From an optimization exercise on the open Yosys and OpenROAD flow, aimed at small area; shortcuts taken in it are not production practice.
Where RTL was checked, it was by simulation tests only, not by an equivalence proof against the original.
The series may have gaps, and a smaller design here may also do less where the tests do not look.
Only the layout flow was run in runs 3, 6 and 7; the RTL was not checked for function there.
No activity file was given, so power comes from the tool's default toggle rates.

**flow/flow/run.sh**
```bash
#!/bin/bash
# Own layout flow. It runs the standard flow (standard.sh) with these
# changes:
#  1. after the standard synthesis, the combinational logic is re-mapped by
#     ABC with an area-oriented script (flow/resyn.ys, flow/area.abc); the
#     flip-flops are untouched black boxes, so register names and cell types
#     stay those of the standard synthesis;
#  2. ports are buffered with buf_1;
#  3. clock tree synthesis inserts no dummy loads.
# Each tool's output goes to a log file of its own in this folder.
set -euo pipefail
W=$(pwd)
R=$W/orfs/results/sky130hd/proc/base
LIB=$FLOW_HOME/platforms/sky130hd/lib/sky130_fd_sc_hd__tt_025C_1v80.lib
YOSYS=$FLOW_HOME/../tools/install/yosys/bin/yosys
export BUFFER_PORTS_ARGS="-buffer_cell sky130_fd_sc_hd__buf_1"
export CTS_ARGS="-sink_clustering_enable -repair_clock_nets -dont_use_dummy_load"

bash standard.sh synth > log_1_synth.txt 2>&1
cp $R/1_2_yosys.v $R/1_2_yosys_std.v
python3 flow/genmodels.py $LIB comb_models.v > log_genmodels.txt 2>&1
sed -e "s#LIBFILE#$LIB#g" -e "s#RESULTS#$R#g" flow/resyn.ys > resyn.ys
$YOSYS -s resyn.ys > log_resyn_yosys.txt 2>&1
rm -f $R/1_synth.odb $R/1_synth.sdc
bash standard.sh synth > log_1b_synth_odb.txt 2>&1
bash standard.sh > log_2_layout.txt 2>&1
```
**flow/flow/area.abc**
```
strash
balance
rewrite
refactor
balance
rewrite
rewrite -z
balance
refactor -z
rewrite -z
balance
dch
&get -n
&st
&dch
&nf -R 1000 -p -F 10 -C 32
&put
```
**flow/flow/genmodels.py**
```python
# Generate Verilog models of the combinational sky130hd cells from the liberty file.
import re, sys
lib = open(sys.argv[1]).read()
out = []
for m in re.finditer(r'\n\s*cell\s*\(\s*"?(\w+)"?\s*\)\s*\{', lib):
    name = m.group(1)
    # find the cell body by brace matching
    i = m.end(); depth = 1
    while depth:
        c = lib[i]
        if c == '{': depth += 1
        elif c == '}': depth -= 1
        i += 1
    body = lib[m.end():i]
    if re.search(r'\b(ff|latch|statetable)\s*\(', body): continue
    pins = []
    for pm in re.finditer(r'\n\s*pin\s*\(\s*"?(\w+)"?\s*\)\s*\{', body):
        j = pm.end(); d = 1
        while d:
            c = body[j]
            if c == '{': d += 1
            elif c == '}': d -= 1
            j += 1
        pb = body[pm.end():j]
        dirm = re.search(r'direction\s*:\s*"?(\w+)"?', pb)
        fm = re.search(r'function\s*:\s*"([^"]*)"', pb)
        pins.append((pm.group(1), dirm.group(1) if dirm else None, fm.group(1) if fm else None))
    outs = [p for p in pins if p[1] == 'output']
    ins = [p for p in pins if p[1] == 'input']
    if not outs or any(p[2] is None for p in outs): continue
    def conv(f):
        f = f.replace('!', '~').replace('+', '|').replace('*', '&')
        f = re.sub(r'(\w)\s+(?=[\w(~])', r'\1 & ', f)   # implicit AND by space
        f = re.sub(r'\)\s+(?=[\w(~])', ') & ', f)
        return f
    ports = [p[0] for p in ins] + [p[0] for p in outs]
    s = 'module %s(%s);\n' % (name, ', '.join(ports))
    for p in ins: s += '  input %s;\n' % p[0]
    for p in outs: s += '  output %s;\n  assign %s = %s;\n' % (p[0], p[0], conv(p[2]))
    s += 'endmodule\n'
    out.append(s)
open(sys.argv[2], 'w').write('\n'.join(out))
print(len(out), 'models')
```
**flow/flow/resyn.ys**
```
# Re-map the standard synthesis's combinational logic for area. The
# flip-flops are read as black boxes, so every register keeps its instance
# name and cell type; only the logic between them is re-mapped by ABC.
read_verilog comb_models.v
read_liberty -lib -ignore_redef LIBFILE
read_verilog RESULTS/1_2_yosys_std.v
hierarchy -top proc
flatten
delete t:$scopeinfo
simplemap
opt_clean
abc -script flow/area.abc -liberty LIBFILE -dont_use sky130_fd_sc_hd__lpflow_bleeder_1 -dont_use sky130_fd_sc_hd__lpflow_clkbufkapwr_1 -dont_use sky130_fd_sc_hd__lpflow_clkbufkapwr_16 -dont_use sky130_fd_sc_hd__lpflow_clkbufkapwr_2 -dont_use sky130_fd_sc_hd__lpflow_clkbufkapwr_4 -dont_use sky130_fd_sc_hd__lpflow_clkbufkapwr_8 -dont_use sky130_fd_sc_hd__lpflow_clkinvkapwr_1 -dont_use sky130_fd_sc_hd__lpflow_clkinvkapwr_16 -dont_use sky130_fd_sc_hd__lpflow_clkinvkapwr_2 -dont_use sky130_fd_sc_hd__lpflow_clkinvkapwr_4 -dont_use sky130_fd_sc_hd__lpflow_clkinvkapwr_8 -dont_use sky130_fd_sc_hd__lpflow_decapkapwr_12 -dont_use sky130_fd_sc_hd__lpflow_decapkapwr_3 -dont_use sky130_fd_sc_hd__lpflow_decapkapwr_4 -dont_use sky130_fd_sc_hd__lpflow_decapkapwr_6 -dont_use sky130_fd_sc_hd__lpflow_decapkapwr_8 -dont_use sky130_fd_sc_hd__lpflow_inputiso0n_1 -dont_use sky130_fd_sc_hd__lpflow_inputiso0p_1 -dont_use sky130_fd_sc_hd__lpflow_inputiso1n_1 -dont_use sky130_fd_sc_hd__lpflow_inputiso1p_1 -dont_use sky130_fd_sc_hd__lpflow_inputisolatch_1 -dont_use sky130_fd_sc_hd__lpflow_isobufsrc_1 -dont_use sky130_fd_sc_hd__lpflow_isobufsrc_16 -dont_use sky130_fd_sc_hd__lpflow_isobufsrc_2 -dont_use sky130_fd_sc_hd__lpflow_isobufsrc_4 -dont_use sky130_fd_sc_hd__lpflow_isobufsrc_8 -dont_use sky130_fd_sc_hd__lpflow_isobufsrckapwr_16 -dont_use sky130_fd_sc_hd__lpflow_lsbuf_lh_hl_isowell_tap_1 -dont_use sky130_fd_sc_hd__lpflow_lsbuf_lh_hl_isowell_tap_2 -dont_use sky130_fd_sc_hd__lpflow_lsbuf_lh_hl_isowell_tap_4 -dont_use sky130_fd_sc_hd__lpflow_lsbuf_lh_isowell_4 -dont_use sky130_fd_sc_hd__lpflow_lsbuf_lh_isowell_tap_1 -dont_use sky130_fd_sc_hd__lpflow_lsbuf_lh_isowell_tap_2 -dont_use sky130_fd_sc_hd__lpflow_lsbuf_lh_isowell_tap_4 -dont_use sky130_fd_sc_hd__probe_p_8 -dont_use sky130_fd_sc_hd__probec_p_8 
opt_clean -purge
setundef -zero
hilomap -singleton -hicell sky130_fd_sc_hd__conb_1 HI -locell sky130_fd_sc_hd__conb_1 LO
insbuf -buf sky130_fd_sc_hd__buf_4 A X
opt_clean -purge
rename -hide w:*.*
opt_clean -purge
tee -o resyn_stat.txt stat -liberty LIBFILE
write_verilog -noattr -nohex -nodec RESULTS/1_2_yosys.v
```
**flow/standard.sh**
```bash
#!/bin/bash
# synth_recipe.tcl (not shown) runs the flow's synth.tcl, then flattens the netlist and writes it again
# the make line also repeats each setting of config.mk as NAME=value (left out here)
make -C /OpenROAD-flow-scripts/flow DESIGN_CONFIG=/design/flow/config.mk WORK_HOME=/design/flow/orfs CLKGATE_MAP_FILE= SYNTH_SCRIPT=/design/flow/synth_recipe.tcl "${@:-finish}"
```
**flow/config.mk**
```make
export PLATFORM = sky130hd
export DESIGN_NAME = proc
export DESIGN_NICKNAME = proc
export VERILOG_FILES = /design/flow/design.v
export SDC_FILE = /design/flow/constraint.sdc
export NUM_CORES = 4
export LEC_CHECK = 0
export CAP_MARGIN = 20
export CORE_MARGIN = 2
export CORE_UTILIZATION = 40
export SLEW_MARGIN = 20
```
**flow/constraint.sdc**
```tcl
create_clock -name core_clock -period 10.0 [get_ports {clk}]
set_input_delay 2.0000 -clock core_clock [delete_from_list [all_inputs] [get_ports {clk}]]
set_output_delay 2.0000 -clock core_clock [all_outputs]
set_load 0.01 [all_outputs]
```
**flow/design.v**
```verilog
module proc(
  input         clk,
  input         reset,
  input         enable_pc_external,
  output [15:0] imem_addr,
  input  [15:0] imem_data,
  output        rf_we,
  output [2:0]  rf_waddr,
  output [15:0] rf_wdata,
  output        st_valid,
  output [15:0] st_addr,
  output [15:0] st_data
);
  integer k;
  reg [15:0]  pc;
  reg [15:0]  di;               
  reg [127:0] rf;               
  reg [23:0]  tkt;              
  reg [7:0]   rob_v;            
  reg [7:0]   rob_we;           
  reg [23:0]  rob_addr;
  reg [127:0] rob_res;
  reg [2:0]   tail, head;
  reg [15:0] e_res, e_data;     
  reg [2:0]  e_dest, e_tick;
  reg        e_twe, e_st;
  reg [1:0]  e_bp;
  reg [15:0] t_res, t_data;
  reg [2:0]  t_dest, t_tick;
  reg        t_twe, t_st;
  reg [1:0]  t_bp;
  reg [2:0]  c_dest, c_tick;
  reg        c_twe, c_bp;
  reg [2:0]  w_dest, w_tick;
  reg        w_twe, w_bp;
  reg [5:0]  l_v;
  reg [17:0] l_tick;
  wire [3:0] op = di[15:12];
  wire is_nop  = op == 4'b0000;
  wire is_add  = op == 4'b0001;
  wire is_sub  = op == 4'b0010;
  wire is_mov  = op == 4'b0011;
  wire is_cmp  = op == 4'b0100;
  wire is_bnz  = op == 4'b0101;
  wire is_ld   = op == 4'b0110;
  wire is_st   = op == 4'b0111;
  wire is_long = op == 4'b1000;
  wire is_exc  = op == 4'b1111;
  wire use_a = is_add | is_sub | is_cmp | is_bnz | is_ld;
  wire use_b = is_add | is_sub | is_cmp | is_bnz;
  wire we_op = is_add | is_sub | is_mov | is_cmp | is_ld | is_long;
  wire tk_op = we_op | is_st | is_exc;
  wire [1:0] bp_op = is_ld ? 2'b10 :
                     (is_nop | is_bnz | is_st | is_exc) ? 2'b00 : 2'b01;
  wire [2:0] opa = di[8:6];
  wire [2:0] opb = di[2:0];                   
  wire [2:0] opr = is_st ? di[11:9] : di[2:0];  
  function [7:0] dec8(input [2:0] a);
    dec8 = 8'b1 << a;
  endfunction
  reg [2:0]  tka, tkb;
  reg [15:0] rfa, rfb;
  reg        ra_v, rb_v;
  reg [2:0]  ra_addr, rb_addr;
  reg [15:0] ra_res, rb_res;
  wire [7:0] opa_h = dec8(opa), opb_h = dec8(opb), opr_h = dec8(opr);
  reg  [7:0] tka_h, tkb_h;
  always @(*) begin
    tka = 3'd0; tkb = 3'd0; rfa = 16'd0; rfb = 16'd0;
    for (k = 0; k < 8; k = k + 1) begin
      tka = tka | (tkt[k*3 +: 3] & {3{opa_h[k]}});
      tkb = tkb | (tkt[k*3 +: 3] & {3{opb_h[k]}});
      rfa = rfa | (rf[k*16 +: 16] & {16{opa_h[k]}});
      rfb = rfb | (rf[k*16 +: 16] & {16{opr_h[k]}});
    end
    tka_h = dec8(tka); tkb_h = dec8(tkb);
    ra_v = |(rob_v & tka_h);
    rb_v = |(rob_v & tkb_h);
    ra_addr = 3'd0; rb_addr = 3'd0; ra_res = 16'd0; rb_res = 16'd0;
    for (k = 0; k < 8; k = k + 1) begin
      ra_addr = ra_addr | (rob_addr[k*3 +: 3] & {3{tka_h[k]}});
      rb_addr = rb_addr | (rob_addr[k*3 +: 3] & {3{tkb_h[k]}});
      ra_res = ra_res | (rob_res[k*16 +: 16] & {16{tka_h[k]}});
      rb_res = rb_res | (rob_res[k*16 +: 16] & {16{tkb_h[k]}});
    end
  end
  wire am = ra_addr == opa;
  wire bm = rb_addr == opb;
  reg [5:0] lm_a, lm_b;
  always @(*) begin
    for (k = 0; k < 6; k = k + 1) begin
      lm_a[k] = l_v[k] & (l_tick[k*3 +: 3] == tka);
      lm_b[k] = l_v[k] & (l_tick[k*3 +: 3] == tkb);
    end
  end
  wire e_hit_a = (e_dest == opa) & (e_tick == tka) & (e_bp != 2'b00);
  wire t_hit_a = (t_dest == opa) & (t_tick == tka) & (t_bp != 2'b00);
  wire c_hit_a = (c_dest == opa) & (c_tick == tka) & c_bp;
  wire w_hit_a = (w_dest == opa) & (w_tick == tka) & w_bp;
  wire e_hit_b = (e_dest == opb) & (e_tick == tkb) & (e_bp != 2'b00);
  wire t_hit_b = (t_dest == opb) & (t_tick == tkb) & (t_bp != 2'b00);
  wire c_hit_b = (c_dest == opb) & (c_tick == tkb) & c_bp;
  wire w_hit_b = (w_dest == opb) & (w_tick == tkb) & w_bp;
  reg fw_a, zr_a, stall_a, fw_b, zr_b, stall_b;
  always @(*) begin
    fw_a = 1'b0; zr_a = 1'b0; stall_a = 1'b0;
    if (use_a) begin
      if (e_hit_a) begin
        if (e_bp == 2'b01) begin fw_a = 1'b1; zr_a = !e_twe; end
        else if (e_bp == 2'b10) stall_a = 1'b1;
      end
      else if (t_hit_a) begin
        if (t_bp == 2'b01) begin fw_a = 1'b1; zr_a = !t_twe; end
        else if (t_bp == 2'b10) stall_a = 1'b1;
      end
      else if (c_hit_a) begin fw_a = 1'b1; zr_a = !c_twe; end
      else if (w_hit_a) begin fw_a = 1'b1; zr_a = !w_twe; end
      else if (|lm_a[4:0] & am) stall_a = 1'b1;
      else if ((lm_a[5] | ra_v) & am) fw_a = 1'b1;
    end
  end
  always @(*) begin
    fw_b = 1'b0; zr_b = 1'b0; stall_b = 1'b0;
    if (use_b) begin
      if (e_hit_b) begin
        if (e_bp == 2'b01) begin fw_b = 1'b1; zr_b = !e_twe; end
        else if (e_bp == 2'b10) stall_b = 1'b1;
      end
      else if (t_hit_b) begin
        if (t_bp == 2'b01) begin fw_b = 1'b1; zr_b = !t_twe; end
        else if (t_bp == 2'b10) stall_b = 1'b1;
      end
      else if (c_hit_b) begin fw_b = 1'b1; zr_b = !c_twe; end
      else if (w_hit_b) begin fw_b = 1'b1; zr_b = !w_twe; end
      else if (|lm_b[4:0] & bm) stall_b = 1'b1;
      else if ((lm_b[5] | rb_v) & bm) fw_b = 1'b1;
    end
    else if (is_st) begin
      stall_b = (tail != head) & ({1'b0, tail} != {1'b0, head} + 4'd1);
    end
  end
  wire [15:0] regA = fw_a ? (zr_a ? 16'h0000 : ra_res) : rfa;
  wire [15:0] regB = fw_b ? (zr_b ? 16'h0000 : rb_res) : rfb;
  wire stall = stall_a | stall_b;
  wire clean = is_bnz & (regA != 16'h0000);
  wire alloc = !stall & tk_op;
  wire [15:0] imm = (is_ld | is_st) ? {10'b0, di[5:0]} : {7'b0, di[8:0]};
  wire        subm = is_sub | is_cmp;
  wire [15:0] bop = (is_ld | is_st) ? imm : regB;
  wire [15:0] sum = regA + (subm ? ~bop : bop) + {15'b0, subm};
  reg  [15:0] alu_out;
  always @(*) begin
    if (is_add | is_sub | is_ld | is_st) alu_out = sum;
    else if (is_mov | is_long) alu_out = imm;
    else if (is_cmp) alu_out = {15'b0, sum == 16'h0000};
    else alu_out = 16'h0000;
  end
  assign imem_addr = pc;
  always @(posedge clk) begin
    if (!stall & enable_pc_external)
      pc <= !reset ? 16'h000c : clean ? regB : pc + 16'd1;
  end
  always @(posedge clk) begin
    if (!reset | clean) di <= 16'h0000;
    else if (!stall) di <= imem_data;
  end
  always @(posedge clk) begin
    if (!reset) begin
      tkt <= 24'h0;
      tail <= 3'd0;
    end
    else if (!stall) begin
      if (we_op) tkt[di[11:9]*3 +: 3] <= tail;
      if (tk_op) tail <= tail + 3'd1;
    end
  end
  wire e_clr = !reset | stall | is_long;
  always @(posedge clk) begin
    e_res  <= sum;
    e_data <= rfb;
    e_dest <= di[11:9];
    e_tick <= tail;
    if (e_clr) begin
      e_bp <= 2'b00; e_st <= 1'b0; e_twe <= 1'b0;
    end else begin
      e_bp <= bp_op; e_st <= is_st; e_twe <= tk_op;
    end
    t_res <= e_res; t_data <= e_data; t_dest <= e_dest; t_tick <= e_tick;
    c_dest <= t_dest; c_tick <= t_tick;
    w_dest <= c_dest; w_tick <= c_tick;
    if (!reset) begin
      t_bp <= 2'b00; t_st <= 1'b0; t_twe <= 1'b0;
      c_bp <= 1'b0;  c_twe <= 1'b0;
      w_bp <= 1'b0;  w_twe <= 1'b0;
    end else begin
      t_bp <= e_bp;  t_st <= e_st; t_twe <= e_twe;
      c_bp <= |t_bp; c_twe <= t_twe;
      w_bp <= c_bp;  w_twe <= c_twe;
    end
    l_tick <= {l_tick[14:0], tail};
    l_v    <= reset ? {l_v[4:0], is_long} : 6'b0;
  end
  assign st_valid = t_st;
  assign st_addr  = t_res;
  assign st_data  = t_data;
  always @(posedge clk) begin
    for (k = 0; k < 8; k = k + 1) begin
      if (!reset | (tail == k))
        rob_v[k] <= 1'b0;
      else if ((w_twe & (w_tick == k)) | (l_v[5] & (l_tick[17:15] == k)))
        rob_v[k] <= 1'b1;
      if (alloc & (tail == k)) begin
        rob_we[k] <= we_op;
        rob_addr[k*3 +: 3] <= is_exc ? 3'b000 : di[11:9];
        rob_res[k*16 +: 16] <= alu_out;
      end
    end
    if (!reset) head <= 3'd0;
    else if (rob_v[head]) head <= head + 3'd1;
  end
  wire [7:0] head_h = dec8(head);
  reg [2:0]  hd_addr;
  reg [15:0] hd_res;
  always @(*) begin
    hd_addr = 3'd0; hd_res = 16'd0;
    for (k = 0; k < 8; k = k + 1) begin
      hd_addr = hd_addr | (rob_addr[k*3 +: 3] & {3{head_h[k]}});
      hd_res = hd_res | (rob_res[k*16 +: 16] & {16{head_h[k]}});
    end
  end
  assign rf_we    = |(rob_v & rob_we & head_h);
  assign rf_waddr = hd_addr;
  assign rf_wdata = hd_res;
  always @(posedge clk) begin
    if (!reset) rf <= 128'h0;
    else if (rf_we) rf[rf_waddr*16 +: 16] <= rf_wdata;
  end
endmodule
```
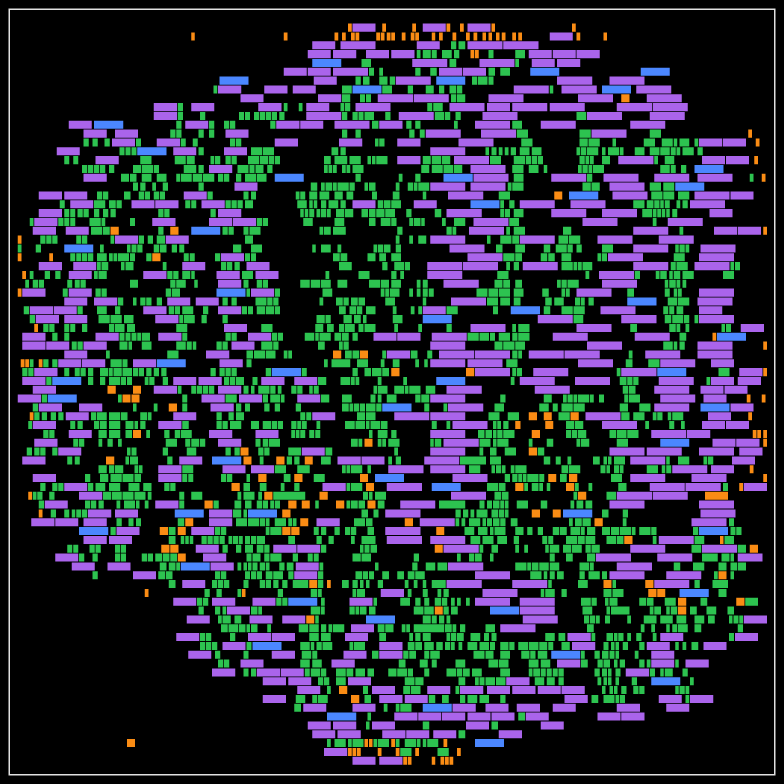
Run 1: cells coloured by class
class	colour	cells
other buffers and delay cells	orange	164
all other logic	green	1694
flip-flops	purple	470
cells driving clock nets	blue	50
core box area: 0.0528 mm²
Rows: 84
Seq/total area: 0.457

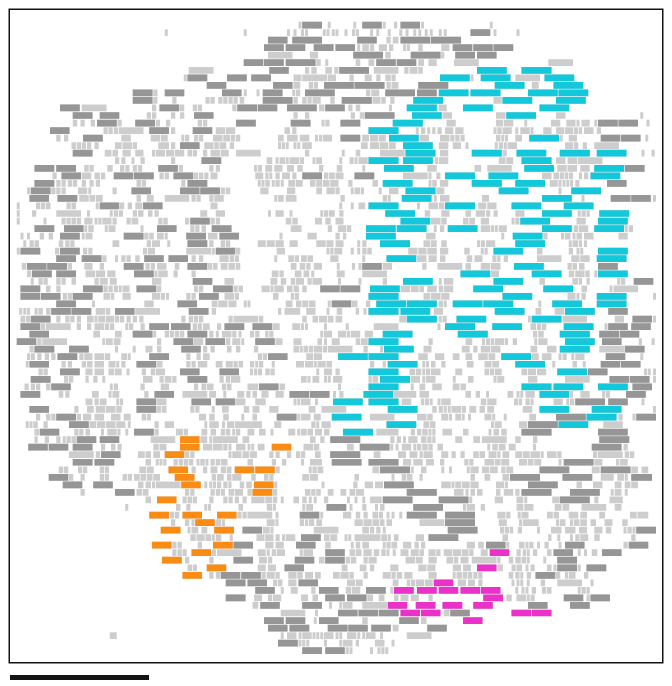
Run 1: where the registers sit
Scale bar: 50 µm. Other sequential cells in the stronger grey, the rest of the logic in the fainter grey.
netlist name	colour	sequential cells
tkt	orange	24
l_tick	magenta	18
rob_res	cyan	128
not coloured	300
register area: 0.0112 mm²
P_seq: 2.21 mW
Final Core Density: 0.464

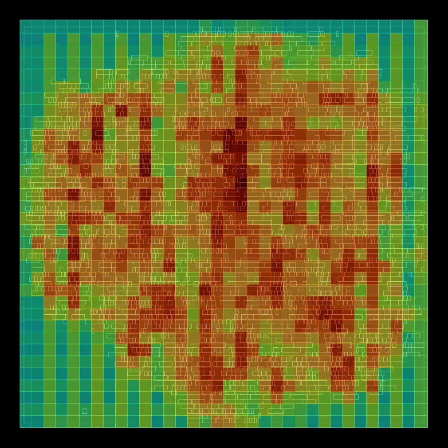
Run 1: congestion heat map
global-route track usage on met3: 0.0815
global route hottest layer: met2
GRT met2 Usage: 0.448
routed len/inst: 27.3 µm
met1 Use GR: 0.396

==> flow_summary.json, run 1 <==
{
  "powerComb_mw": 0.872,
  "postCtsSetupBuffers": 0,
  "critical_path.top_delay_family": "simple AND/OR/NAND/NOR gates",
  "clock_buffers": 50,
  "r2r-start": "di[2]",
  "clock.fmax_ghz": 0.108,
  "critPathCapture": "rob_res[78]",
  "multi_input_cells": 1620,
  "critPathMaxFanout": 20,
  "synthesis.nets": 2199,
  "worst_pin_slew_ns": 1.23,
  "n_fill_cell": 4988,
  "post-place-ws_ns": 0.881,
  "yosysWarningCount": 1,
  "clock_sinks": 470,
  "cp-startpoint": "di[2]",
  "min_delay_worst_endpoint": "t_data[6]",
  "cp_num_buf_inv": 1,
  "hold_class": "reg -> reg",
  "drcViolationCount": 0,
  "dpl_cell_area_mm2": 0.0232,
  "vias": 20300,
  "worstSetupPathDepth": 31,
  "insertion_delay_ns": 0.61,
  "worstHoldPathCells": 0,
  "cpPeakStageDelay_ns": 0.97,
  "cts.repair.resized": 0,
  "r2r_end": "rob_res[78]",
  "gp_congestion": 0.982,
  "die_h_um": 235,
  "status": "complete, no violations",
  "seq_power_share": 0.472,
  "multiInputGateArea_mm2": 0.00998,
  "cts_buffers": 50,
  "critPathCaptureType": "register",
  "slew_violations": 0,
  "cts.path.max_buffers": 3,
  "die_x_um": 235,
  "r2r_slack_ns": 0.73,
  "cts_tree": "built",
  "synth_cells": 2180,
  "nNonClkInverters": 74,
  "multi_input_area_share": 0.408,
  "power.total_mw": 4.67,
  "largestPowerGroup": "registers",
  "grt_pass1_wl_mm": 123,
  "place_hpwl_mm": 58.0,
  "final_cell_count_no_fill": 3066,
  "h-tree-depth": 2,
  "hp-start": "e_data[6]",
  "layout_commonest_cell": "a21oi_1",
  "layout_setup_ws_ns": 0.728,
  "drt_wl_total_mm": 83.8,
  "cts-root-buf": "clkbuf_16",
  "largest_class": "flip-flops and latches",
  "stdcell_area_mm2": 0.0245,
  "fin_crit_ns": 9.27,
  "clock_area_frac": 0.0512,
  "area_growth_pct": 14.3,
  "drt-pass1-iter-count": 11,
  "grt_max_degree": 99,
  "p_sw_mw": 1.43,
  "p_clk_mw": 1.59,
  "num_io_pins": 88,
  "cp-start-kind": "register",
  "swShare": 0.306,
  "syn-mean-instance-area_um2": 9.81,
  "port_buffers": 87,
  "maxUsedRoutingLayer": "met5",
  "reg2reg_depth": 31,
  "dr_wl_met2_mm": 36.6,
  "initial_utilization": 0.405,
  "layout_common_cells": "a21oi_1 (305), dfxtp_1 (293), o21ai_0 (232)",
  "power.density_mw_per_mm2": 191,
  "crit_path_top_delay_cell": "dfxtp_1",
  "required_ns": 10.33,
  "timing.hold.ws_ns": 0.324,
  "signal_buffer_area_fraction": 0.0376,
  "dp.cells": 3015,
  "postCtsHoldBufs": 0,
  "p_int_mw": 3.24,
  "leakage_nw": 8.48,
  "grt_pass1_vias": 18700,
  "gr-total-overflow": 0,
  "clkPwrFrac": 0.341,
  "grt_setup_unrepaired": "false",
  "top_regs": "rf x128, rob_res x128",
  "buffers": 164,
  "via_per_inst": 6.62,
  "drt-met1-wl_mm": 33.6,
  "cap_violations": 0,
  "slew-limit-headroom": 0.182,
  "grt_antenna_before_repair": 4,
  "worstPathArrival_ns": 9.60,
  "setup_viol": 0
}
## Run 2: what changed since run 1
--- a/flow/flow/run.sh
+++ b/flow/flow/run.sh
@@ -8,3 +8,3 @@
 #  2. ports are buffered with buf_1;
-#  3. clock tree synthesis inserts no dummy loads.
+#  3. clock tree synthesis inserts no dummy loads and uses clkbuf_4 buffers.
 # Each tool's output goes to a log file of its own in this folder.
@@ -16,3 +16,3 @@
 export BUFFER_PORTS_ARGS="-buffer_cell sky130_fd_sc_hd__buf_1"
-export CTS_ARGS="-sink_clustering_enable -repair_clock_nets -dont_use_dummy_load"
+export CTS_ARGS="-sink_clustering_enable -repair_clock_nets -dont_use_dummy_load -buf_list sky130_fd_sc_hd__clkbuf_4"
 
--- a/flow/config.mk
+++ b/flow/config.mk
@@ -9,3 +9,4 @@
 export CORE_MARGIN = 2
-export CORE_UTILIZATION = 40
+export CORE_UTILIZATION = 55
+export PLACE_DENSITY = 0.65
 export SLEW_MARGIN = 20
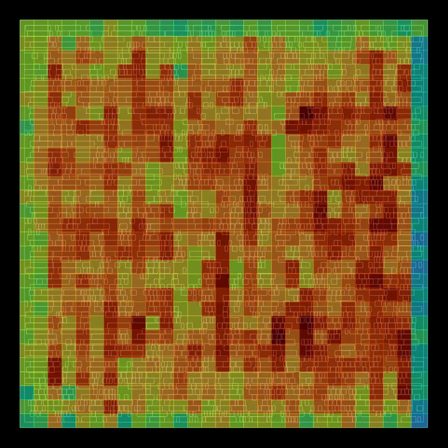
Run 2: congestion heat map
global-route track usage on met3: 0.102
routed len/inst: 27.4 µm

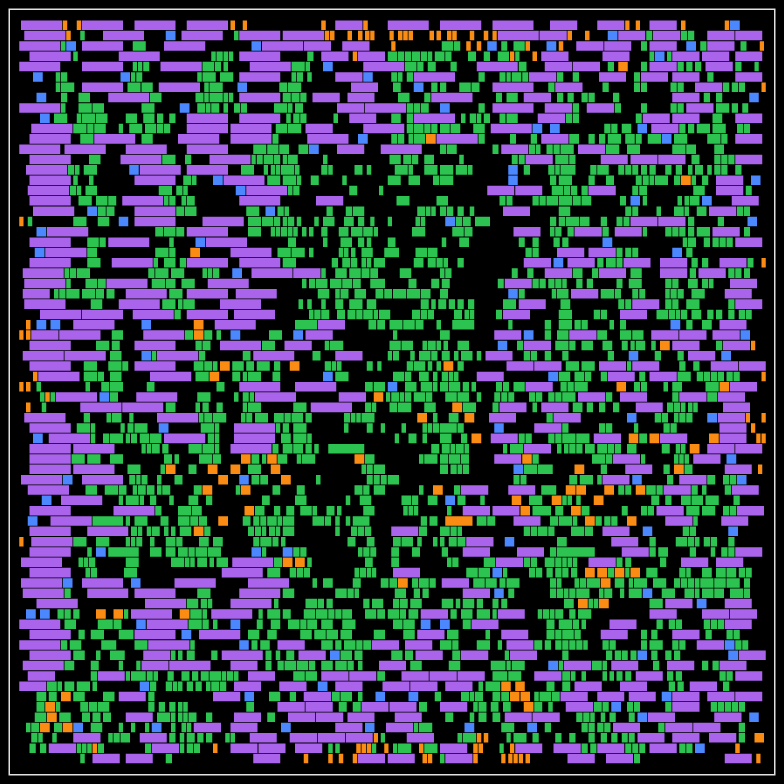
Run 2: cells coloured by class
class	colour	cells
other buffers and delay cells	orange	162
cells driving clock nets	blue	118
all other logic	green	1694
flip-flops	purple	470
Rows: 72
Seq/total area: 0.468
Final Core Density: 0.620
final instance area: 0.0239 mm²

==> run 2 against run 1 <==
Against the previous run:
- worst hold slack lost 0.031 ns
- critical endpoint is now rob_res[80]
- count of clock-buffer cells in the layout is 68 higher
- still clean
- first-iteration DRC count rose by 7.4%
- total power decreased by 8.2%
- die area shrank 27%
==> flow_summary.json, run 2 <==
{
  "status": "complete, no violations",
  "hold_class": "reg -> reg",
  "nNetsFinal": 2465,
  "cts.repair.resized": 0,
  "r2r_slack_ns": 0.59,
  "grt_max_degree": 79,
  "postCtsSetupBuffers": 0,
  "regArea_mm2": 0.0112,
  "power.density_mw_per_mm2": 180,
  "peakVddDrop_mv": 0.127,
  "maxUsedRoutingLayer": "met4",
  "grtUsageTotal": 0.395,
  "p_int_mw": 2.90,
  "critPathCaptureType": "register",
  "use_met2": 0.614,
  "cp-startpoint": "di[2]",
  "place_hpwl_mm": 55.0,
  "synth_cells": 2180,
  "grt_antenna_before_repair": 3,
  "tns_ns": 0,
  "multi_input_cells": 1620,
  "required_ns": 10.55,
  "via_per_inst": 7.01,
  "cts_tree": "built",
  "port_buffers": 87,
  "nNonClkInverters": 74,
  "num_io_pins": 88,
  "min_delay_worst_endpoint": "t_data[6]",
  "gr-total-overflow": 0,
  "multi_input_area_share": 0.418,
  "p_clk_mw": 1.22,
  "die_x_um": 201,
  "n_tap_cell": 518,
  "coreArea_mm2": 0.0386,
  "worstPathArrival_ns": 9.96,
  "drcViolationCount": 0,
  "fin_skew_ns": 0.0825,
  "synthesis.nets": 2199,
  "clock_sinks": 470,
  "drt_iter0_drc": 3900,
  "signal_buffer_area_fraction": 0.0379,
  "grt_setup_unrepaired": "false",
  "cts-root-buf": "clkbuf_4",
  "setup_viol": 0,
  "top_regs": "rf x128, rob_res x128",
  "clock_buffers": 118,
  "pg_seq_mw": 2.21,
  "cts_buffers": 118,
  "timing.hold.ws_ns": 0.293,
  "cp_num_buf_inv": 1,
  "top_usage_layer": "met2",
  "worstSetupPathDepth": 29,
  "insertion_delay_ns": 0.92,
  "seq_power_share": 0.515,
  "synth_area_mm2": 0.0214,
  "post-place-ws_ns": 0.691,
  "worst_pin_slew_ns": 1.17,
  "power.total_mw": 4.29,
  "fin_crit_ns": 9.41,
  "vias": 20800,
  "layout_common_cells": "a21oi_1 (305), dfxtp_1 (294), o21ai_0 (234)",
  "dp.cells": 2844,
  "layout_commonest_cell": "a21oi_1",
  "n_antenna_cell": 6,
  "layout_setup_ws_ns": 0.589,
  "dr_wl_met2_mm": 36.3,
  "die_h_um": 201,
  "clkPwrFrac": 0.284,
  "slew_violations": 0,
  "r2r_end": "rob_res[80]",
  "worstHoldPathCells": 0,
  "hp-start": "e_data[6]",
  "syn-mean-instance-area_um2": 9.81,
  "powerComb_mw": 0.862,
  "drt-pass1-iter-count": 12,
  "cpPeakStageDelay_ns": 1.03,
  "drive_gt1_frac": 0.0917,
  "largestPowerGroup": "registers",
  "swShare": 0.323,
  "cts.path.max_buffers": 3,
  "slew-limit-headroom": 0.209,
  "critPathMaxFanout": 24,
  "drt_wl_total_mm": 81.4,
  "path_class": "reg -> reg",
  "clock.fmax_ghz": 0.106,
  "critPathCapture": "rob_res[80]",
  "leakage_nw": 8.40,
  "largest_class": "flip-flops and latches",
  "initial_utilization": 0.555,
  "grt_pass1_wl_mm": 121,
  "cts.clk_slew.worst_paths_ns": 0.06,
  "cap_violations": 0,
  "critical_path.top_delay_family": "compound AO/OA/AOI/OAI gates",
  "multiInputGateArea_mm2": 0.00999,
  "n_fill_cell": 3412,
  "cp-start-kind": "register",
  "period_share": 0.941,
  "area_growth_pct": 11.7,
  "gp_congestion": 0.999,
  "pwr-share-comb": 0.201,
  "reg2reg_depth": 29,
  "yosysWarningCount": 1,
  "p_sw_mw": 1.39,
  "final_cell_count_no_fill": 2968,
  "grt_pass1_vias": 19600,
  "hold_viol": 0,
  "dpl_cell_area_mm2": 0.0230,
  "dr_wl_met3_mm": 9.51,
  "r2r-start": "di[2]",
  "postCtsHoldBufs": 0,
  "buffers": 162,
  "clock_area_frac": 0.0371,
  "drt-met1-wl_mm": 31.4,
  "grtUsageMet1": 0.517,
  "antenna_left": 0,
  "die-area_mm2": 0.0405,
  "seq_cell_count": 470,
  "crit_path_top_delay_cell": "or4_2",
  "h-tree-depth": 3
}
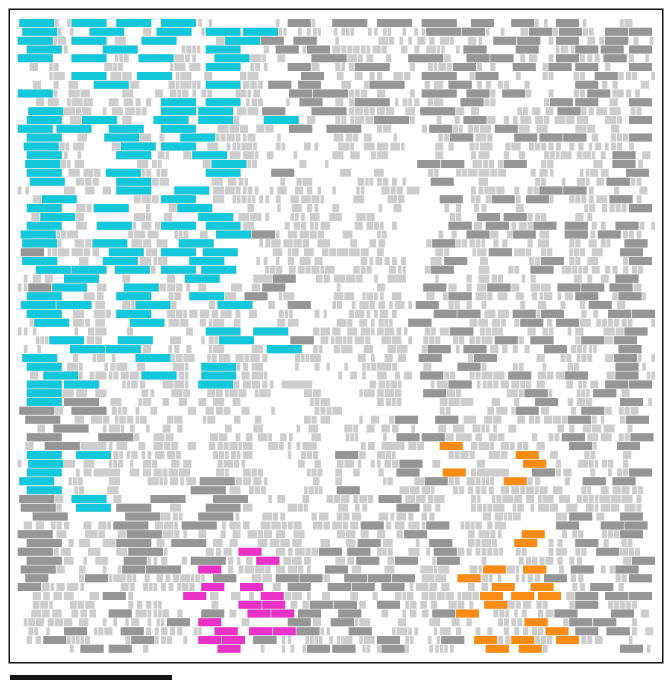
Run 2: where the registers sit
Scale bar: 50 µm. Other sequential cells in the stronger grey, the rest of the logic in the fainter grey.
netlist name	colour	sequential cells
tkt	orange	24
l_tick	magenta	18
rob_res	cyan	128

## Run 3: what changed since run 2
--- a/flow/design.v
+++ b/flow/design.v
@@ -23,3 +23,3 @@
   reg [2:0]   tail, head;
-  reg [15:0] e_res, e_data;     
+  reg [15:0] e_data;            
   reg [2:0]  e_dest, e_tick;
@@ -27,3 +27,3 @@
   reg [1:0]  e_bp;
-  reg [15:0] t_res, t_data;
+  reg [15:0] t_data;
   reg [2:0]  t_dest, t_tick;
@@ -163,4 +163,5 @@
   always @(posedge clk) begin
-    if (!reset | clean) di <= 16'h0000;
-    else if (!stall) di <= imem_data;
+    if (!stall) di[11:0] <= imem_data[11:0];
+    if (!reset | clean) di[15:12] <= 4'h0;
+    else if (!stall) di[15:12] <= imem_data[15:12];
   end
@@ -178,3 +179,2 @@
   always @(posedge clk) begin
-    e_res  <= sum;
     e_data <= rfb;
@@ -187,3 +187,3 @@
     end
-    t_res <= e_res; t_data <= e_data; t_dest <= e_dest; t_tick <= e_tick;
+    t_data <= e_data; t_dest <= e_dest; t_tick <= e_tick;
     c_dest <= t_dest; c_tick <= t_tick;
@@ -203,3 +203,10 @@
   assign st_valid = t_st;
-  assign st_addr  = t_res;
+  wire [7:0] tt_h = dec8(t_tick);
+  reg [15:0] st_res;
+  always @(*) begin
+    st_res = 16'd0;
+    for (k = 0; k < 8; k = k + 1)
+      st_res = st_res | (rob_res[k*16 +: 16] & {16{tt_h[k]}});
+  end
+  assign st_addr  = st_res;
   assign st_data  = t_data;
==> flow/flow/area.abc (replaced) <==
strash
&get -n
&syn4
&deepsyn -T 60
&syn4
&deepsyn -T 60
&put
dch
&get -n
&st
&dch
&nf -R 1000 -p -F 10 -C 32
&put
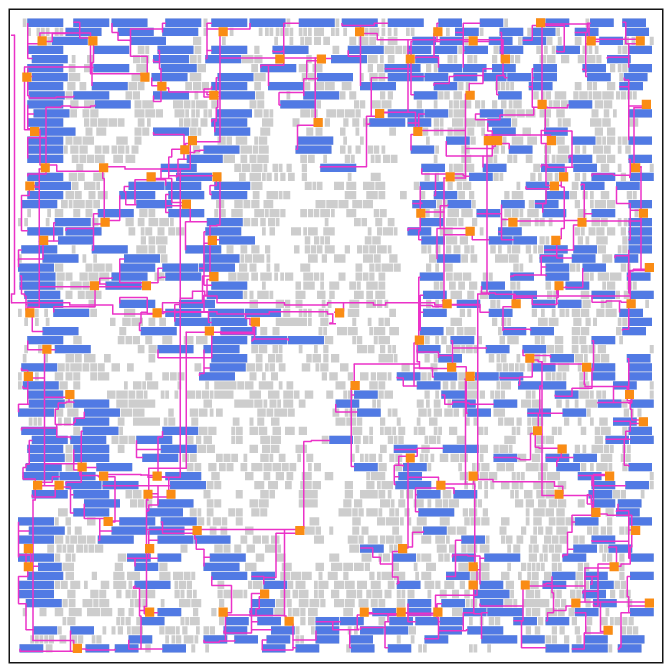
Run 3: routed clock nets over the placement
[flip-flops] blue | count: 438
[cells driving clock nets] orange | count: 110
[clock wires] magenta | length: 5510 µm
routed clock nets	111
flops lie	spread over the die
Clk. pwr: 1.14 mW
Clock Latency Late Sink: 0.86 ns

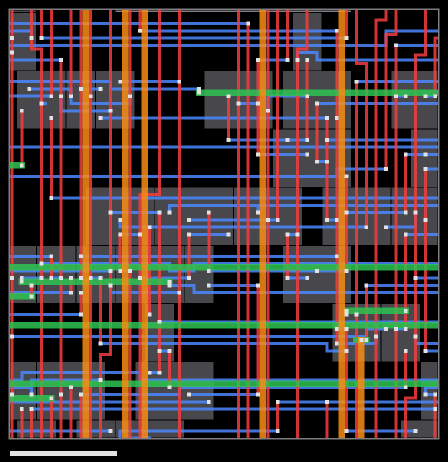
Run 3: layout detail
Scale bar: 5 µm. Window x 88 to 108, y 127 to 147 µm. Cells in grey, sequential cells in the stronger grey; small squares are vias.
layer	colour
met4	orange
met2	red
met1	blue
met3	green
most frequent	xnor2_1 (8), maj3_1 (4)
sequential cells in the window	0
cells with their middle in the window	27

==> run 3 against run 2 <==
Against the previous run:
- critical path type unchanged
- worst hold slack improved by 0.030 ns
- cell count fell by 5.7%
- largest cell class unchanged
- via count shrank 0.75%
- clock skew is 0.040 ns higher
- still clean on timing, DRC and antenna
- combinational power shrank 9.4%
- sequential share of layout area fell by 0.16 points
==> flow_summary.json, run 3 <==
{
  "cts_tree": "built",
  "pwr-share-comb": 0.197,
  "layout_common_cells": "nand2_1 (272), dfxtp_1 (250), o21ai_0 (198)",
  "grtUsageMet1": 0.555,
  "clock_buffers": 110,
  "drt-met1-wl_mm": 30.3,
  "crit_path_top_delay_cell": "edfxtp_1",
  "min_delay_worst_endpoint": "t_data[12]",
  "peakVddDrop_mv": 0.126,
  "tns_ns": 0,
  "cpMostUsedCell": "maj3_1",
  "worst_pin_slew_ns": 1.20,
  "multiInputGateArea_mm2": 0.00933,
  "synthesis.nets": 2054,
  "cts.clk_slew.worst_paths_ns": 0.06,
  "initial_utilization": 0.555,
  "slew_violations": 0,
  "grt_setup_unrepaired": "false",
  "cts.path.max_buffers": 3,
  "nNonClkInverters": 78,
  "maxUsedRoutingLayer": "met5",
  "drt-pass1-iter-count": 11,
  "cpPeakStageDelay_ns": 0.50,
  "use_met3": 0.132,
  "worstPathArrival_ns": 10.00,
  "worstSetupPathDepth": 42,
  "largestPowerGroup": "registers",
  "cts-root-buf": "clkbuf_4",
  "port_buffers": 87,
  "clock.fmax_ghz": 0.106,
  "slew-limit-headroom": 0.195,
  "post-place-ws_ns": -0.00124,
  "grt_pass1_vias": 19600,
  "nNetsFinal": 2348,
  "cp_num_buf_inv": 4,
  "dpl_cell_area_mm2": 0.0219,
  "top_usage_layer": "met2",
  "yosysWarningCount": 1,
  "via_per_inst": 7.38,
  "r2r-start": "di[8]",
  "multi_input_area_share": 0.408,
  "critPathCapture": "rob_res[0]",
  "path_class": "reg -> reg",
  "postCtsHoldBufs": 0,
  "status": "complete, no violations",
  "required_ns": 10.58,
  "place_hpwl_mm": 56.5,
  "dr_wl_met3_mm": 12.2,
  "grt_max_degree": 59,
  "grt_antenna_before_repair": 2,
  "n_tap_cell": 468,
  "drt_wl_total_mm": 83.9,
  "postCtsSetupBuffers": 0,
  "setup_viol": 0,
  "seq_power_share": 0.517,
  "wl_per_cell_um": 30.0,
  "r2r_end": "rob_res[0]",
  "period_share": 0.942,
  "seq_cell_count": 438,
  "grt_pass1_wl_mm": 123,
  "powerComb_mw": 0.781,
  "hp-start": "e_data[12]",
  "die_x_um": 196,
  "swShare": 0.320,
  "die_h_um": 196,
  "hold_viol": 0,
  "antenna_left": 0,
  "dr_wl_met2_mm": 36.0,
  "fin_util": 0.629,
  "multi_input_cells": 1503,
  "timing.hold.ws_ns": 0.323,
  "drcViolationCount": 0,
  "clock_sinks": 438,
  "cap_violations": 0,
  "vias": 20700,
  "leakage_nw": 7.53,
  "clock_area_frac": 0.0361,
  "synth_area_mm2": 0.0202,
  "power.density_mw_per_mm2": 174,
  "final_cell_count_no_fill": 2799,
  "num_io_pins": 88,
  "power.total_mw": 3.97,
  "critPathCaptureType": "register",
  "p_sw_mw": 1.27,
  "die-area_mm2": 0.0383,
  "critical_path.top_delay_family": "simple AND/OR/NAND/NOR gates",
  "p_int_mw": 2.70,
  "largest_class": "flip-flops and latches",
  "layout_commonest_cell": "nand2_1",
  "signal_buffer_area_fraction": 0.0508,
  "pg_seq_mw": 2.05,
  "n_antenna_cell": 4,
  "gp_congestion": 1.01,
  "dp.cells": 2680,
  "hold_class": "reg -> reg",
  "synth_cells": 2035,
  "fin_skew_ns": 0.122,
  "layout_setup_ws_ns": 0.584,
  "r2r_slack_ns": 0.58,
  "syn-mean-instance-area_um2": 9.92,
  "use_met2": 0.650,
  "cts.repair.resized": 1,
  "area_growth_pct": 13.2,
  "drt_iter0_drc": 3331,
  "stdcell_area_mm2": 0.0229,
  "cp-start-kind": "register",
  "clkPwrFrac": 0.287,
  "cts_buffers": 110,
  "reg2reg_depth": 42,
  "critPathMaxFanout": 9,
  "n_fill_cell": 3136,
  "grtUsageTotal": 0.432,
  "buffers": 198,
  "drive_gt1_frac": 0.114,
  "gr-total-overflow": 0,
  "worstHoldPathCells": 0,
  "regArea_mm2": 0.0107,
  "fin_crit_ns": 9.42,
  "top_regs": "rf x128, rob_res x128",
  "cp-startpoint": "di[8]",
  "coreArea_mm2": 0.0363,
  "h-tree-depth": 3
}
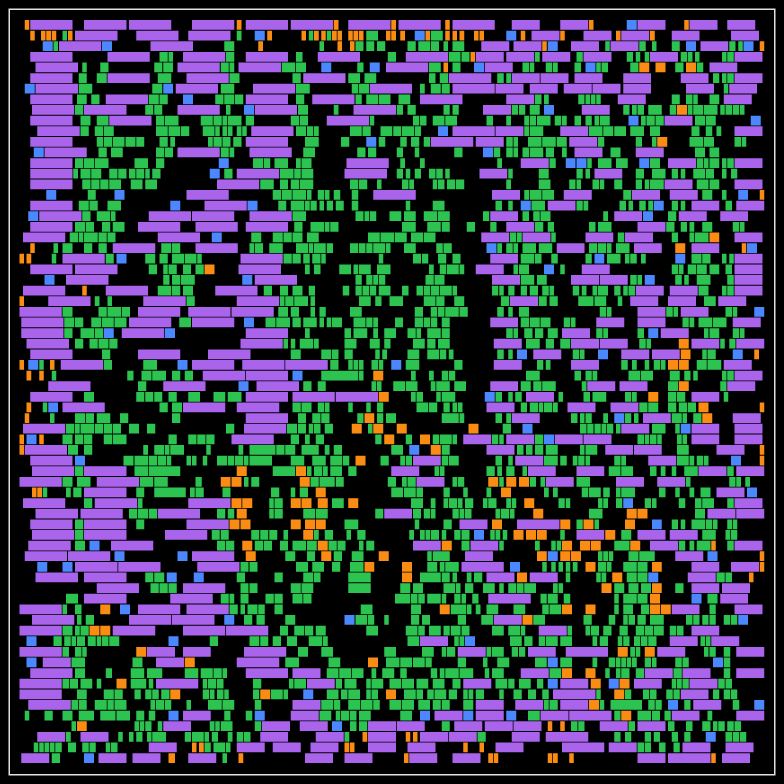
Run 3: cells coloured by class
class	colour	cells
flip-flops	purple	438
cells driving clock nets	blue	110
other buffers and delay cells	orange	198
all other logic	green	1581
Seq/total area: 0.466
Rows: 70

## Run 4: what changed since run 3
--- a/flow/design.v
+++ b/flow/design.v
@@ -61,2 +61,3 @@
   reg [2:0]  tka, tkb;
+  reg [2:0]  tka_r, tkb_r;    
   reg [15:0] rfa, rfb;
@@ -69,5 +70,4 @@
     tka = 3'd0; tkb = 3'd0; rfa = 16'd0; rfb = 16'd0;
-    for (k = 0; k < 8; k = k + 1) begin
-      tka = tka | (tkt[k*3 +: 3] & {3{opa_h[k]}});
-      tkb = tkb | (tkt[k*3 +: 3] & {3{opb_h[k]}});
+    tka = tka_r; tkb = tkb_r;
+    for (k = 0; k < 8; k = k + 1) begin
       rfa = rfa | (rf[k*16 +: 16] & {16{opa_h[k]}});
@@ -84,2 +84,18 @@
       rb_res = rb_res | (rob_res[k*16 +: 16] & {16{tkb_h[k]}});
+    end
+  end
+  wire [7:0] nra_h = dec8(imem_data[8:6]), nrb_h = dec8(imem_data[2:0]);
+  reg  [2:0] tka_n, tkb_n;
+  always @(*) begin
+    tka_n = 3'd0; tkb_n = 3'd0;
+    for (k = 0; k < 8; k = k + 1) begin
+      tka_n = tka_n | (tkt[k*3 +: 3] & {3{nra_h[k]}});
+      tkb_n = tkb_n | (tkt[k*3 +: 3] & {3{nrb_h[k]}});
+    end
+  end
+  wire tw = we_op & reset;    
+  always @(posedge clk) begin
+    if (!stall) begin
+      tka_r <= (tw & (di[11:9] == imem_data[8:6])) ? tail : tka_n;
+      tkb_r <= (tw & (di[11:9] == imem_data[2:0])) ? tail : tkb_n;
     end
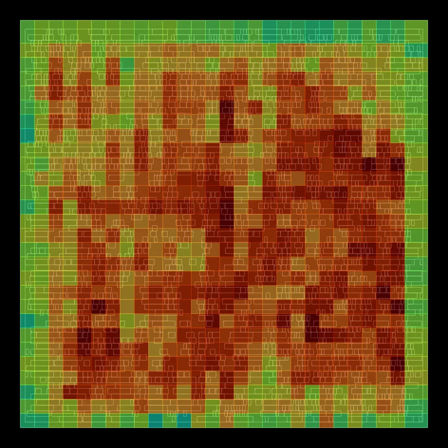
Run 4: congestion heat map
GRT met2 Usage: 0.625
global-route track usage on met3: 0.139
Final Core Density: 0.621

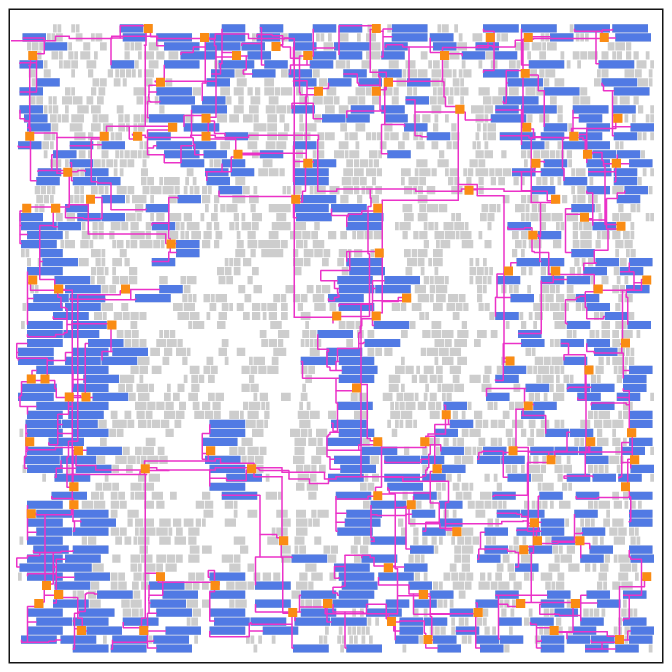
Run 4: routed clock nets over the placement
[cells driving clock nets] orange | count: 109
[flip-flops] blue | count: 444
[clock wires] magenta | length: 5620 µm
flops lie	spread over the die

==> run 4 against run 3 <==
Against the previous run:
- fmax grew 4.1%
- clock skew shrank 0.0099 ns
- core utilization shrank 0.76 points
==> flow_summary.json, run 4 <==
{
  "status": "complete, no violations",
  "vias": 20500,
  "cpMostUsedCell": "maj3_1",
  "synth_area_mm2": 0.0206,
  "cp-startpoint": "tka_r[0]",
  "largest_class": "flip-flops and latches",
  "power.density_mw_per_mm2": 182,
  "critPathCaptureType": "register",
  "cp_num_buf_inv": 1,
  "fin_crit_ns": 9.04,
  "critical_path.top_delay_family": "compound AO/OA/AOI/OAI gates",
  "synthesis.nets": 2045,
  "buffers": 153,
  "layout_commonest_cell": "nand2_1",
  "r2r_end": "rob_res[112]",
  "drcViolationCount": 0,
  "r2r_slack_ns": 0.96,
  "gp_congestion": 1.04,
  "hp-start": "e_data[14]",
  "area_growth_pct": 10.9,
  "min_delay_worst_endpoint": "t_data[14]",
  "drt-pass1-iter-count": 14,
  "layout_common_cells": "nand2_1 (261), dfxtp_1 (250), edfxtp_1 (194)",
  "post-place-ws_ns": 1.33,
  "dr_wl_met2_mm": 35.5,
  "port_buffers": 87,
  "postCtsHoldBufs": 0,
  "regArea_mm2": 0.0108,
  "pg_seq_mw": 2.13,
  "layout_setup_ws_ns": 0.959,
  "worst_pin_slew_ns": 1.34,
  "wl_per_cell_um": 30.5,
  "period_share": 0.904,
  "grt_setup_unrepaired": "false",
  "cts.path.max_buffers": 3,
  "synth_cells": 2026,
  "dr_wl_met3_mm": 12.1,
  "drt-met1-wl_mm": 29.9,
  "dp.cells": 2629,
  "yosysWarningCount": 1,
  "clock_buffers": 109,
  "clock_sinks": 444,
  "setup_viol": 0,
  "grt_pass1_wl_mm": 122,
  "hold_class": "reg -> reg",
  "cts-root-buf": "clkbuf_4",
  "grt_antenna_before_repair": 4,
  "pwr-share-comb": 0.215,
  "peakVddDrop_mv": 0.133,
  "drt_iter0_drc": 3733,
  "maxUsedRoutingLayer": "met5",
  "gr-total-overflow": 0,
  "cp-start-kind": "register",
  "worstSetupPathDepth": 35,
  "nNonClkInverters": 70,
  "critPathCapture": "rob_res[112]",
  "multi_input_area_share": 0.415,
  "worstPathArrival_ns": 9.59,
  "die_x_um": 197,
  "leakage_nw": 7.58,
  "tns_ns": 0,
  "fin_skew_ns": 0.112,
  "via_per_inst": 7.49,
  "critPathMaxFanout": 18,
  "reg2reg_depth": 35
}
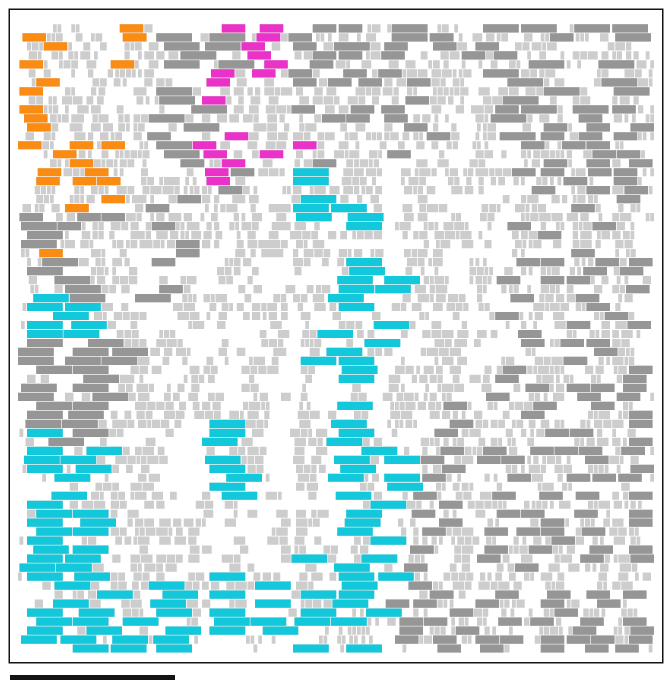
Run 4: where the registers sit
Scale bar: 50 µm. Other sequential cells in the stronger grey, the rest of the logic in the fainter grey.
netlist name	colour	sequential cells
l_tick	magenta	18
rob_res	cyan	128
tkt	orange	24
not coloured	274

## Run 5: what changed since run 4
--- a/flow/design.v
+++ b/flow/design.v
@@ -23,3 +23,3 @@
   reg [2:0]   tail, head;
-  reg [15:0] e_data;            
+  reg [15:0] e_res, e_data;     
   reg [2:0]  e_dest, e_tick;
@@ -27,3 +27,3 @@
   reg [1:0]  e_bp;
-  reg [15:0] t_data;
+  reg [15:0] t_res, t_data;
   reg [2:0]  t_dest, t_tick;
@@ -61,3 +61,2 @@
   reg [2:0]  tka, tkb;
-  reg [2:0]  tka_r, tkb_r;    
   reg [15:0] rfa, rfb;
@@ -70,4 +69,5 @@
     tka = 3'd0; tkb = 3'd0; rfa = 16'd0; rfb = 16'd0;
-    tka = tka_r; tkb = tkb_r;
-    for (k = 0; k < 8; k = k + 1) begin
+    for (k = 0; k < 8; k = k + 1) begin
+      tka = tka | (tkt[k*3 +: 3] & {3{opa_h[k]}});
+      tkb = tkb | (tkt[k*3 +: 3] & {3{opb_h[k]}});
       rfa = rfa | (rf[k*16 +: 16] & {16{opa_h[k]}});
@@ -84,18 +84,2 @@
       rb_res = rb_res | (rob_res[k*16 +: 16] & {16{tkb_h[k]}});
-    end
-  end
-  wire [7:0] nra_h = dec8(imem_data[8:6]), nrb_h = dec8(imem_data[2:0]);
-  reg  [2:0] tka_n, tkb_n;
-  always @(*) begin
-    tka_n = 3'd0; tkb_n = 3'd0;
-    for (k = 0; k < 8; k = k + 1) begin
-      tka_n = tka_n | (tkt[k*3 +: 3] & {3{nra_h[k]}});
-      tkb_n = tkb_n | (tkt[k*3 +: 3] & {3{nrb_h[k]}});
-    end
-  end
-  wire tw = we_op & reset;    
-  always @(posedge clk) begin
-    if (!stall) begin
-      tka_r <= (tw & (di[11:9] == imem_data[8:6])) ? tail : tka_n;
-      tkb_r <= (tw & (di[11:9] == imem_data[2:0])) ? tail : tkb_n;
     end
@@ -179,5 +163,4 @@
   always @(posedge clk) begin
-    if (!stall) di[11:0] <= imem_data[11:0];
-    if (!reset | clean) di[15:12] <= 4'h0;
-    else if (!stall) di[15:12] <= imem_data[15:12];
+    if (!reset | clean) di <= 16'h0000;
+    else if (!stall) di <= imem_data;
   end
@@ -195,2 +178,3 @@
   always @(posedge clk) begin
+    e_res  <= sum;
     e_data <= rfb;
@@ -203,3 +187,3 @@
     end
-    t_data <= e_data; t_dest <= e_dest; t_tick <= e_tick;
+    t_res <= e_res; t_data <= e_data; t_dest <= e_dest; t_tick <= e_tick;
     c_dest <= t_dest; c_tick <= t_tick;
@@ -219,10 +203,3 @@
   assign st_valid = t_st;
-  wire [7:0] tt_h = dec8(t_tick);
-  reg [15:0] st_res;
-  always @(*) begin
-    st_res = 16'd0;
-    for (k = 0; k < 8; k = k + 1)
-      st_res = st_res | (rob_res[k*16 +: 16] & {16{tt_h[k]}});
-  end
-  assign st_addr  = st_res;
+  assign st_addr  = t_res;
   assign st_data  = t_data;
==> flow/run.sh (new file) <==
#!/bin/bash
# synth_recipe.tcl (not shown) runs the flow's synth.tcl, then flattens the netlist and writes it again
# the make line also repeats each setting of config.mk as NAME=value (left out here)
make -C /OpenROAD-flow-scripts/flow DESIGN_CONFIG=/design/flow/config.mk WORK_HOME=/design/flow/orfs CLKGATE_MAP_FILE= SYNTH_SCRIPT=/design/flow/synth_recipe.tcl finish
--- a/flow/config.mk
+++ b/flow/config.mk
@@ -9,4 +9,5 @@
 export CORE_MARGIN = 2
-export CORE_UTILIZATION = 55
-export PLACE_DENSITY = 0.65
+export CORE_UTILIZATION = 60
+export CTS_BUF_LIST = sky130_fd_sc_hd__clkbuf_4
+export PLACE_DENSITY = 0.72
 export SLEW_MARGIN = 20
removed: flow/flow/run.sh
removed: flow/flow/area.abc
removed: flow/flow/genmodels.py
removed: flow/flow/resyn.ys
removed: flow/standard.sh
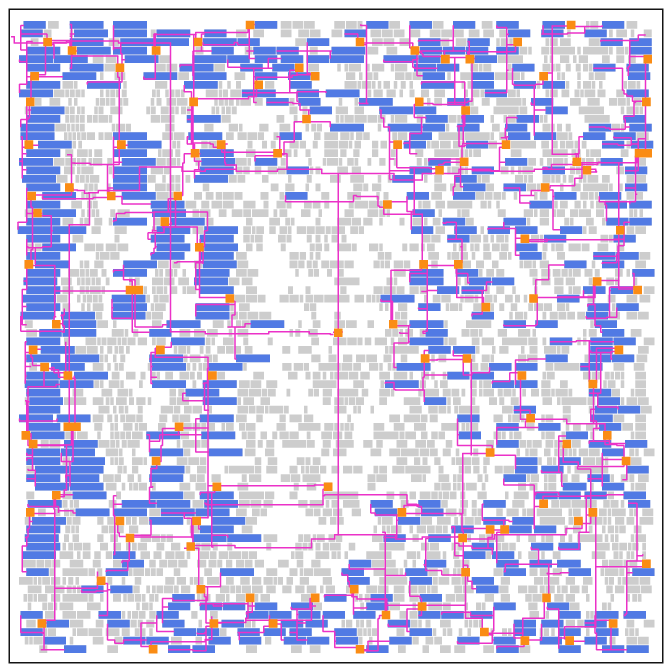
Run 5: routed clock nets over the placement
[flip-flops] blue | count: 470
[clock wires] magenta | length: 6250 µm
[cells driving clock nets] orange | count: 116
routed clock nets	117
flops lie	spread over the die
Setup Skew: 0.107 ns
Clock Latency Late Sink: 0.97 ns

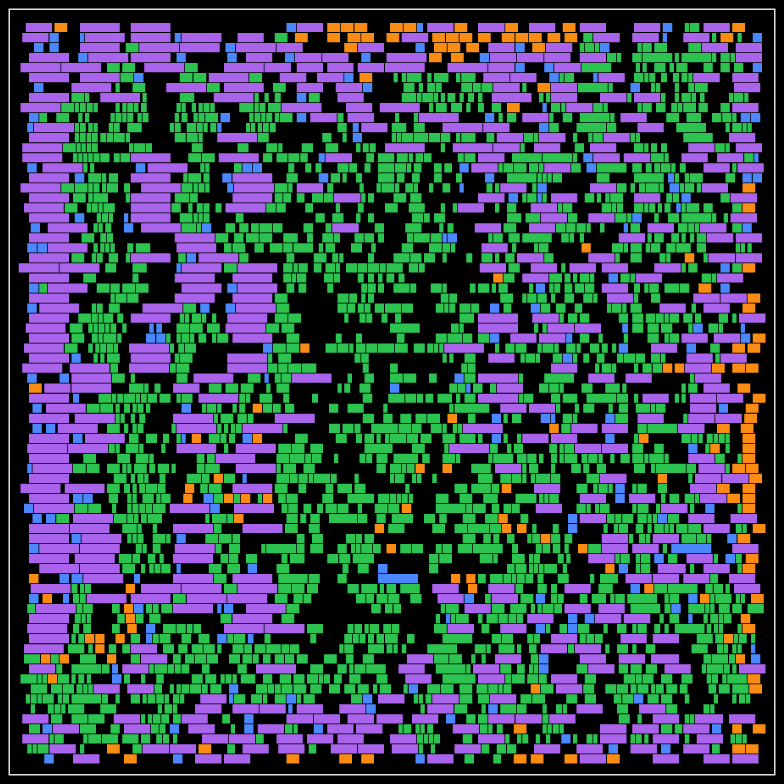
Run 5: cells coloured by class
class	colour	cells
all other logic	green	1881
other buffers and delay cells	orange	144
flip-flops	purple	470
clock drivers and dummy loads	blue	207

==> run 5 against run 4 <==
Against the previous run:
- count of clock-buffer cells in the layout is 51 higher
- non-clock buffer count is 9 lower
- sequential share of layout area shrank 6.8 points
- clock skew fell by 0.0055 ns
- worst hold slack is essentially flat
- die area rose by 10%
- clock power increased by about 40%
- highest routed layer is now met4
- design area up 20%
- fmax is 4.7% higher
- cell count up 18%
==> flow_summary.json, run 5 <==
{
  "status": "complete, no violations",
  "h-tree-depth": 3,
  "grt_setup_unrepaired": "false",
  "dr_wl_met3_mm": 11.9,
  "drive_gt1_frac": 0.134,
  "critical_path.top_delay_family": "compound AO/OA/AOI/OAI gates",
  "yosysWarningCount": 1,
  "slew-limit-headroom": 0.219,
  "nNonClkInverters": 40,
  "peakVddDrop_mv": 0.150,
  "cp-start-kind": "register",
  "period_share": 0.863,
  "critPathCaptureType": "register",
  "yosysUniqueCellTypes": 103,
  "reg2reg_depth": 31,
  "setup_viol": 0,
  "drt-met1-wl_mm": 34.2,
  "maxUsedRoutingLayer": "met4",
  "synth-compound-area-share": 0.198,
  "vias": 22400,
  "area_growth_pct": 10.5,
  "critPathMaxFanout": 22,
  "r2r_slack_ns": 1.37,
  "min_delay_worst_endpoint": "t_data[15]",
  "critPathCapture": "rob_res[80]",
  "drt_iter0_drc": 3658,
  "die_x_um": 207,
  "wl_per_cell_um": 27.4,
  "layout_common_cells": "dfxtp_1 (291), nand2_1 (285), nor2_1 (268)",
  "largest_class": "multi-input combinational cells",
  "layout_setup_ws_ns": 1.37,
  "use_met2": 0.607,
  "cp_num_buf_inv": 3,
  "worstPathArrival_ns": 9.39,
  "pwr-share-comb": 0.190,
  "synth_area_mm2": 0.0248,
  "layout_commonest_cell": "dfxtp_1",
  "p_sw_mw": 1.49,
  "swShare": 0.315,
  "worst_pin_slew_ns": 1.17,
  "crit_path_top_delay_cell": "dfxtp_1",
  "synth_cells": 2559,
  "synthesis.nets": 2616,
  "dpl_cell_area_mm2": 0.0260,
  "seq_power_share": 0.472,
  "drt-pass1-iter-count": 8,
  "hold_class": "reg -> reg",
  "postCtsHoldBufs": 0,
  "grt_antenna_before_repair": 7,
  "top_usage_layer": "met2",
  "buffers": 144,
  "async_flop_share": 0,
  "worstSetupPathDepth": 31,
  "cpMostUsedCell": "a21oi_1",
  "leakage_nw": 10.4,
  "power.density_mw_per_mm2": 172,
  "clock_sinks": 470,
  "power.total_mw": 4.73,
  "gp_congestion": 0.995,
  "hold_viol": 0,
  "post-place-ws_ns": 1.53,
  "port_buffers": 87,
  "drcViolationCount": 0,
  "num_rows": 74,
  "synth_top_area_share": 0.237,
  "dr_wl_met2_mm": 38.6,
  "top_regs": "rf x128, rob_res x128",
  "n_antenna_cell": 6,
  "place_hpwl_mm": 60.1,
  "hp-start": "e_data[15]",
  "via_per_inst": 6.93,
  "gr-total-overflow": 0,
  "cts_buffers": 116,
  "cp-startpoint": "di[1]",
  "tns_ns": 0,
  "dp.cells": 3027,
  "clock_buffers": 160,
  "path_class": "reg -> reg",
  "cts-root-buf": "clkbuf_4",
  "yosysSeqAreaShare": 0.450,
  "clock.fmax_ghz": 0.116,
  "cts.path.max_buffers": 3,
  "use_met3": 0.124,
  "r2r_end": "rob_res[80]",
  "fin_crit_ns": 8.63,
  "multi_input_area_share": 0.462,
  "grt_pass1_wl_mm": 132,
  "nNetsFinal": 2670,
  "num_io_pins": 88
}
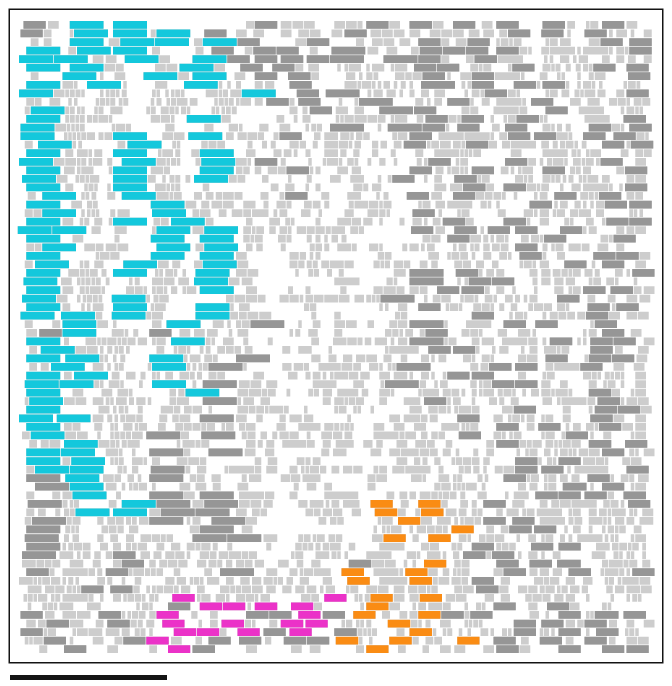
Run 5: where the registers sit
Scale bar: 50 µm. Other sequential cells in the stronger grey, the rest of the logic in the fainter grey.
netlist name	colour	sequential cells
tkt	orange	24
l_tick	magenta	18
rob_res	cyan	128
not coloured	300
register area: 0.0112 mm²
Final Core Density: 0.672
P_seq: 2.23 mW
Seq/total area: 0.407

## Run 6: what changed since run 5
--- a/flow/design.v
+++ b/flow/design.v
@@ -55,7 +55,3 @@
   wire [2:0] opa = di[8:6];
-  wire [2:0] opb = di[2:0];                   
-  wire [2:0] opr = is_st ? di[11:9] : di[2:0];  
-  function [7:0] dec8(input [2:0] a);
-    dec8 = 8'b1 << a;
-  endfunction
+  wire [2:0] opb = is_st ? di[11:9] : di[2:0];
   reg [2:0]  tka, tkb;
@@ -65,22 +61,13 @@
   reg [15:0] ra_res, rb_res;
-  wire [7:0] opa_h = dec8(opa), opb_h = dec8(opb), opr_h = dec8(opr);
-  reg  [7:0] tka_h, tkb_h;
-  always @(*) begin
-    tka = 3'd0; tkb = 3'd0; rfa = 16'd0; rfb = 16'd0;
-    for (k = 0; k < 8; k = k + 1) begin
-      tka = tka | (tkt[k*3 +: 3] & {3{opa_h[k]}});
-      tkb = tkb | (tkt[k*3 +: 3] & {3{opb_h[k]}});
-      rfa = rfa | (rf[k*16 +: 16] & {16{opa_h[k]}});
-      rfb = rfb | (rf[k*16 +: 16] & {16{opr_h[k]}});
-    end
-    tka_h = dec8(tka); tkb_h = dec8(tkb);
-    ra_v = |(rob_v & tka_h);
-    rb_v = |(rob_v & tkb_h);
-    ra_addr = 3'd0; rb_addr = 3'd0; ra_res = 16'd0; rb_res = 16'd0;
-    for (k = 0; k < 8; k = k + 1) begin
-      ra_addr = ra_addr | (rob_addr[k*3 +: 3] & {3{tka_h[k]}});
-      rb_addr = rb_addr | (rob_addr[k*3 +: 3] & {3{tkb_h[k]}});
-      ra_res = ra_res | (rob_res[k*16 +: 16] & {16{tka_h[k]}});
-      rb_res = rb_res | (rob_res[k*16 +: 16] & {16{tkb_h[k]}});
-    end
+  always @(*) begin
+    tka = tkt[opa*3 +: 3];
+    tkb = tkt[opb*3 +: 3];
+    rfa = rf[opa*16 +: 16];
+    rfb = rf[opb*16 +: 16];
+    ra_v = rob_v[tka];
+    rb_v = rob_v[tkb];
+    ra_addr = rob_addr[tka*3 +: 3];
+    rb_addr = rob_addr[tkb*3 +: 3];
+    ra_res = rob_res[tka*16 +: 16];
+    rb_res = rob_res[tkb*16 +: 16];
   end
@@ -220,15 +207,5 @@
   end
-  wire [7:0] head_h = dec8(head);
-  reg [2:0]  hd_addr;
-  reg [15:0] hd_res;
-  always @(*) begin
-    hd_addr = 3'd0; hd_res = 16'd0;
-    for (k = 0; k < 8; k = k + 1) begin
-      hd_addr = hd_addr | (rob_addr[k*3 +: 3] & {3{head_h[k]}});
-      hd_res = hd_res | (rob_res[k*16 +: 16] & {16{head_h[k]}});
-    end
-  end
-  assign rf_we    = |(rob_v & rob_we & head_h);
-  assign rf_waddr = hd_addr;
-  assign rf_wdata = hd_res;
+  assign rf_we    = rob_v[head] & rob_we[head];
+  assign rf_waddr = rob_addr[head*3 +: 3];
+  assign rf_wdata = rob_res[head*16 +: 16];
   always @(posedge clk) begin
--- a/flow/config.mk
+++ b/flow/config.mk
@@ -10,3 +10,2 @@
 export CORE_UTILIZATION = 60
-export CTS_BUF_LIST = sky130_fd_sc_hd__clkbuf_4
 export PLACE_DENSITY = 0.72
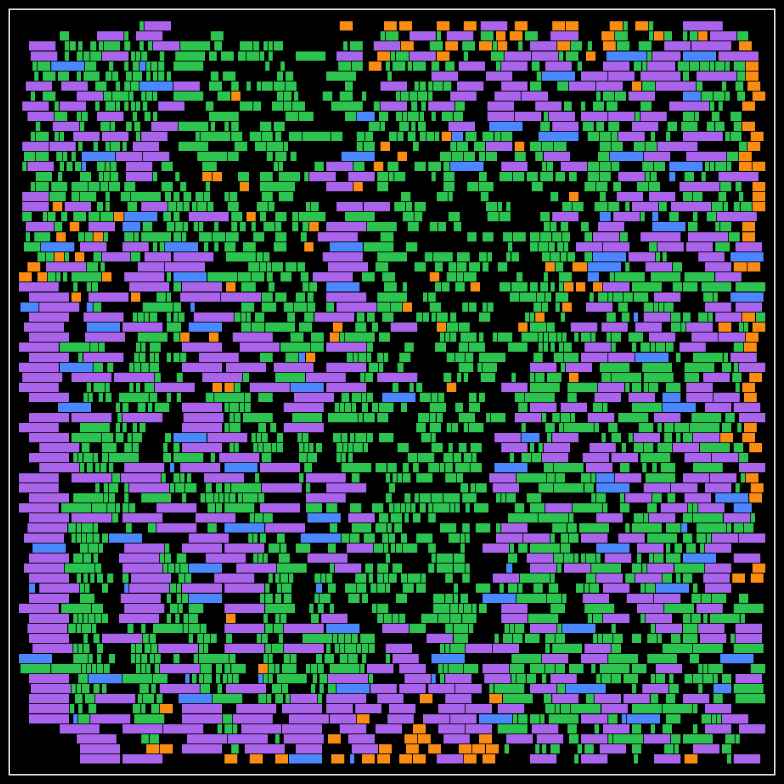
Run 6: cells coloured by class
class	colour	cells
clock drivers and dummy loads	blue	91
all other logic	green	1748
other buffers and delay cells	orange	142
flip-flops	purple	470

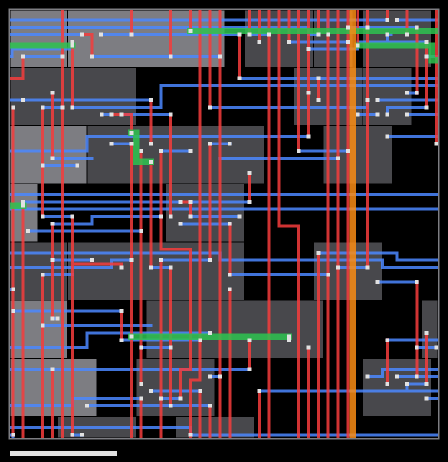
Run 6: layout detail
Scale bar: 5 µm. Window x 93 to 113, y 135 to 155 µm. Cells in grey, sequential cells in the stronger grey; small squares are vias.
layer	colour
met3	green
met4	orange
met1	blue
met2	red
cells with their middle in the window	15
most frequent	mux4_2 (4), xnor2_1 (3)
sequential cells in the window	1
netlist names of flops here include	l_tick (1)

==> run 6 against run 5 <==
Against the previous run:
- still clean on timing, DRC and antenna
- highest routed layer is now met5
- die area down 0.43%
- global-route usage down 2.1 points
- synthesized area decreased by 0.43%
- sequential share of layout area down 0.48 points
- total power up 6.5%
- design area increased by 1.2%
- sequential power hardly changed
- wire length decreased by 8.1%
==> flow_summary.json, run 6 <==
{
  "num_rows": 74,
  "multiInputGateArea_mm2": 0.0127,
  "syn-mean-instance-area_um2": 10.3,
  "crit_path_top_delay_cell": "dfxtp_1",
  "multi_input_area_share": 0.459,
  "num_io_pins": 88,
  "worstPathArrival_ns": 9.53,
  "seq_area_frac": 0.403,
  "cpMostUsedCell": "a21oi_1",
  "synthTopCellsByCount": "dfxtp_1 (294), nor2_1 (280), nand2_1 (248), edfxtp_1 (176), a22oi_1 (137)",
  "grt_setup_unrepaired": "false",
  "leakage_nw": 10.1,
  "fin_crit_ns": 9.21,
  "cap_violations": 0,
  "slew-limit-headroom": 0.237,
  "synth-compound-area-share": 0.137,
  "status": "complete, no violations",
  "swShare": 0.285,
  "largest_class": "multi-input combinational cells",
  "cts_buffers": 49,
  "insertion_delay_ns": 0.60,
  "maxUsedRoutingLayer": "met5",
  "synth_cells": 2390,
  "largestPowerGroup": "registers",
  "layout_setup_ws_ns": 0.790,
  "nNetsFinal": 2461,
  "critPathCaptureType": "register",
  "clock.fmax_ghz": 0.109,
  "synth_top_area_share": 0.238,
  "critPathMaxFanout": 25,
  "grt_pass1_wl_mm": 122,
  "gr-total-overflow": 0,
  "hold_viol": 0,
  "cts_tree": "built",
  "p_clk_mw": 1.94,
  "n_antenna_cell": 0,
  "pg_seq_mw": 2.20,
  "grt_max_degree": 117,
  "reg2reg_depth": 31,
  "worstHoldPathCells": 0,
  "via_per_inst": 6.94,
  "dr_wl_met2_mm": 35.8,
  "fin_skew_ns": 0.0212,
  "dr_wl_met3_mm": 10.1,
  "synth_top_family_by_area": "simple AND/OR/NAND/NOR gates",
  "top_regs": "rf x128, rob_res x128",
  "tns_ns": 0,
  "worstSetupPathDepth": 31,
  "async_flop_share": 0,
  "gp_congestion": 0.963,
  "dpl_cell_area_mm2": 0.0260,
  "nNonClkInverters": 41,
  "min_delay_worst_endpoint": "t_res[4]",
  "seq_power_share": 0.437,
  "place_hpwl_mm": 55.8,
  "path_class": "reg -> reg",
  "die_x_um": 207,
  "layout_common_cells": "dfxtp_1 (289), nor2_1 (280), nand2_1 (248)",
  "top_usage_layer": "met2",
  "r2r_end": "rob_res[32]",
  "clock_buffers": 71,
  "critPathCapture": "rob_res[32]",
  "slew_violations": 0,
  "dp.cells": 2892,
  "hold_class": "reg -> reg",
  "worst_pin_slew_ns": 1.12,
  "cp-startpoint": "di[15]",
  "seq_cell_count": 470,
  "clock_sinks": 470,
  "cts-root-buf": "clkbuf_16",
  "yosysUniqueCellTypes": 88,
  "grt_antenna_before_repair": 4,
  "drcViolationCount": 0,
  "p_sw_mw": 1.44,
  "stdcell_area_mm2": 0.0278,
  "buffers": 142,
  "drive_gt1_frac": 0.145,
  "layout_commonest_cell": "dfxtp_1",
  "post-place-ws_ns": 1.07,
  "regArea_mm2": 0.0112,
  "initial_utilization": 0.607,
  "cp-start-kind": "register",
  "wl_per_cell_um": 27.4,
  "synth_area_mm2": 0.0247,
  "use_met2": 0.565,
  "synthesis.nets": 2440,
  "vias": 20700,
  "postCtsHoldBufs": 0,
  "yosys.cell_count.top_type": "dfxtp_1",
  "cp_num_buf_inv": 2,
  "power.total_mw": 5.04,
  "critical_path.top_delay_family": "compound AO/OA/AOI/OAI gates",
  "peakVddDrop_mv": 0.188,
  "drt-pass1-iter-count": 6,
  "port_buffers": 87,
  "synthXorXnorAreaFrac": 0.0362,
  "p_int_mw": 3.60,
  "setup_viol": 0,
  "period_share": 0.921,
  "drt-met1-wl_mm": 32.5,
  "yosysWarningCount": 1,
  "cts.path.max_buffers": 3,
  "cts.clk_slew.worst_paths_ns": 0.06,
  "synth-adder-area-share": 0.0160,
  "yosysSeqAreaShare": 0.452,
  "power.density_mw_per_mm2": 181,
  "pwr-share-comb": 0.177,
  "drt_iter0_drc": 3180,
  "r2r_slack_ns": 0.79,
  "area_growth_pct": 12.3,
  "hp-start": "e_res[4]",
  "h-tree-depth": 2,
  "required_ns": 10.32,
  "multi_input_cells": 1707
}
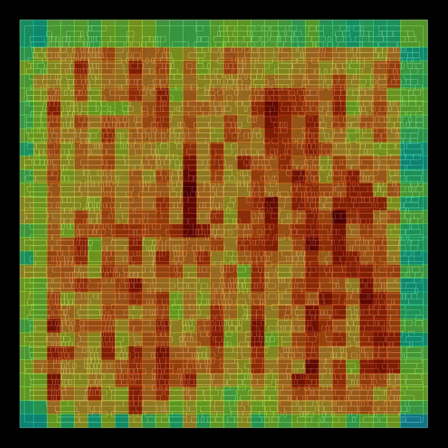
Run 6: congestion heat map
Total GRT Usage: 0.382
met1 Use GR: 0.549
Final Core Density: 0.681
global-route track usage on met3: 0.0852

--- run 7: outline of the changes from run 6 ---
flow/design.v: 215 -> 1622 lines; modules unchanged: 0
  flip_flop: new, 13 lines
  register: new, 17 lines
  mux2: new, 14 lines
  mux4: new, 18 lines
  mux4_: new, 18 lines
  mux8: new, 26 lines
  decode3: new, 28 lines
  port_selector: new, 30 lines
  register_file: new, 56 lines
  rob_bypasses_reg_file: new, 53 lines
  rob_register_file: new, 83 lines
  rob: new, 98 lines
  fetch: new, 35 lines
  decode: new, 462 lines
  alu: new, 31 lines
  alu_stage: new, 68 lines
  tlblookup_stage: new, 37 lines
  cache_stage: new, 37 lines
  wb_stage: new, 31 lines
  f_stages: new, 117 lines
  proc: edited, 215 -> 350 lines
==> module register_file as of run 7 <==
module register_file#(parameter NUM_REGISTERS = 8, parameter LOG_NUM_REGISTERS=3, parameter WIDTH = 16)
( 
  input clk,
  input [LOG_NUM_REGISTERS-1:0]rb,  
  input [LOG_NUM_REGISTERS-1:0]ra,
  output reg [WIDTH-1:0] a,
  output reg [WIDTH-1:0] b,
  input [WIDTH-1:0] d,
  input [LOG_NUM_REGISTERS-1:0] writeAddr,
  input writeEnable,  
  input reset
  );
  wire [7:0] writeEnableInternal1;
  wire [WIDTH*NUM_REGISTERS - 1:0]concatenated_outputs;  
  always @(*)
    begin
      case(ra)
        3'b000: a <= concatenated_outputs[15:0];
        3'b001: a <= concatenated_outputs[31:16];
        3'b010: a <= concatenated_outputs[47:32];
        3'b011: a <= concatenated_outputs[63:48];
        3'b100: a <= concatenated_outputs[79:64];
        3'b101: a <= concatenated_outputs[95:80];
        3'b110: a <= concatenated_outputs[111:96];
        default: a <= concatenated_outputs[127:112];
      endcase
    end
  always @(*)
    begin
      case(rb)
        3'b000: b <= concatenated_outputs[15:0];
        3'b001: b <= concatenated_outputs[31:16];
        3'b010: b <= concatenated_outputs[47:32];
        3'b011: b <= concatenated_outputs[63:48];
        3'b100: b <= concatenated_outputs[79:64];
        3'b101: b <= concatenated_outputs[95:80];
        3'b110: b <= concatenated_outputs[111:96];
        default: b <= concatenated_outputs[127:112];
      endcase
    end
  decode3 we_dec
  ( 
    .writeEnable(writeEnable),
    .d(writeAddr),
    .q(writeEnableInternal1)
  );
  genvar i;
  generate
    for (i=0; i<NUM_REGISTERS; i=i+1)
      begin: gen_regfile
        register my_register(.clk(clk), .d(d), .enable(writeEnableInternal1[i]), 
          .reset(reset), 
          .q(concatenated_outputs[(i + 1)*WIDTH - 1:i*WIDTH]));
      end  
  endgenerate
endmodule
==> module port_selector as of run 7 <==
module port_selector #(parameter ADDR_WIDTH=3, parameter LOG_PORT_NUM=2)(
	input[ADDR_WIDTH-1:0] addr_a,
	input[ADDR_WIDTH-1:0] addr_b,
	input[ADDR_WIDTH-1:0] addr_c,
	input we_a,
	input we_b,
	input we_c,
	input[ADDR_WIDTH-1:0] fixed_addr,  
	output reg we_output,
	output reg[LOG_PORT_NUM-1:0]sel  
);
	always @(*)begin
		if(we_a==1 & addr_a==fixed_addr) begin
			we_output<=1'b1;
			sel<=2'b00;  
		end
		else if(we_b==1 & addr_b==fixed_addr) begin
			we_output<=1'b1;
			sel<=2'b01; 
		     end
		else if(we_c==1 & addr_c==fixed_addr) begin
			we_output<=1'b1;
			sel<=2'b10;
		     end
		else begin
			we_output<=1'b0;
			sel<=2'b00;	
		end
	end
endmodule
==> module flip_flop as of run 7 <==
module flip_flop(clk, d, enable, reset, q);
input clk, d, enable, reset;
output reg q;
always @(posedge clk)
begin
    if (reset == 0) begin
      q <= 0;  
    end
  else if (enable == 1) begin
      q <= d;
  end 
end
endmodule
==> module mux2 as of run 7 <==
module mux2 #(parameter WIDTH=16)(
  input [WIDTH-1:0] a,
  input [WIDTH-1:0] b,
  input sel,
  output reg   [WIDTH-1:0] out);
  always @(*)
  begin
    case(sel)
      1'b0 : out=a;
      1'b1 : out=b;
      default : out= {WIDTH{1'b0}};
    endcase
  end
endmodule
==> module rob as of run 7 <==
module rob#(parameter ROB_REGISTER_SIZE=41, 
           parameter ROB_NUM_REGS=8,
           parameter LOG_ROB_NUM_REGS=3)(
  input clk,
  input reset,
  input [2:0]   slot_id_input_sp,
  input [1:0]   valid_exception_input_sp,
  input [2:0]   addr_result_input_sp,
  input [15:0]  result_input_sp,
  input [15:0]  pc_input_sp,
  input         write_enable_input_sp, 
  input [1:0]   ex_vector_input_sp,
  input         ticketWE_input_sp, 
  input         ldBYTE,
  input [2:0]   slot_id_input_lp,
  input [1:0]   valid_exception_input_lp,
  input [2:0]   addr_result_input_lp,
  input [15:0]  result_input_lp,
  input [15:0]  pc_input_lp,
  input         write_enable_input_lp,
  input [1:0]   ex_vector_input_lp, 
  input ticketWE_input_lp, 
  input tail_increment_enable,
  input [2:0]rb,  
  input [2:0]rc,  
  output [15:0] result_head,
  output [2:0] addr_result_head,
  output        write_enable_RB,
  output [15:0] pc_output,
  output [1:0]  ex_vector_head,
  output ldBYTE_output,
  output reg[2:0]tail,
  output[ROB_REGISTER_SIZE-1:0] b,
  output[ROB_REGISTER_SIZE-1:0] c,
  output reg  empty
  );
  wire [2:0]increment_tail;
  wire [2:0]increment_head;
  reg [2:0]     head;
  wire[1:0]     valid_exception_head;
  reg enable_increment_head;
   rob_register_file #(ROB_NUM_REGS, LOG_ROB_NUM_REGS, ROB_REGISTER_SIZE) reorder_buffer(
  .clk(clk), 
  .reset(reset),
  .ra(head), 
  .a({addr_result_head, result_head,
      valid_exception_head, pc_output, ex_vector_head, ldBYTE_output, write_enable_RB}),
  .rb(rb),
  .b(b),
  .rc(rc),
  .c(c),
  .writeAddr_b(slot_id_input_sp),
  .d_b({addr_result_input_sp, result_input_sp, valid_exception_input_sp,
    pc_input_sp, ex_vector_input_sp, ldBYTE, write_enable_input_sp}),
  .writeEnable_b(ticketWE_input_sp),
  .d_a(41'h0000000000),
  .writeAddr_a(tail),
  .writeEnable_a(1'b1),
  .writeAddr_c(slot_id_input_lp),
  .d_c({addr_result_input_lp, result_input_lp, valid_exception_input_lp,
    pc_input_lp, ex_vector_input_lp, 1'b0, write_enable_input_lp}),
  .writeEnable_c(ticketWE_input_lp)
  );
  register #(LOG_ROB_NUM_REGS) tail_aux(
  .clk(clk),
  .reset(reset),
  .enable(tail_increment_enable),
  .d((increment_tail +1'b1)),
  .q(increment_tail)
  );
  register #(LOG_ROB_NUM_REGS) head_aux(
  .clk(clk),
  .reset(reset),
  .enable(enable_increment_head),
  .d((increment_head +1'b1)),
  .q(increment_head)
  );
  always @ (*)
  begin
      if(valid_exception_head==2'b10) begin 
        enable_increment_head<=1'b1;
      end
      else begin
        enable_increment_head<=1'b0;
      end
  end
  always @ (*)
  begin
    if((tail-head)==0 | (tail-head==1))begin
      empty<=1'b1;
    end
    else begin
      empty<=1'b0;
    end
    tail <=increment_tail;
    head <=increment_head;
  end
endmodule
==> module mux4_ as of run 7 <==
module mux4_#(parameter WIDTH=16)(
  input [WIDTH-1:0] a,
  input [WIDTH-1:0] b,
  input [WIDTH-1:0] c,
  input [WIDTH-1:0] d,
  input [1:0] sel, 
  output reg   [WIDTH-1:0] out);
  always @(*)
  begin
    case(sel)
      2'b00 : out<=a;
      2'b01 : out<=b;
      2'b10 : out<=c;
      2'b11 : out<=d;
      default : out<= {WIDTH{1'b0}};
    endcase
  end
endmodule
==> module tlblookup_stage as of run 7 <==
module tlblookup_stage(
  input       clk,
  input       enable_tlblookup,
  input       reset,
  input[15:0] alu_result,
  input[15:0] dataReg,
  input[1:0]  ldSt_enable,
  input[2:0]  destReg_addr_input,
  input       we_input,
  input [1:0] bp_input,
  input [2:0] tail_rob_input,
  input [15:0]pc_input,
  input [1:0] ex_vector_input,
  input ticketWE_input,
  output[15:0]  tlblookup_result,
  output[2:0]   destReg_addr_output,
  output        we_output,
  output [1:0]  bp_output,
  output[15:0]  dataReg_output,
  output[1:0]   ldSt_enable_output,
  output [2:0]  tail_rob_output,
  output [15:0] pc_output,  
  output [1:0]  ex_vector_output,
  output ticketWE_output
  );
  register #(62) tlblookup_register(
    .clk(clk),
    .enable(enable_tlblookup),
    .reset(reset),
    .d({alu_result, destReg_addr_input, we_input, bp_input,
     dataReg, ldSt_enable, tail_rob_input, pc_input,
     ex_vector_input, ticketWE_input}),
    .q({tlblookup_result, destReg_addr_output, we_output, bp_output,
     dataReg_output, ldSt_enable_output, tail_rob_output, pc_output,
     ex_vector_output, ticketWE_output})
  );
endmodule
==> module alu_stage as of run 7 <==
module alu_stage(
  input       clk,
  input       enable_alu,
  input       reset,
  input [15:0]regA,
  input [15:0]regB,
  input [3:0] cop,
  input [8:0] inmediate,
  input [15:0]dataReg,
  input [1:0] ldSt_enable,
  input [2:0] destReg_addr,
  input [1:0] ex_vector_input,
  input ticketWE_input,
  input       we,
  input [1:0] bp_input,
  input [2:0] tail_rob_input,
  input [15:0]pc_input,
  output[15:0]  alu_result,
  output        OVF,
  output[2:0]   destReg_addr_output,
  output        we_output,
  output [1:0]  bp_output,
  output [15:0] dataReg_output,
  output [1:0]  ldSt_enable_output,
  output [2:0]  tail_rob_output,
  output [15:0] pc_output,
  output [1:0] ex_vector_output,
  output ticketWE_output
  );
  wire [15:0]q_regA__alu_in;
  wire [15:0]q_regB__mux_a;
  wire [15:0]mux_out__alu_in;
  wire [3:0] q_cop__alu_in;
  wire [8:0] q_inmediate__mux_b; 
  reg regB_sel;
  register #(91) alu_register(
    .clk(clk),
    .enable(enable_alu),
    .reset(reset & enable_alu),
    .d({regA, regB, cop, destReg_addr, we, inmediate, bp_input, dataReg,
       ldSt_enable, tail_rob_input, pc_input, 
       ex_vector_input, ticketWE_input}),
    .q({q_regA__alu_in, q_regB__mux_a, q_cop__alu_in, destReg_addr_output,
       we_output, q_inmediate__mux_b, bp_output, dataReg_output, 
       ldSt_enable_output, tail_rob_output, pc_output, 
       ex_vector_output, ticketWE_output})
  );
  mux2 my_mux(
    .a(q_regB__mux_a),
    .b({ 7'b0000000, q_inmediate__mux_b}),
    .out(mux_out__alu_in),
    .sel(regB_sel)
  );
  alu my_alu(
    .reg_A(q_regA__alu_in),
    .reg_B(mux_out__alu_in),
    .cop(q_cop__alu_in),
    .result(alu_result),
    .OVF(OVF)
  );
  always @(*)
  begin
    case (q_cop__alu_in)
      4'b0011, 4'b0110, 4'b0111: regB_sel<=1;
      default:                   regB_sel<=0;
    endcase
  end
endmodule
==> module mux8 as of run 7 <==
module mux8(
  input [15:0] a,
  input [15:0] b,
  input [15:0] c,
  input [15:0] d,
  input [15:0] e,
  input [15:0] f,
  input [15:0] g,
  input [15:0] h,
  input [2:0] sel, 
  output reg   [15:0] out);
  always @(*)
  begin
    case(sel)
      3'b000 : out=a;
      3'b001 : out=b;
      3'b010 : out=c;
      3'b011 : out=d;
      3'b100 : out=e;
      3'b101 : out=f;
      3'b110 : out=g;
      3'b111 : out=h;
      default : out= 16'h0;
    endcase
  end
endmodule
==> module decode3 as of run 7 <==
module decode3
( 
input writeEnable,
input [2:0] d,
output reg [7:0] q
);
always @(*)
begin
  if (writeEnable == 0)
    begin
      q = 8'h00;
    end
  else
    begin
      case(d)
        3'b000: q <= 8'b00000001;
        3'b001: q <= 8'b00000010;
        3'b010: q <= 8'b00000100;
        3'b011: q <= 8'b00001000;
        3'b100: q <= 8'b00010000;
        3'b101: q <= 8'b00100000;
        3'b110: q <= 8'b01000000;
        3'b111: q <= 8'b10000000;
        default: q <= 8'b00000000;
      endcase
    end
end
endmodule
==> module register as of run 7 <==
module register#(parameter WIDTH = 16)
(
  input clk,
  input [WIDTH-1:0] d,
  input enable,
  input reset,
  output [WIDTH-1:0] q
  );
  genvar i;
  generate
    for (i=0; i< WIDTH; i=i+1)
      begin: gen_register
        flip_flop my_flip_flop(.clk(clk), .d(d[i]), .enable(enable), 
          .reset(reset), .q(q[i]));
      end
  endgenerate
endmodule
==> module cache_stage as of run 7 <==
module cache_stage(
  input       clk,
  input       enable_cache,
  input       reset,
  input[15:0] dataReg,
  input[1:0]  ldSt_enable,
  input[15:0]tlb_result,
  input[2:0] destReg_addr_input,
  input      we_input,
  input [1:0] bp_input,
  input [2:0] tail_rob_input,
  input [15:0]pc_input,
  input [1:0] ex_vector_input,
  input ticketWE_input,
  output[15:0]cache_result,
  output[2:0] destReg_addr_output,
  output     we_output,
  output [1:0] bp_output,
  output [2:0] tail_rob_output,
  output [15:0]pc_output,
  output [1:0] ex_vector_output,
  output ticketWE_output
  );
  wire[15:0] dataReg_output;
  wire[1:0]  ldSt_enable_output;
  register #(62) cache_register(
    .clk(clk),
    .enable(enable_cache),
    .reset(reset),
    .d({tlb_result, destReg_addr_input, we_input, bp_input, dataReg,
      ldSt_enable, tail_rob_input, pc_input, 
      ex_vector_input, ticketWE_input}),
    .q({cache_result, destReg_addr_output, we_output, bp_output,
      dataReg_output, ldSt_enable_output, tail_rob_output, pc_output,
      ex_vector_output, ticketWE_output})
  );
endmodule
==> module wb_stage as of run 7 <==
module wb_stage(
  input       clk,
  input       enable_wb,
  input       reset,
  input[15:0] cache_result,
  input[2:0]  destReg_addr_input,
  input       we_input,
  input [1:0] bp_input,
  input [2:0]  tail_rob_input,
  input [15:0]  pc_input,
  input [1:0] ex_vector_input,
  input ticketWE_input,
  output[15:0]wb_result,
  output[2:0] destReg_addr_output,
  output      we_output,
  output [1:0]bp_output,
  output [2:0]  tail_rob_output,
  output [15:0]  pc_output,
  output [1:0] ex_vector_output,
  output ticketWE_output
  );
  register #(44) tlblookup_register(
    .clk(clk),
    .enable(enable_wb),
    .reset(reset),
    .d({cache_result, destReg_addr_input, we_input, bp_input,
      tail_rob_input, pc_input, ex_vector_input, ticketWE_input}),
    .q({wb_result, destReg_addr_output, we_output, bp_output,
      tail_rob_output, pc_output, ex_vector_output, ticketWE_output})
  );
endmodule
==> module mux4 as of run 7 <==
module mux4(
  input [15:0] a,
  input [15:0] b,
  input [15:0] c,
  input [15:0] d,
  input [1:0] sel, 
  output reg   [15:0] out);
  always @(*)
  begin
    case(sel)
      2'b00 : out=a;
      2'b01 : out=b;
      2'b10 : out=c;
      2'b11 : out=d;
      default : out= 16'h0;
    endcase
  end
endmodule
--- a/flow/config.mk
+++ b/flow/config.mk
@@ -8,5 +8,4 @@
 export CAP_MARGIN = 20
 export CORE_MARGIN = 2
-export CORE_UTILIZATION = 60
-export PLACE_DENSITY = 0.72
+export CORE_UTILIZATION = 40
 export SLEW_MARGIN = 20
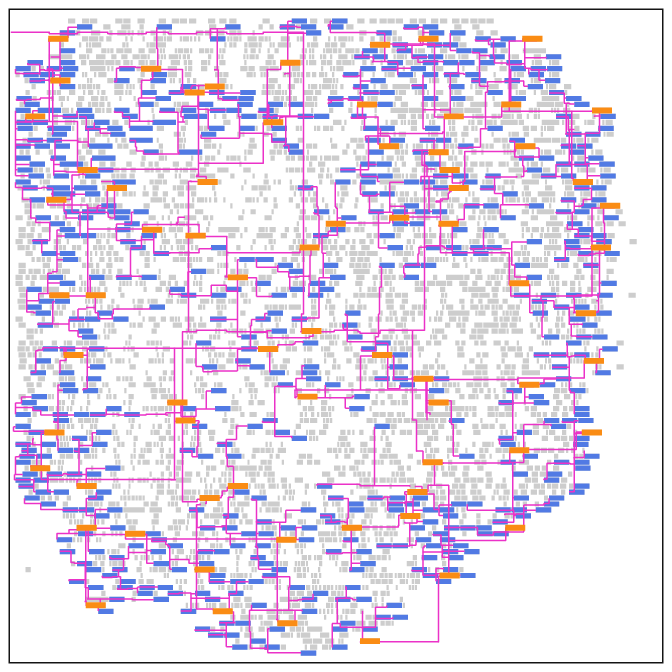
Run 7: routed clock nets over the placement
[flip-flops] blue | count: 609
[cells driving clock nets] orange | count: 70
[clock wires] magenta | length: 8740 µm
flops lie	spread over the die
Setup Skew: 0.0409 ns
Clk. pwr: 2.68 mW
Clock power frac: 0.378
Clock Latency Late Sink: 0.65 ns

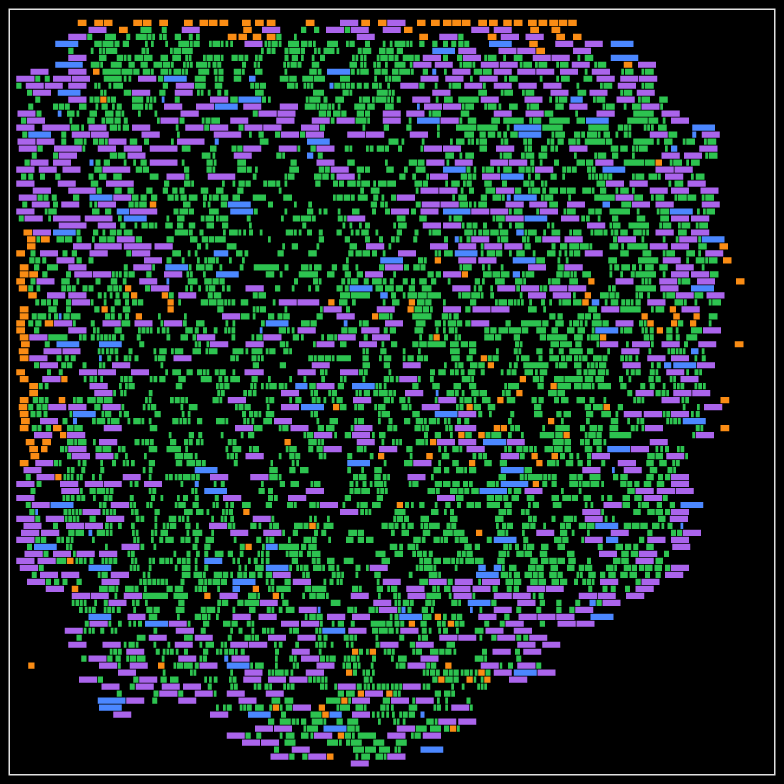
Run 7: cells coloured by class
class	colour	cells
all other logic	green	3226
clock drivers and dummy loads	blue	127
other buffers and delay cells	orange	178
flip-flops	purple	609
Seq/total area: 0.325
Rows: 107
core box area: 0.0853 mm²
Final Core Density: 0.447
final instance area: 0.0381 mm²

==> run 7 against run 6 <==
Against the previous run:
- critical path type unchanged
- combinational power rose by 97%
- sequential share of layout area fell by 7.8 points
- critical path depth fell by 15
- register-to-register slack improved by 1.2 ns
- synthesized area rose by 39%
- first-iteration DRC count rose by 70%
- die area rose by 110%
- still clean on timing, DRC and antenna
- via count rose by 64%
- sequential cell count rose by 139
- synthesized cell count rose by 77%
- design area rose by 37%
- wire length rose by 94%
==> flow_summary.json, run 7 <==
{
  "drcViolationCount": 0,
  "dpl_cell_area_mm2": 0.0357,
  "cp-start-kind": "register",
  "async_flop_share": 0,
  "num_io_pins": 88,
  "cpPeakStageDelay_ns": 1.00,
  "dr_wl_met2_mm": 65.0,
  "place_hpwl_mm": 112,
  "synth_cells": 4235,
  "buffers": 178,
  "use_met3": 0.0863,
  "grt_setup_unrepaired": "false",
  "swShare": 0.357,
  "n_antenna_cell": 14,
  "cts.path.max_buffers": 3,
  "critPathCaptureType": "register",
  "regArea_mm2": 0.0124,
  "yosysSeqAreaShare": 0.359,
  "r2r_slack_ns": 2.01,
  "gr-total-overflow": 0,
  "grtUsageMet1": 0.469,
  "path_class": "reg -> reg",
  "setup_viol": 0,
  "dr_wl_met3_mm": 19.3,
  "p_int_mw": 4.56,
  "critPathMaxFanout": 58,
  "synth_top_area_share": 0.345,
  "status": "complete, no violations",
  "required_ns": 10.41,
  "drive_gt1_frac": 0.0862,
  "synthXorXnorAreaFrac": 0.0293,
  "die_x_um": 297,
  "nNonClkInverters": 83,
  "area_growth_pct": 10.6,
  "slew-limit-headroom": 0.142,
  "leakage_nw": 14.9,
  "drt_iter0_drc": 5406,
  "gp_congestion": 1.04,
  "synth_top_family_by_area": "simple AND/OR/NAND/NOR gates",
  "cts-root-buf": "clkbuf_16",
  "grt_pass1_wl_mm": 227,
  "initial_utilization": 0.404,
  "layout_common_cells": "nor2_1 (696), dfxtp_1 (590), nand2_1 (379)",
  "slew_violations": 0,
  "worstHoldPathCells": 1,
  "via_per_inst": 6.42,
  "port_buffers": 87,
  "cap_violations": 0,
  "synth-compound-area-share": 0.206,
  "syn-mean-instance-area_um2": 8.13,
  "power.total_mw": 7.09,
  "power.density_mw_per_mm2": 186,
  "cp_num_buf_inv": 1,
  "largest_class": "multi-input combinational cells",
  "peakVddDrop_mv": 0.154,
  "clock.fmax_ghz": 0.125,
  "layout_commonest_cell": "nor2_1",
  "maxUsedRoutingLayer": "met5",
  "seq_cell_count": 609,
  "top_usage_layer": "met2",
  "hold_viol": 0,
  "tns_ns": 0,
  "reg2reg_depth": 16,
  "synth_area_mm2": 0.0344,
  "seq_power_share": 0.375,
  "grt_antenna_before_repair": 13,
  "pg_seq_mw": 2.66,
  "cp_cell_sequence": "nor2_1 > a31oi_1 > nand3_1 > nor2_1 > a221oi_1 > a21oi_1 > and4b_1 > a31oi_4 > mux2i_1 > o22a_1 > o311ai_1 > nor4_2 > and4_1 > a21oi_2 > buf_4 > nor3_1",
  "drt-met1-wl_mm": 64.2,
  "largestPowerGroup": "the clock network",
  "grt_max_degree": 124,
  "post-place-ws_ns": 2.50,
  "synth-adder-area-share": 0.0192,
  "critical_path.top_delay_family": "simple AND/OR/NAND/NOR gates",
  "grt_pass1_vias": 31100,
  "cts.clk_slew.worst_paths_ns": 0.06,
  "pwr-share-comb": 0.247,
  "worst_pin_slew_ns": 1.29,
  "clock_buffers": 85,
  "multi_input_area_share": 0.526,
  "clock_sinks": 609,
  "yosys.cell_count.top_type": "nor2_1",
  "synthesis.nets": 4305,
  "crit_path_top_delay_cell": "nor2_1",
  "yosysUniqueCellTypes": 116,
  "layout_setup_ws_ns": 2.01,
  "fin_crit_ns": 7.99,
  "yosysWarningCount": 17,
  "p_sw_mw": 2.53,
  "hold_class": "reg -> reg",
  "period_share": 0.799,
  "multi_input_cells": 3143,
  "cpMostUsedCell": "nor2_1",
  "worstPathArrival_ns": 8.40,
  "worstSetupPathDepth": 16,
  "synthTopCellsByCount": "nor2_1 (699), dfxtp_1 (593), nand2_1 (380), clkbuf_1 (258), mux2i_1 (242)",
  "nNetsFinal": 4155,
  "postCtsHoldBufs": 0,
  "vias": 34000
}
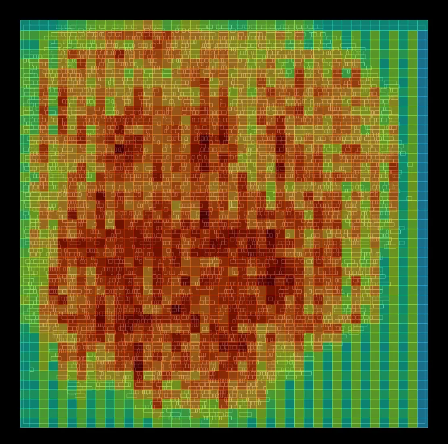
Run 7: congestion heat map
Total GRT Usage: 0.347
GRT met2 Usage: 0.501

-- re-timing with driven ports --
In the flow no input, the clock included, has a driving cell. The finished layouts below were timed again as built, in two steps.
Step 1, drivers: a clkbuf_16 drives clk and a buf_2 each remaining input, both assumed.
Step 2 adds t to the input delays and takes it off the output delays; t is the mean of the earliest and latest rising clock arrival at the registers after step 1. Input paths then give back, and output paths get back, about the clock's delay inside the block.
Three values: ideal, step 1, step 2; two values: the first two.
| run | shift t [ns] | slack for setup (ns) | clock arrival spread, ns |
|---|---|---|---|
| run 1 | 0.649 | 0.728 / 0.728 / 0.728 | 0.047 / 0.047 |
| run 2 | 0.930 | 0.589 / 0.589 / 0.589 | 0.083 / 0.082 |
| run 3 | 0.854 | 0.584 / 0.584 / 0.584 | 0.126 / 0.126 |
| run 4 | 0.873 | 0.959 / 0.959 / 0.959 | 0.112 / 0.112 |
| run 5 | 0.975 | 1.368 / 1.368 / 1.368 | 0.107 / 0.107 |
| run 6 | 0.647 | 0.790 / 0.790 / 0.790 | 0.021 / 0.021 |
| run 7 | 0.705 | 2.009 / 2.009 / 2.009 | 0.041 / 0.041 |
After both steps setup and hold are still met in every run listed.
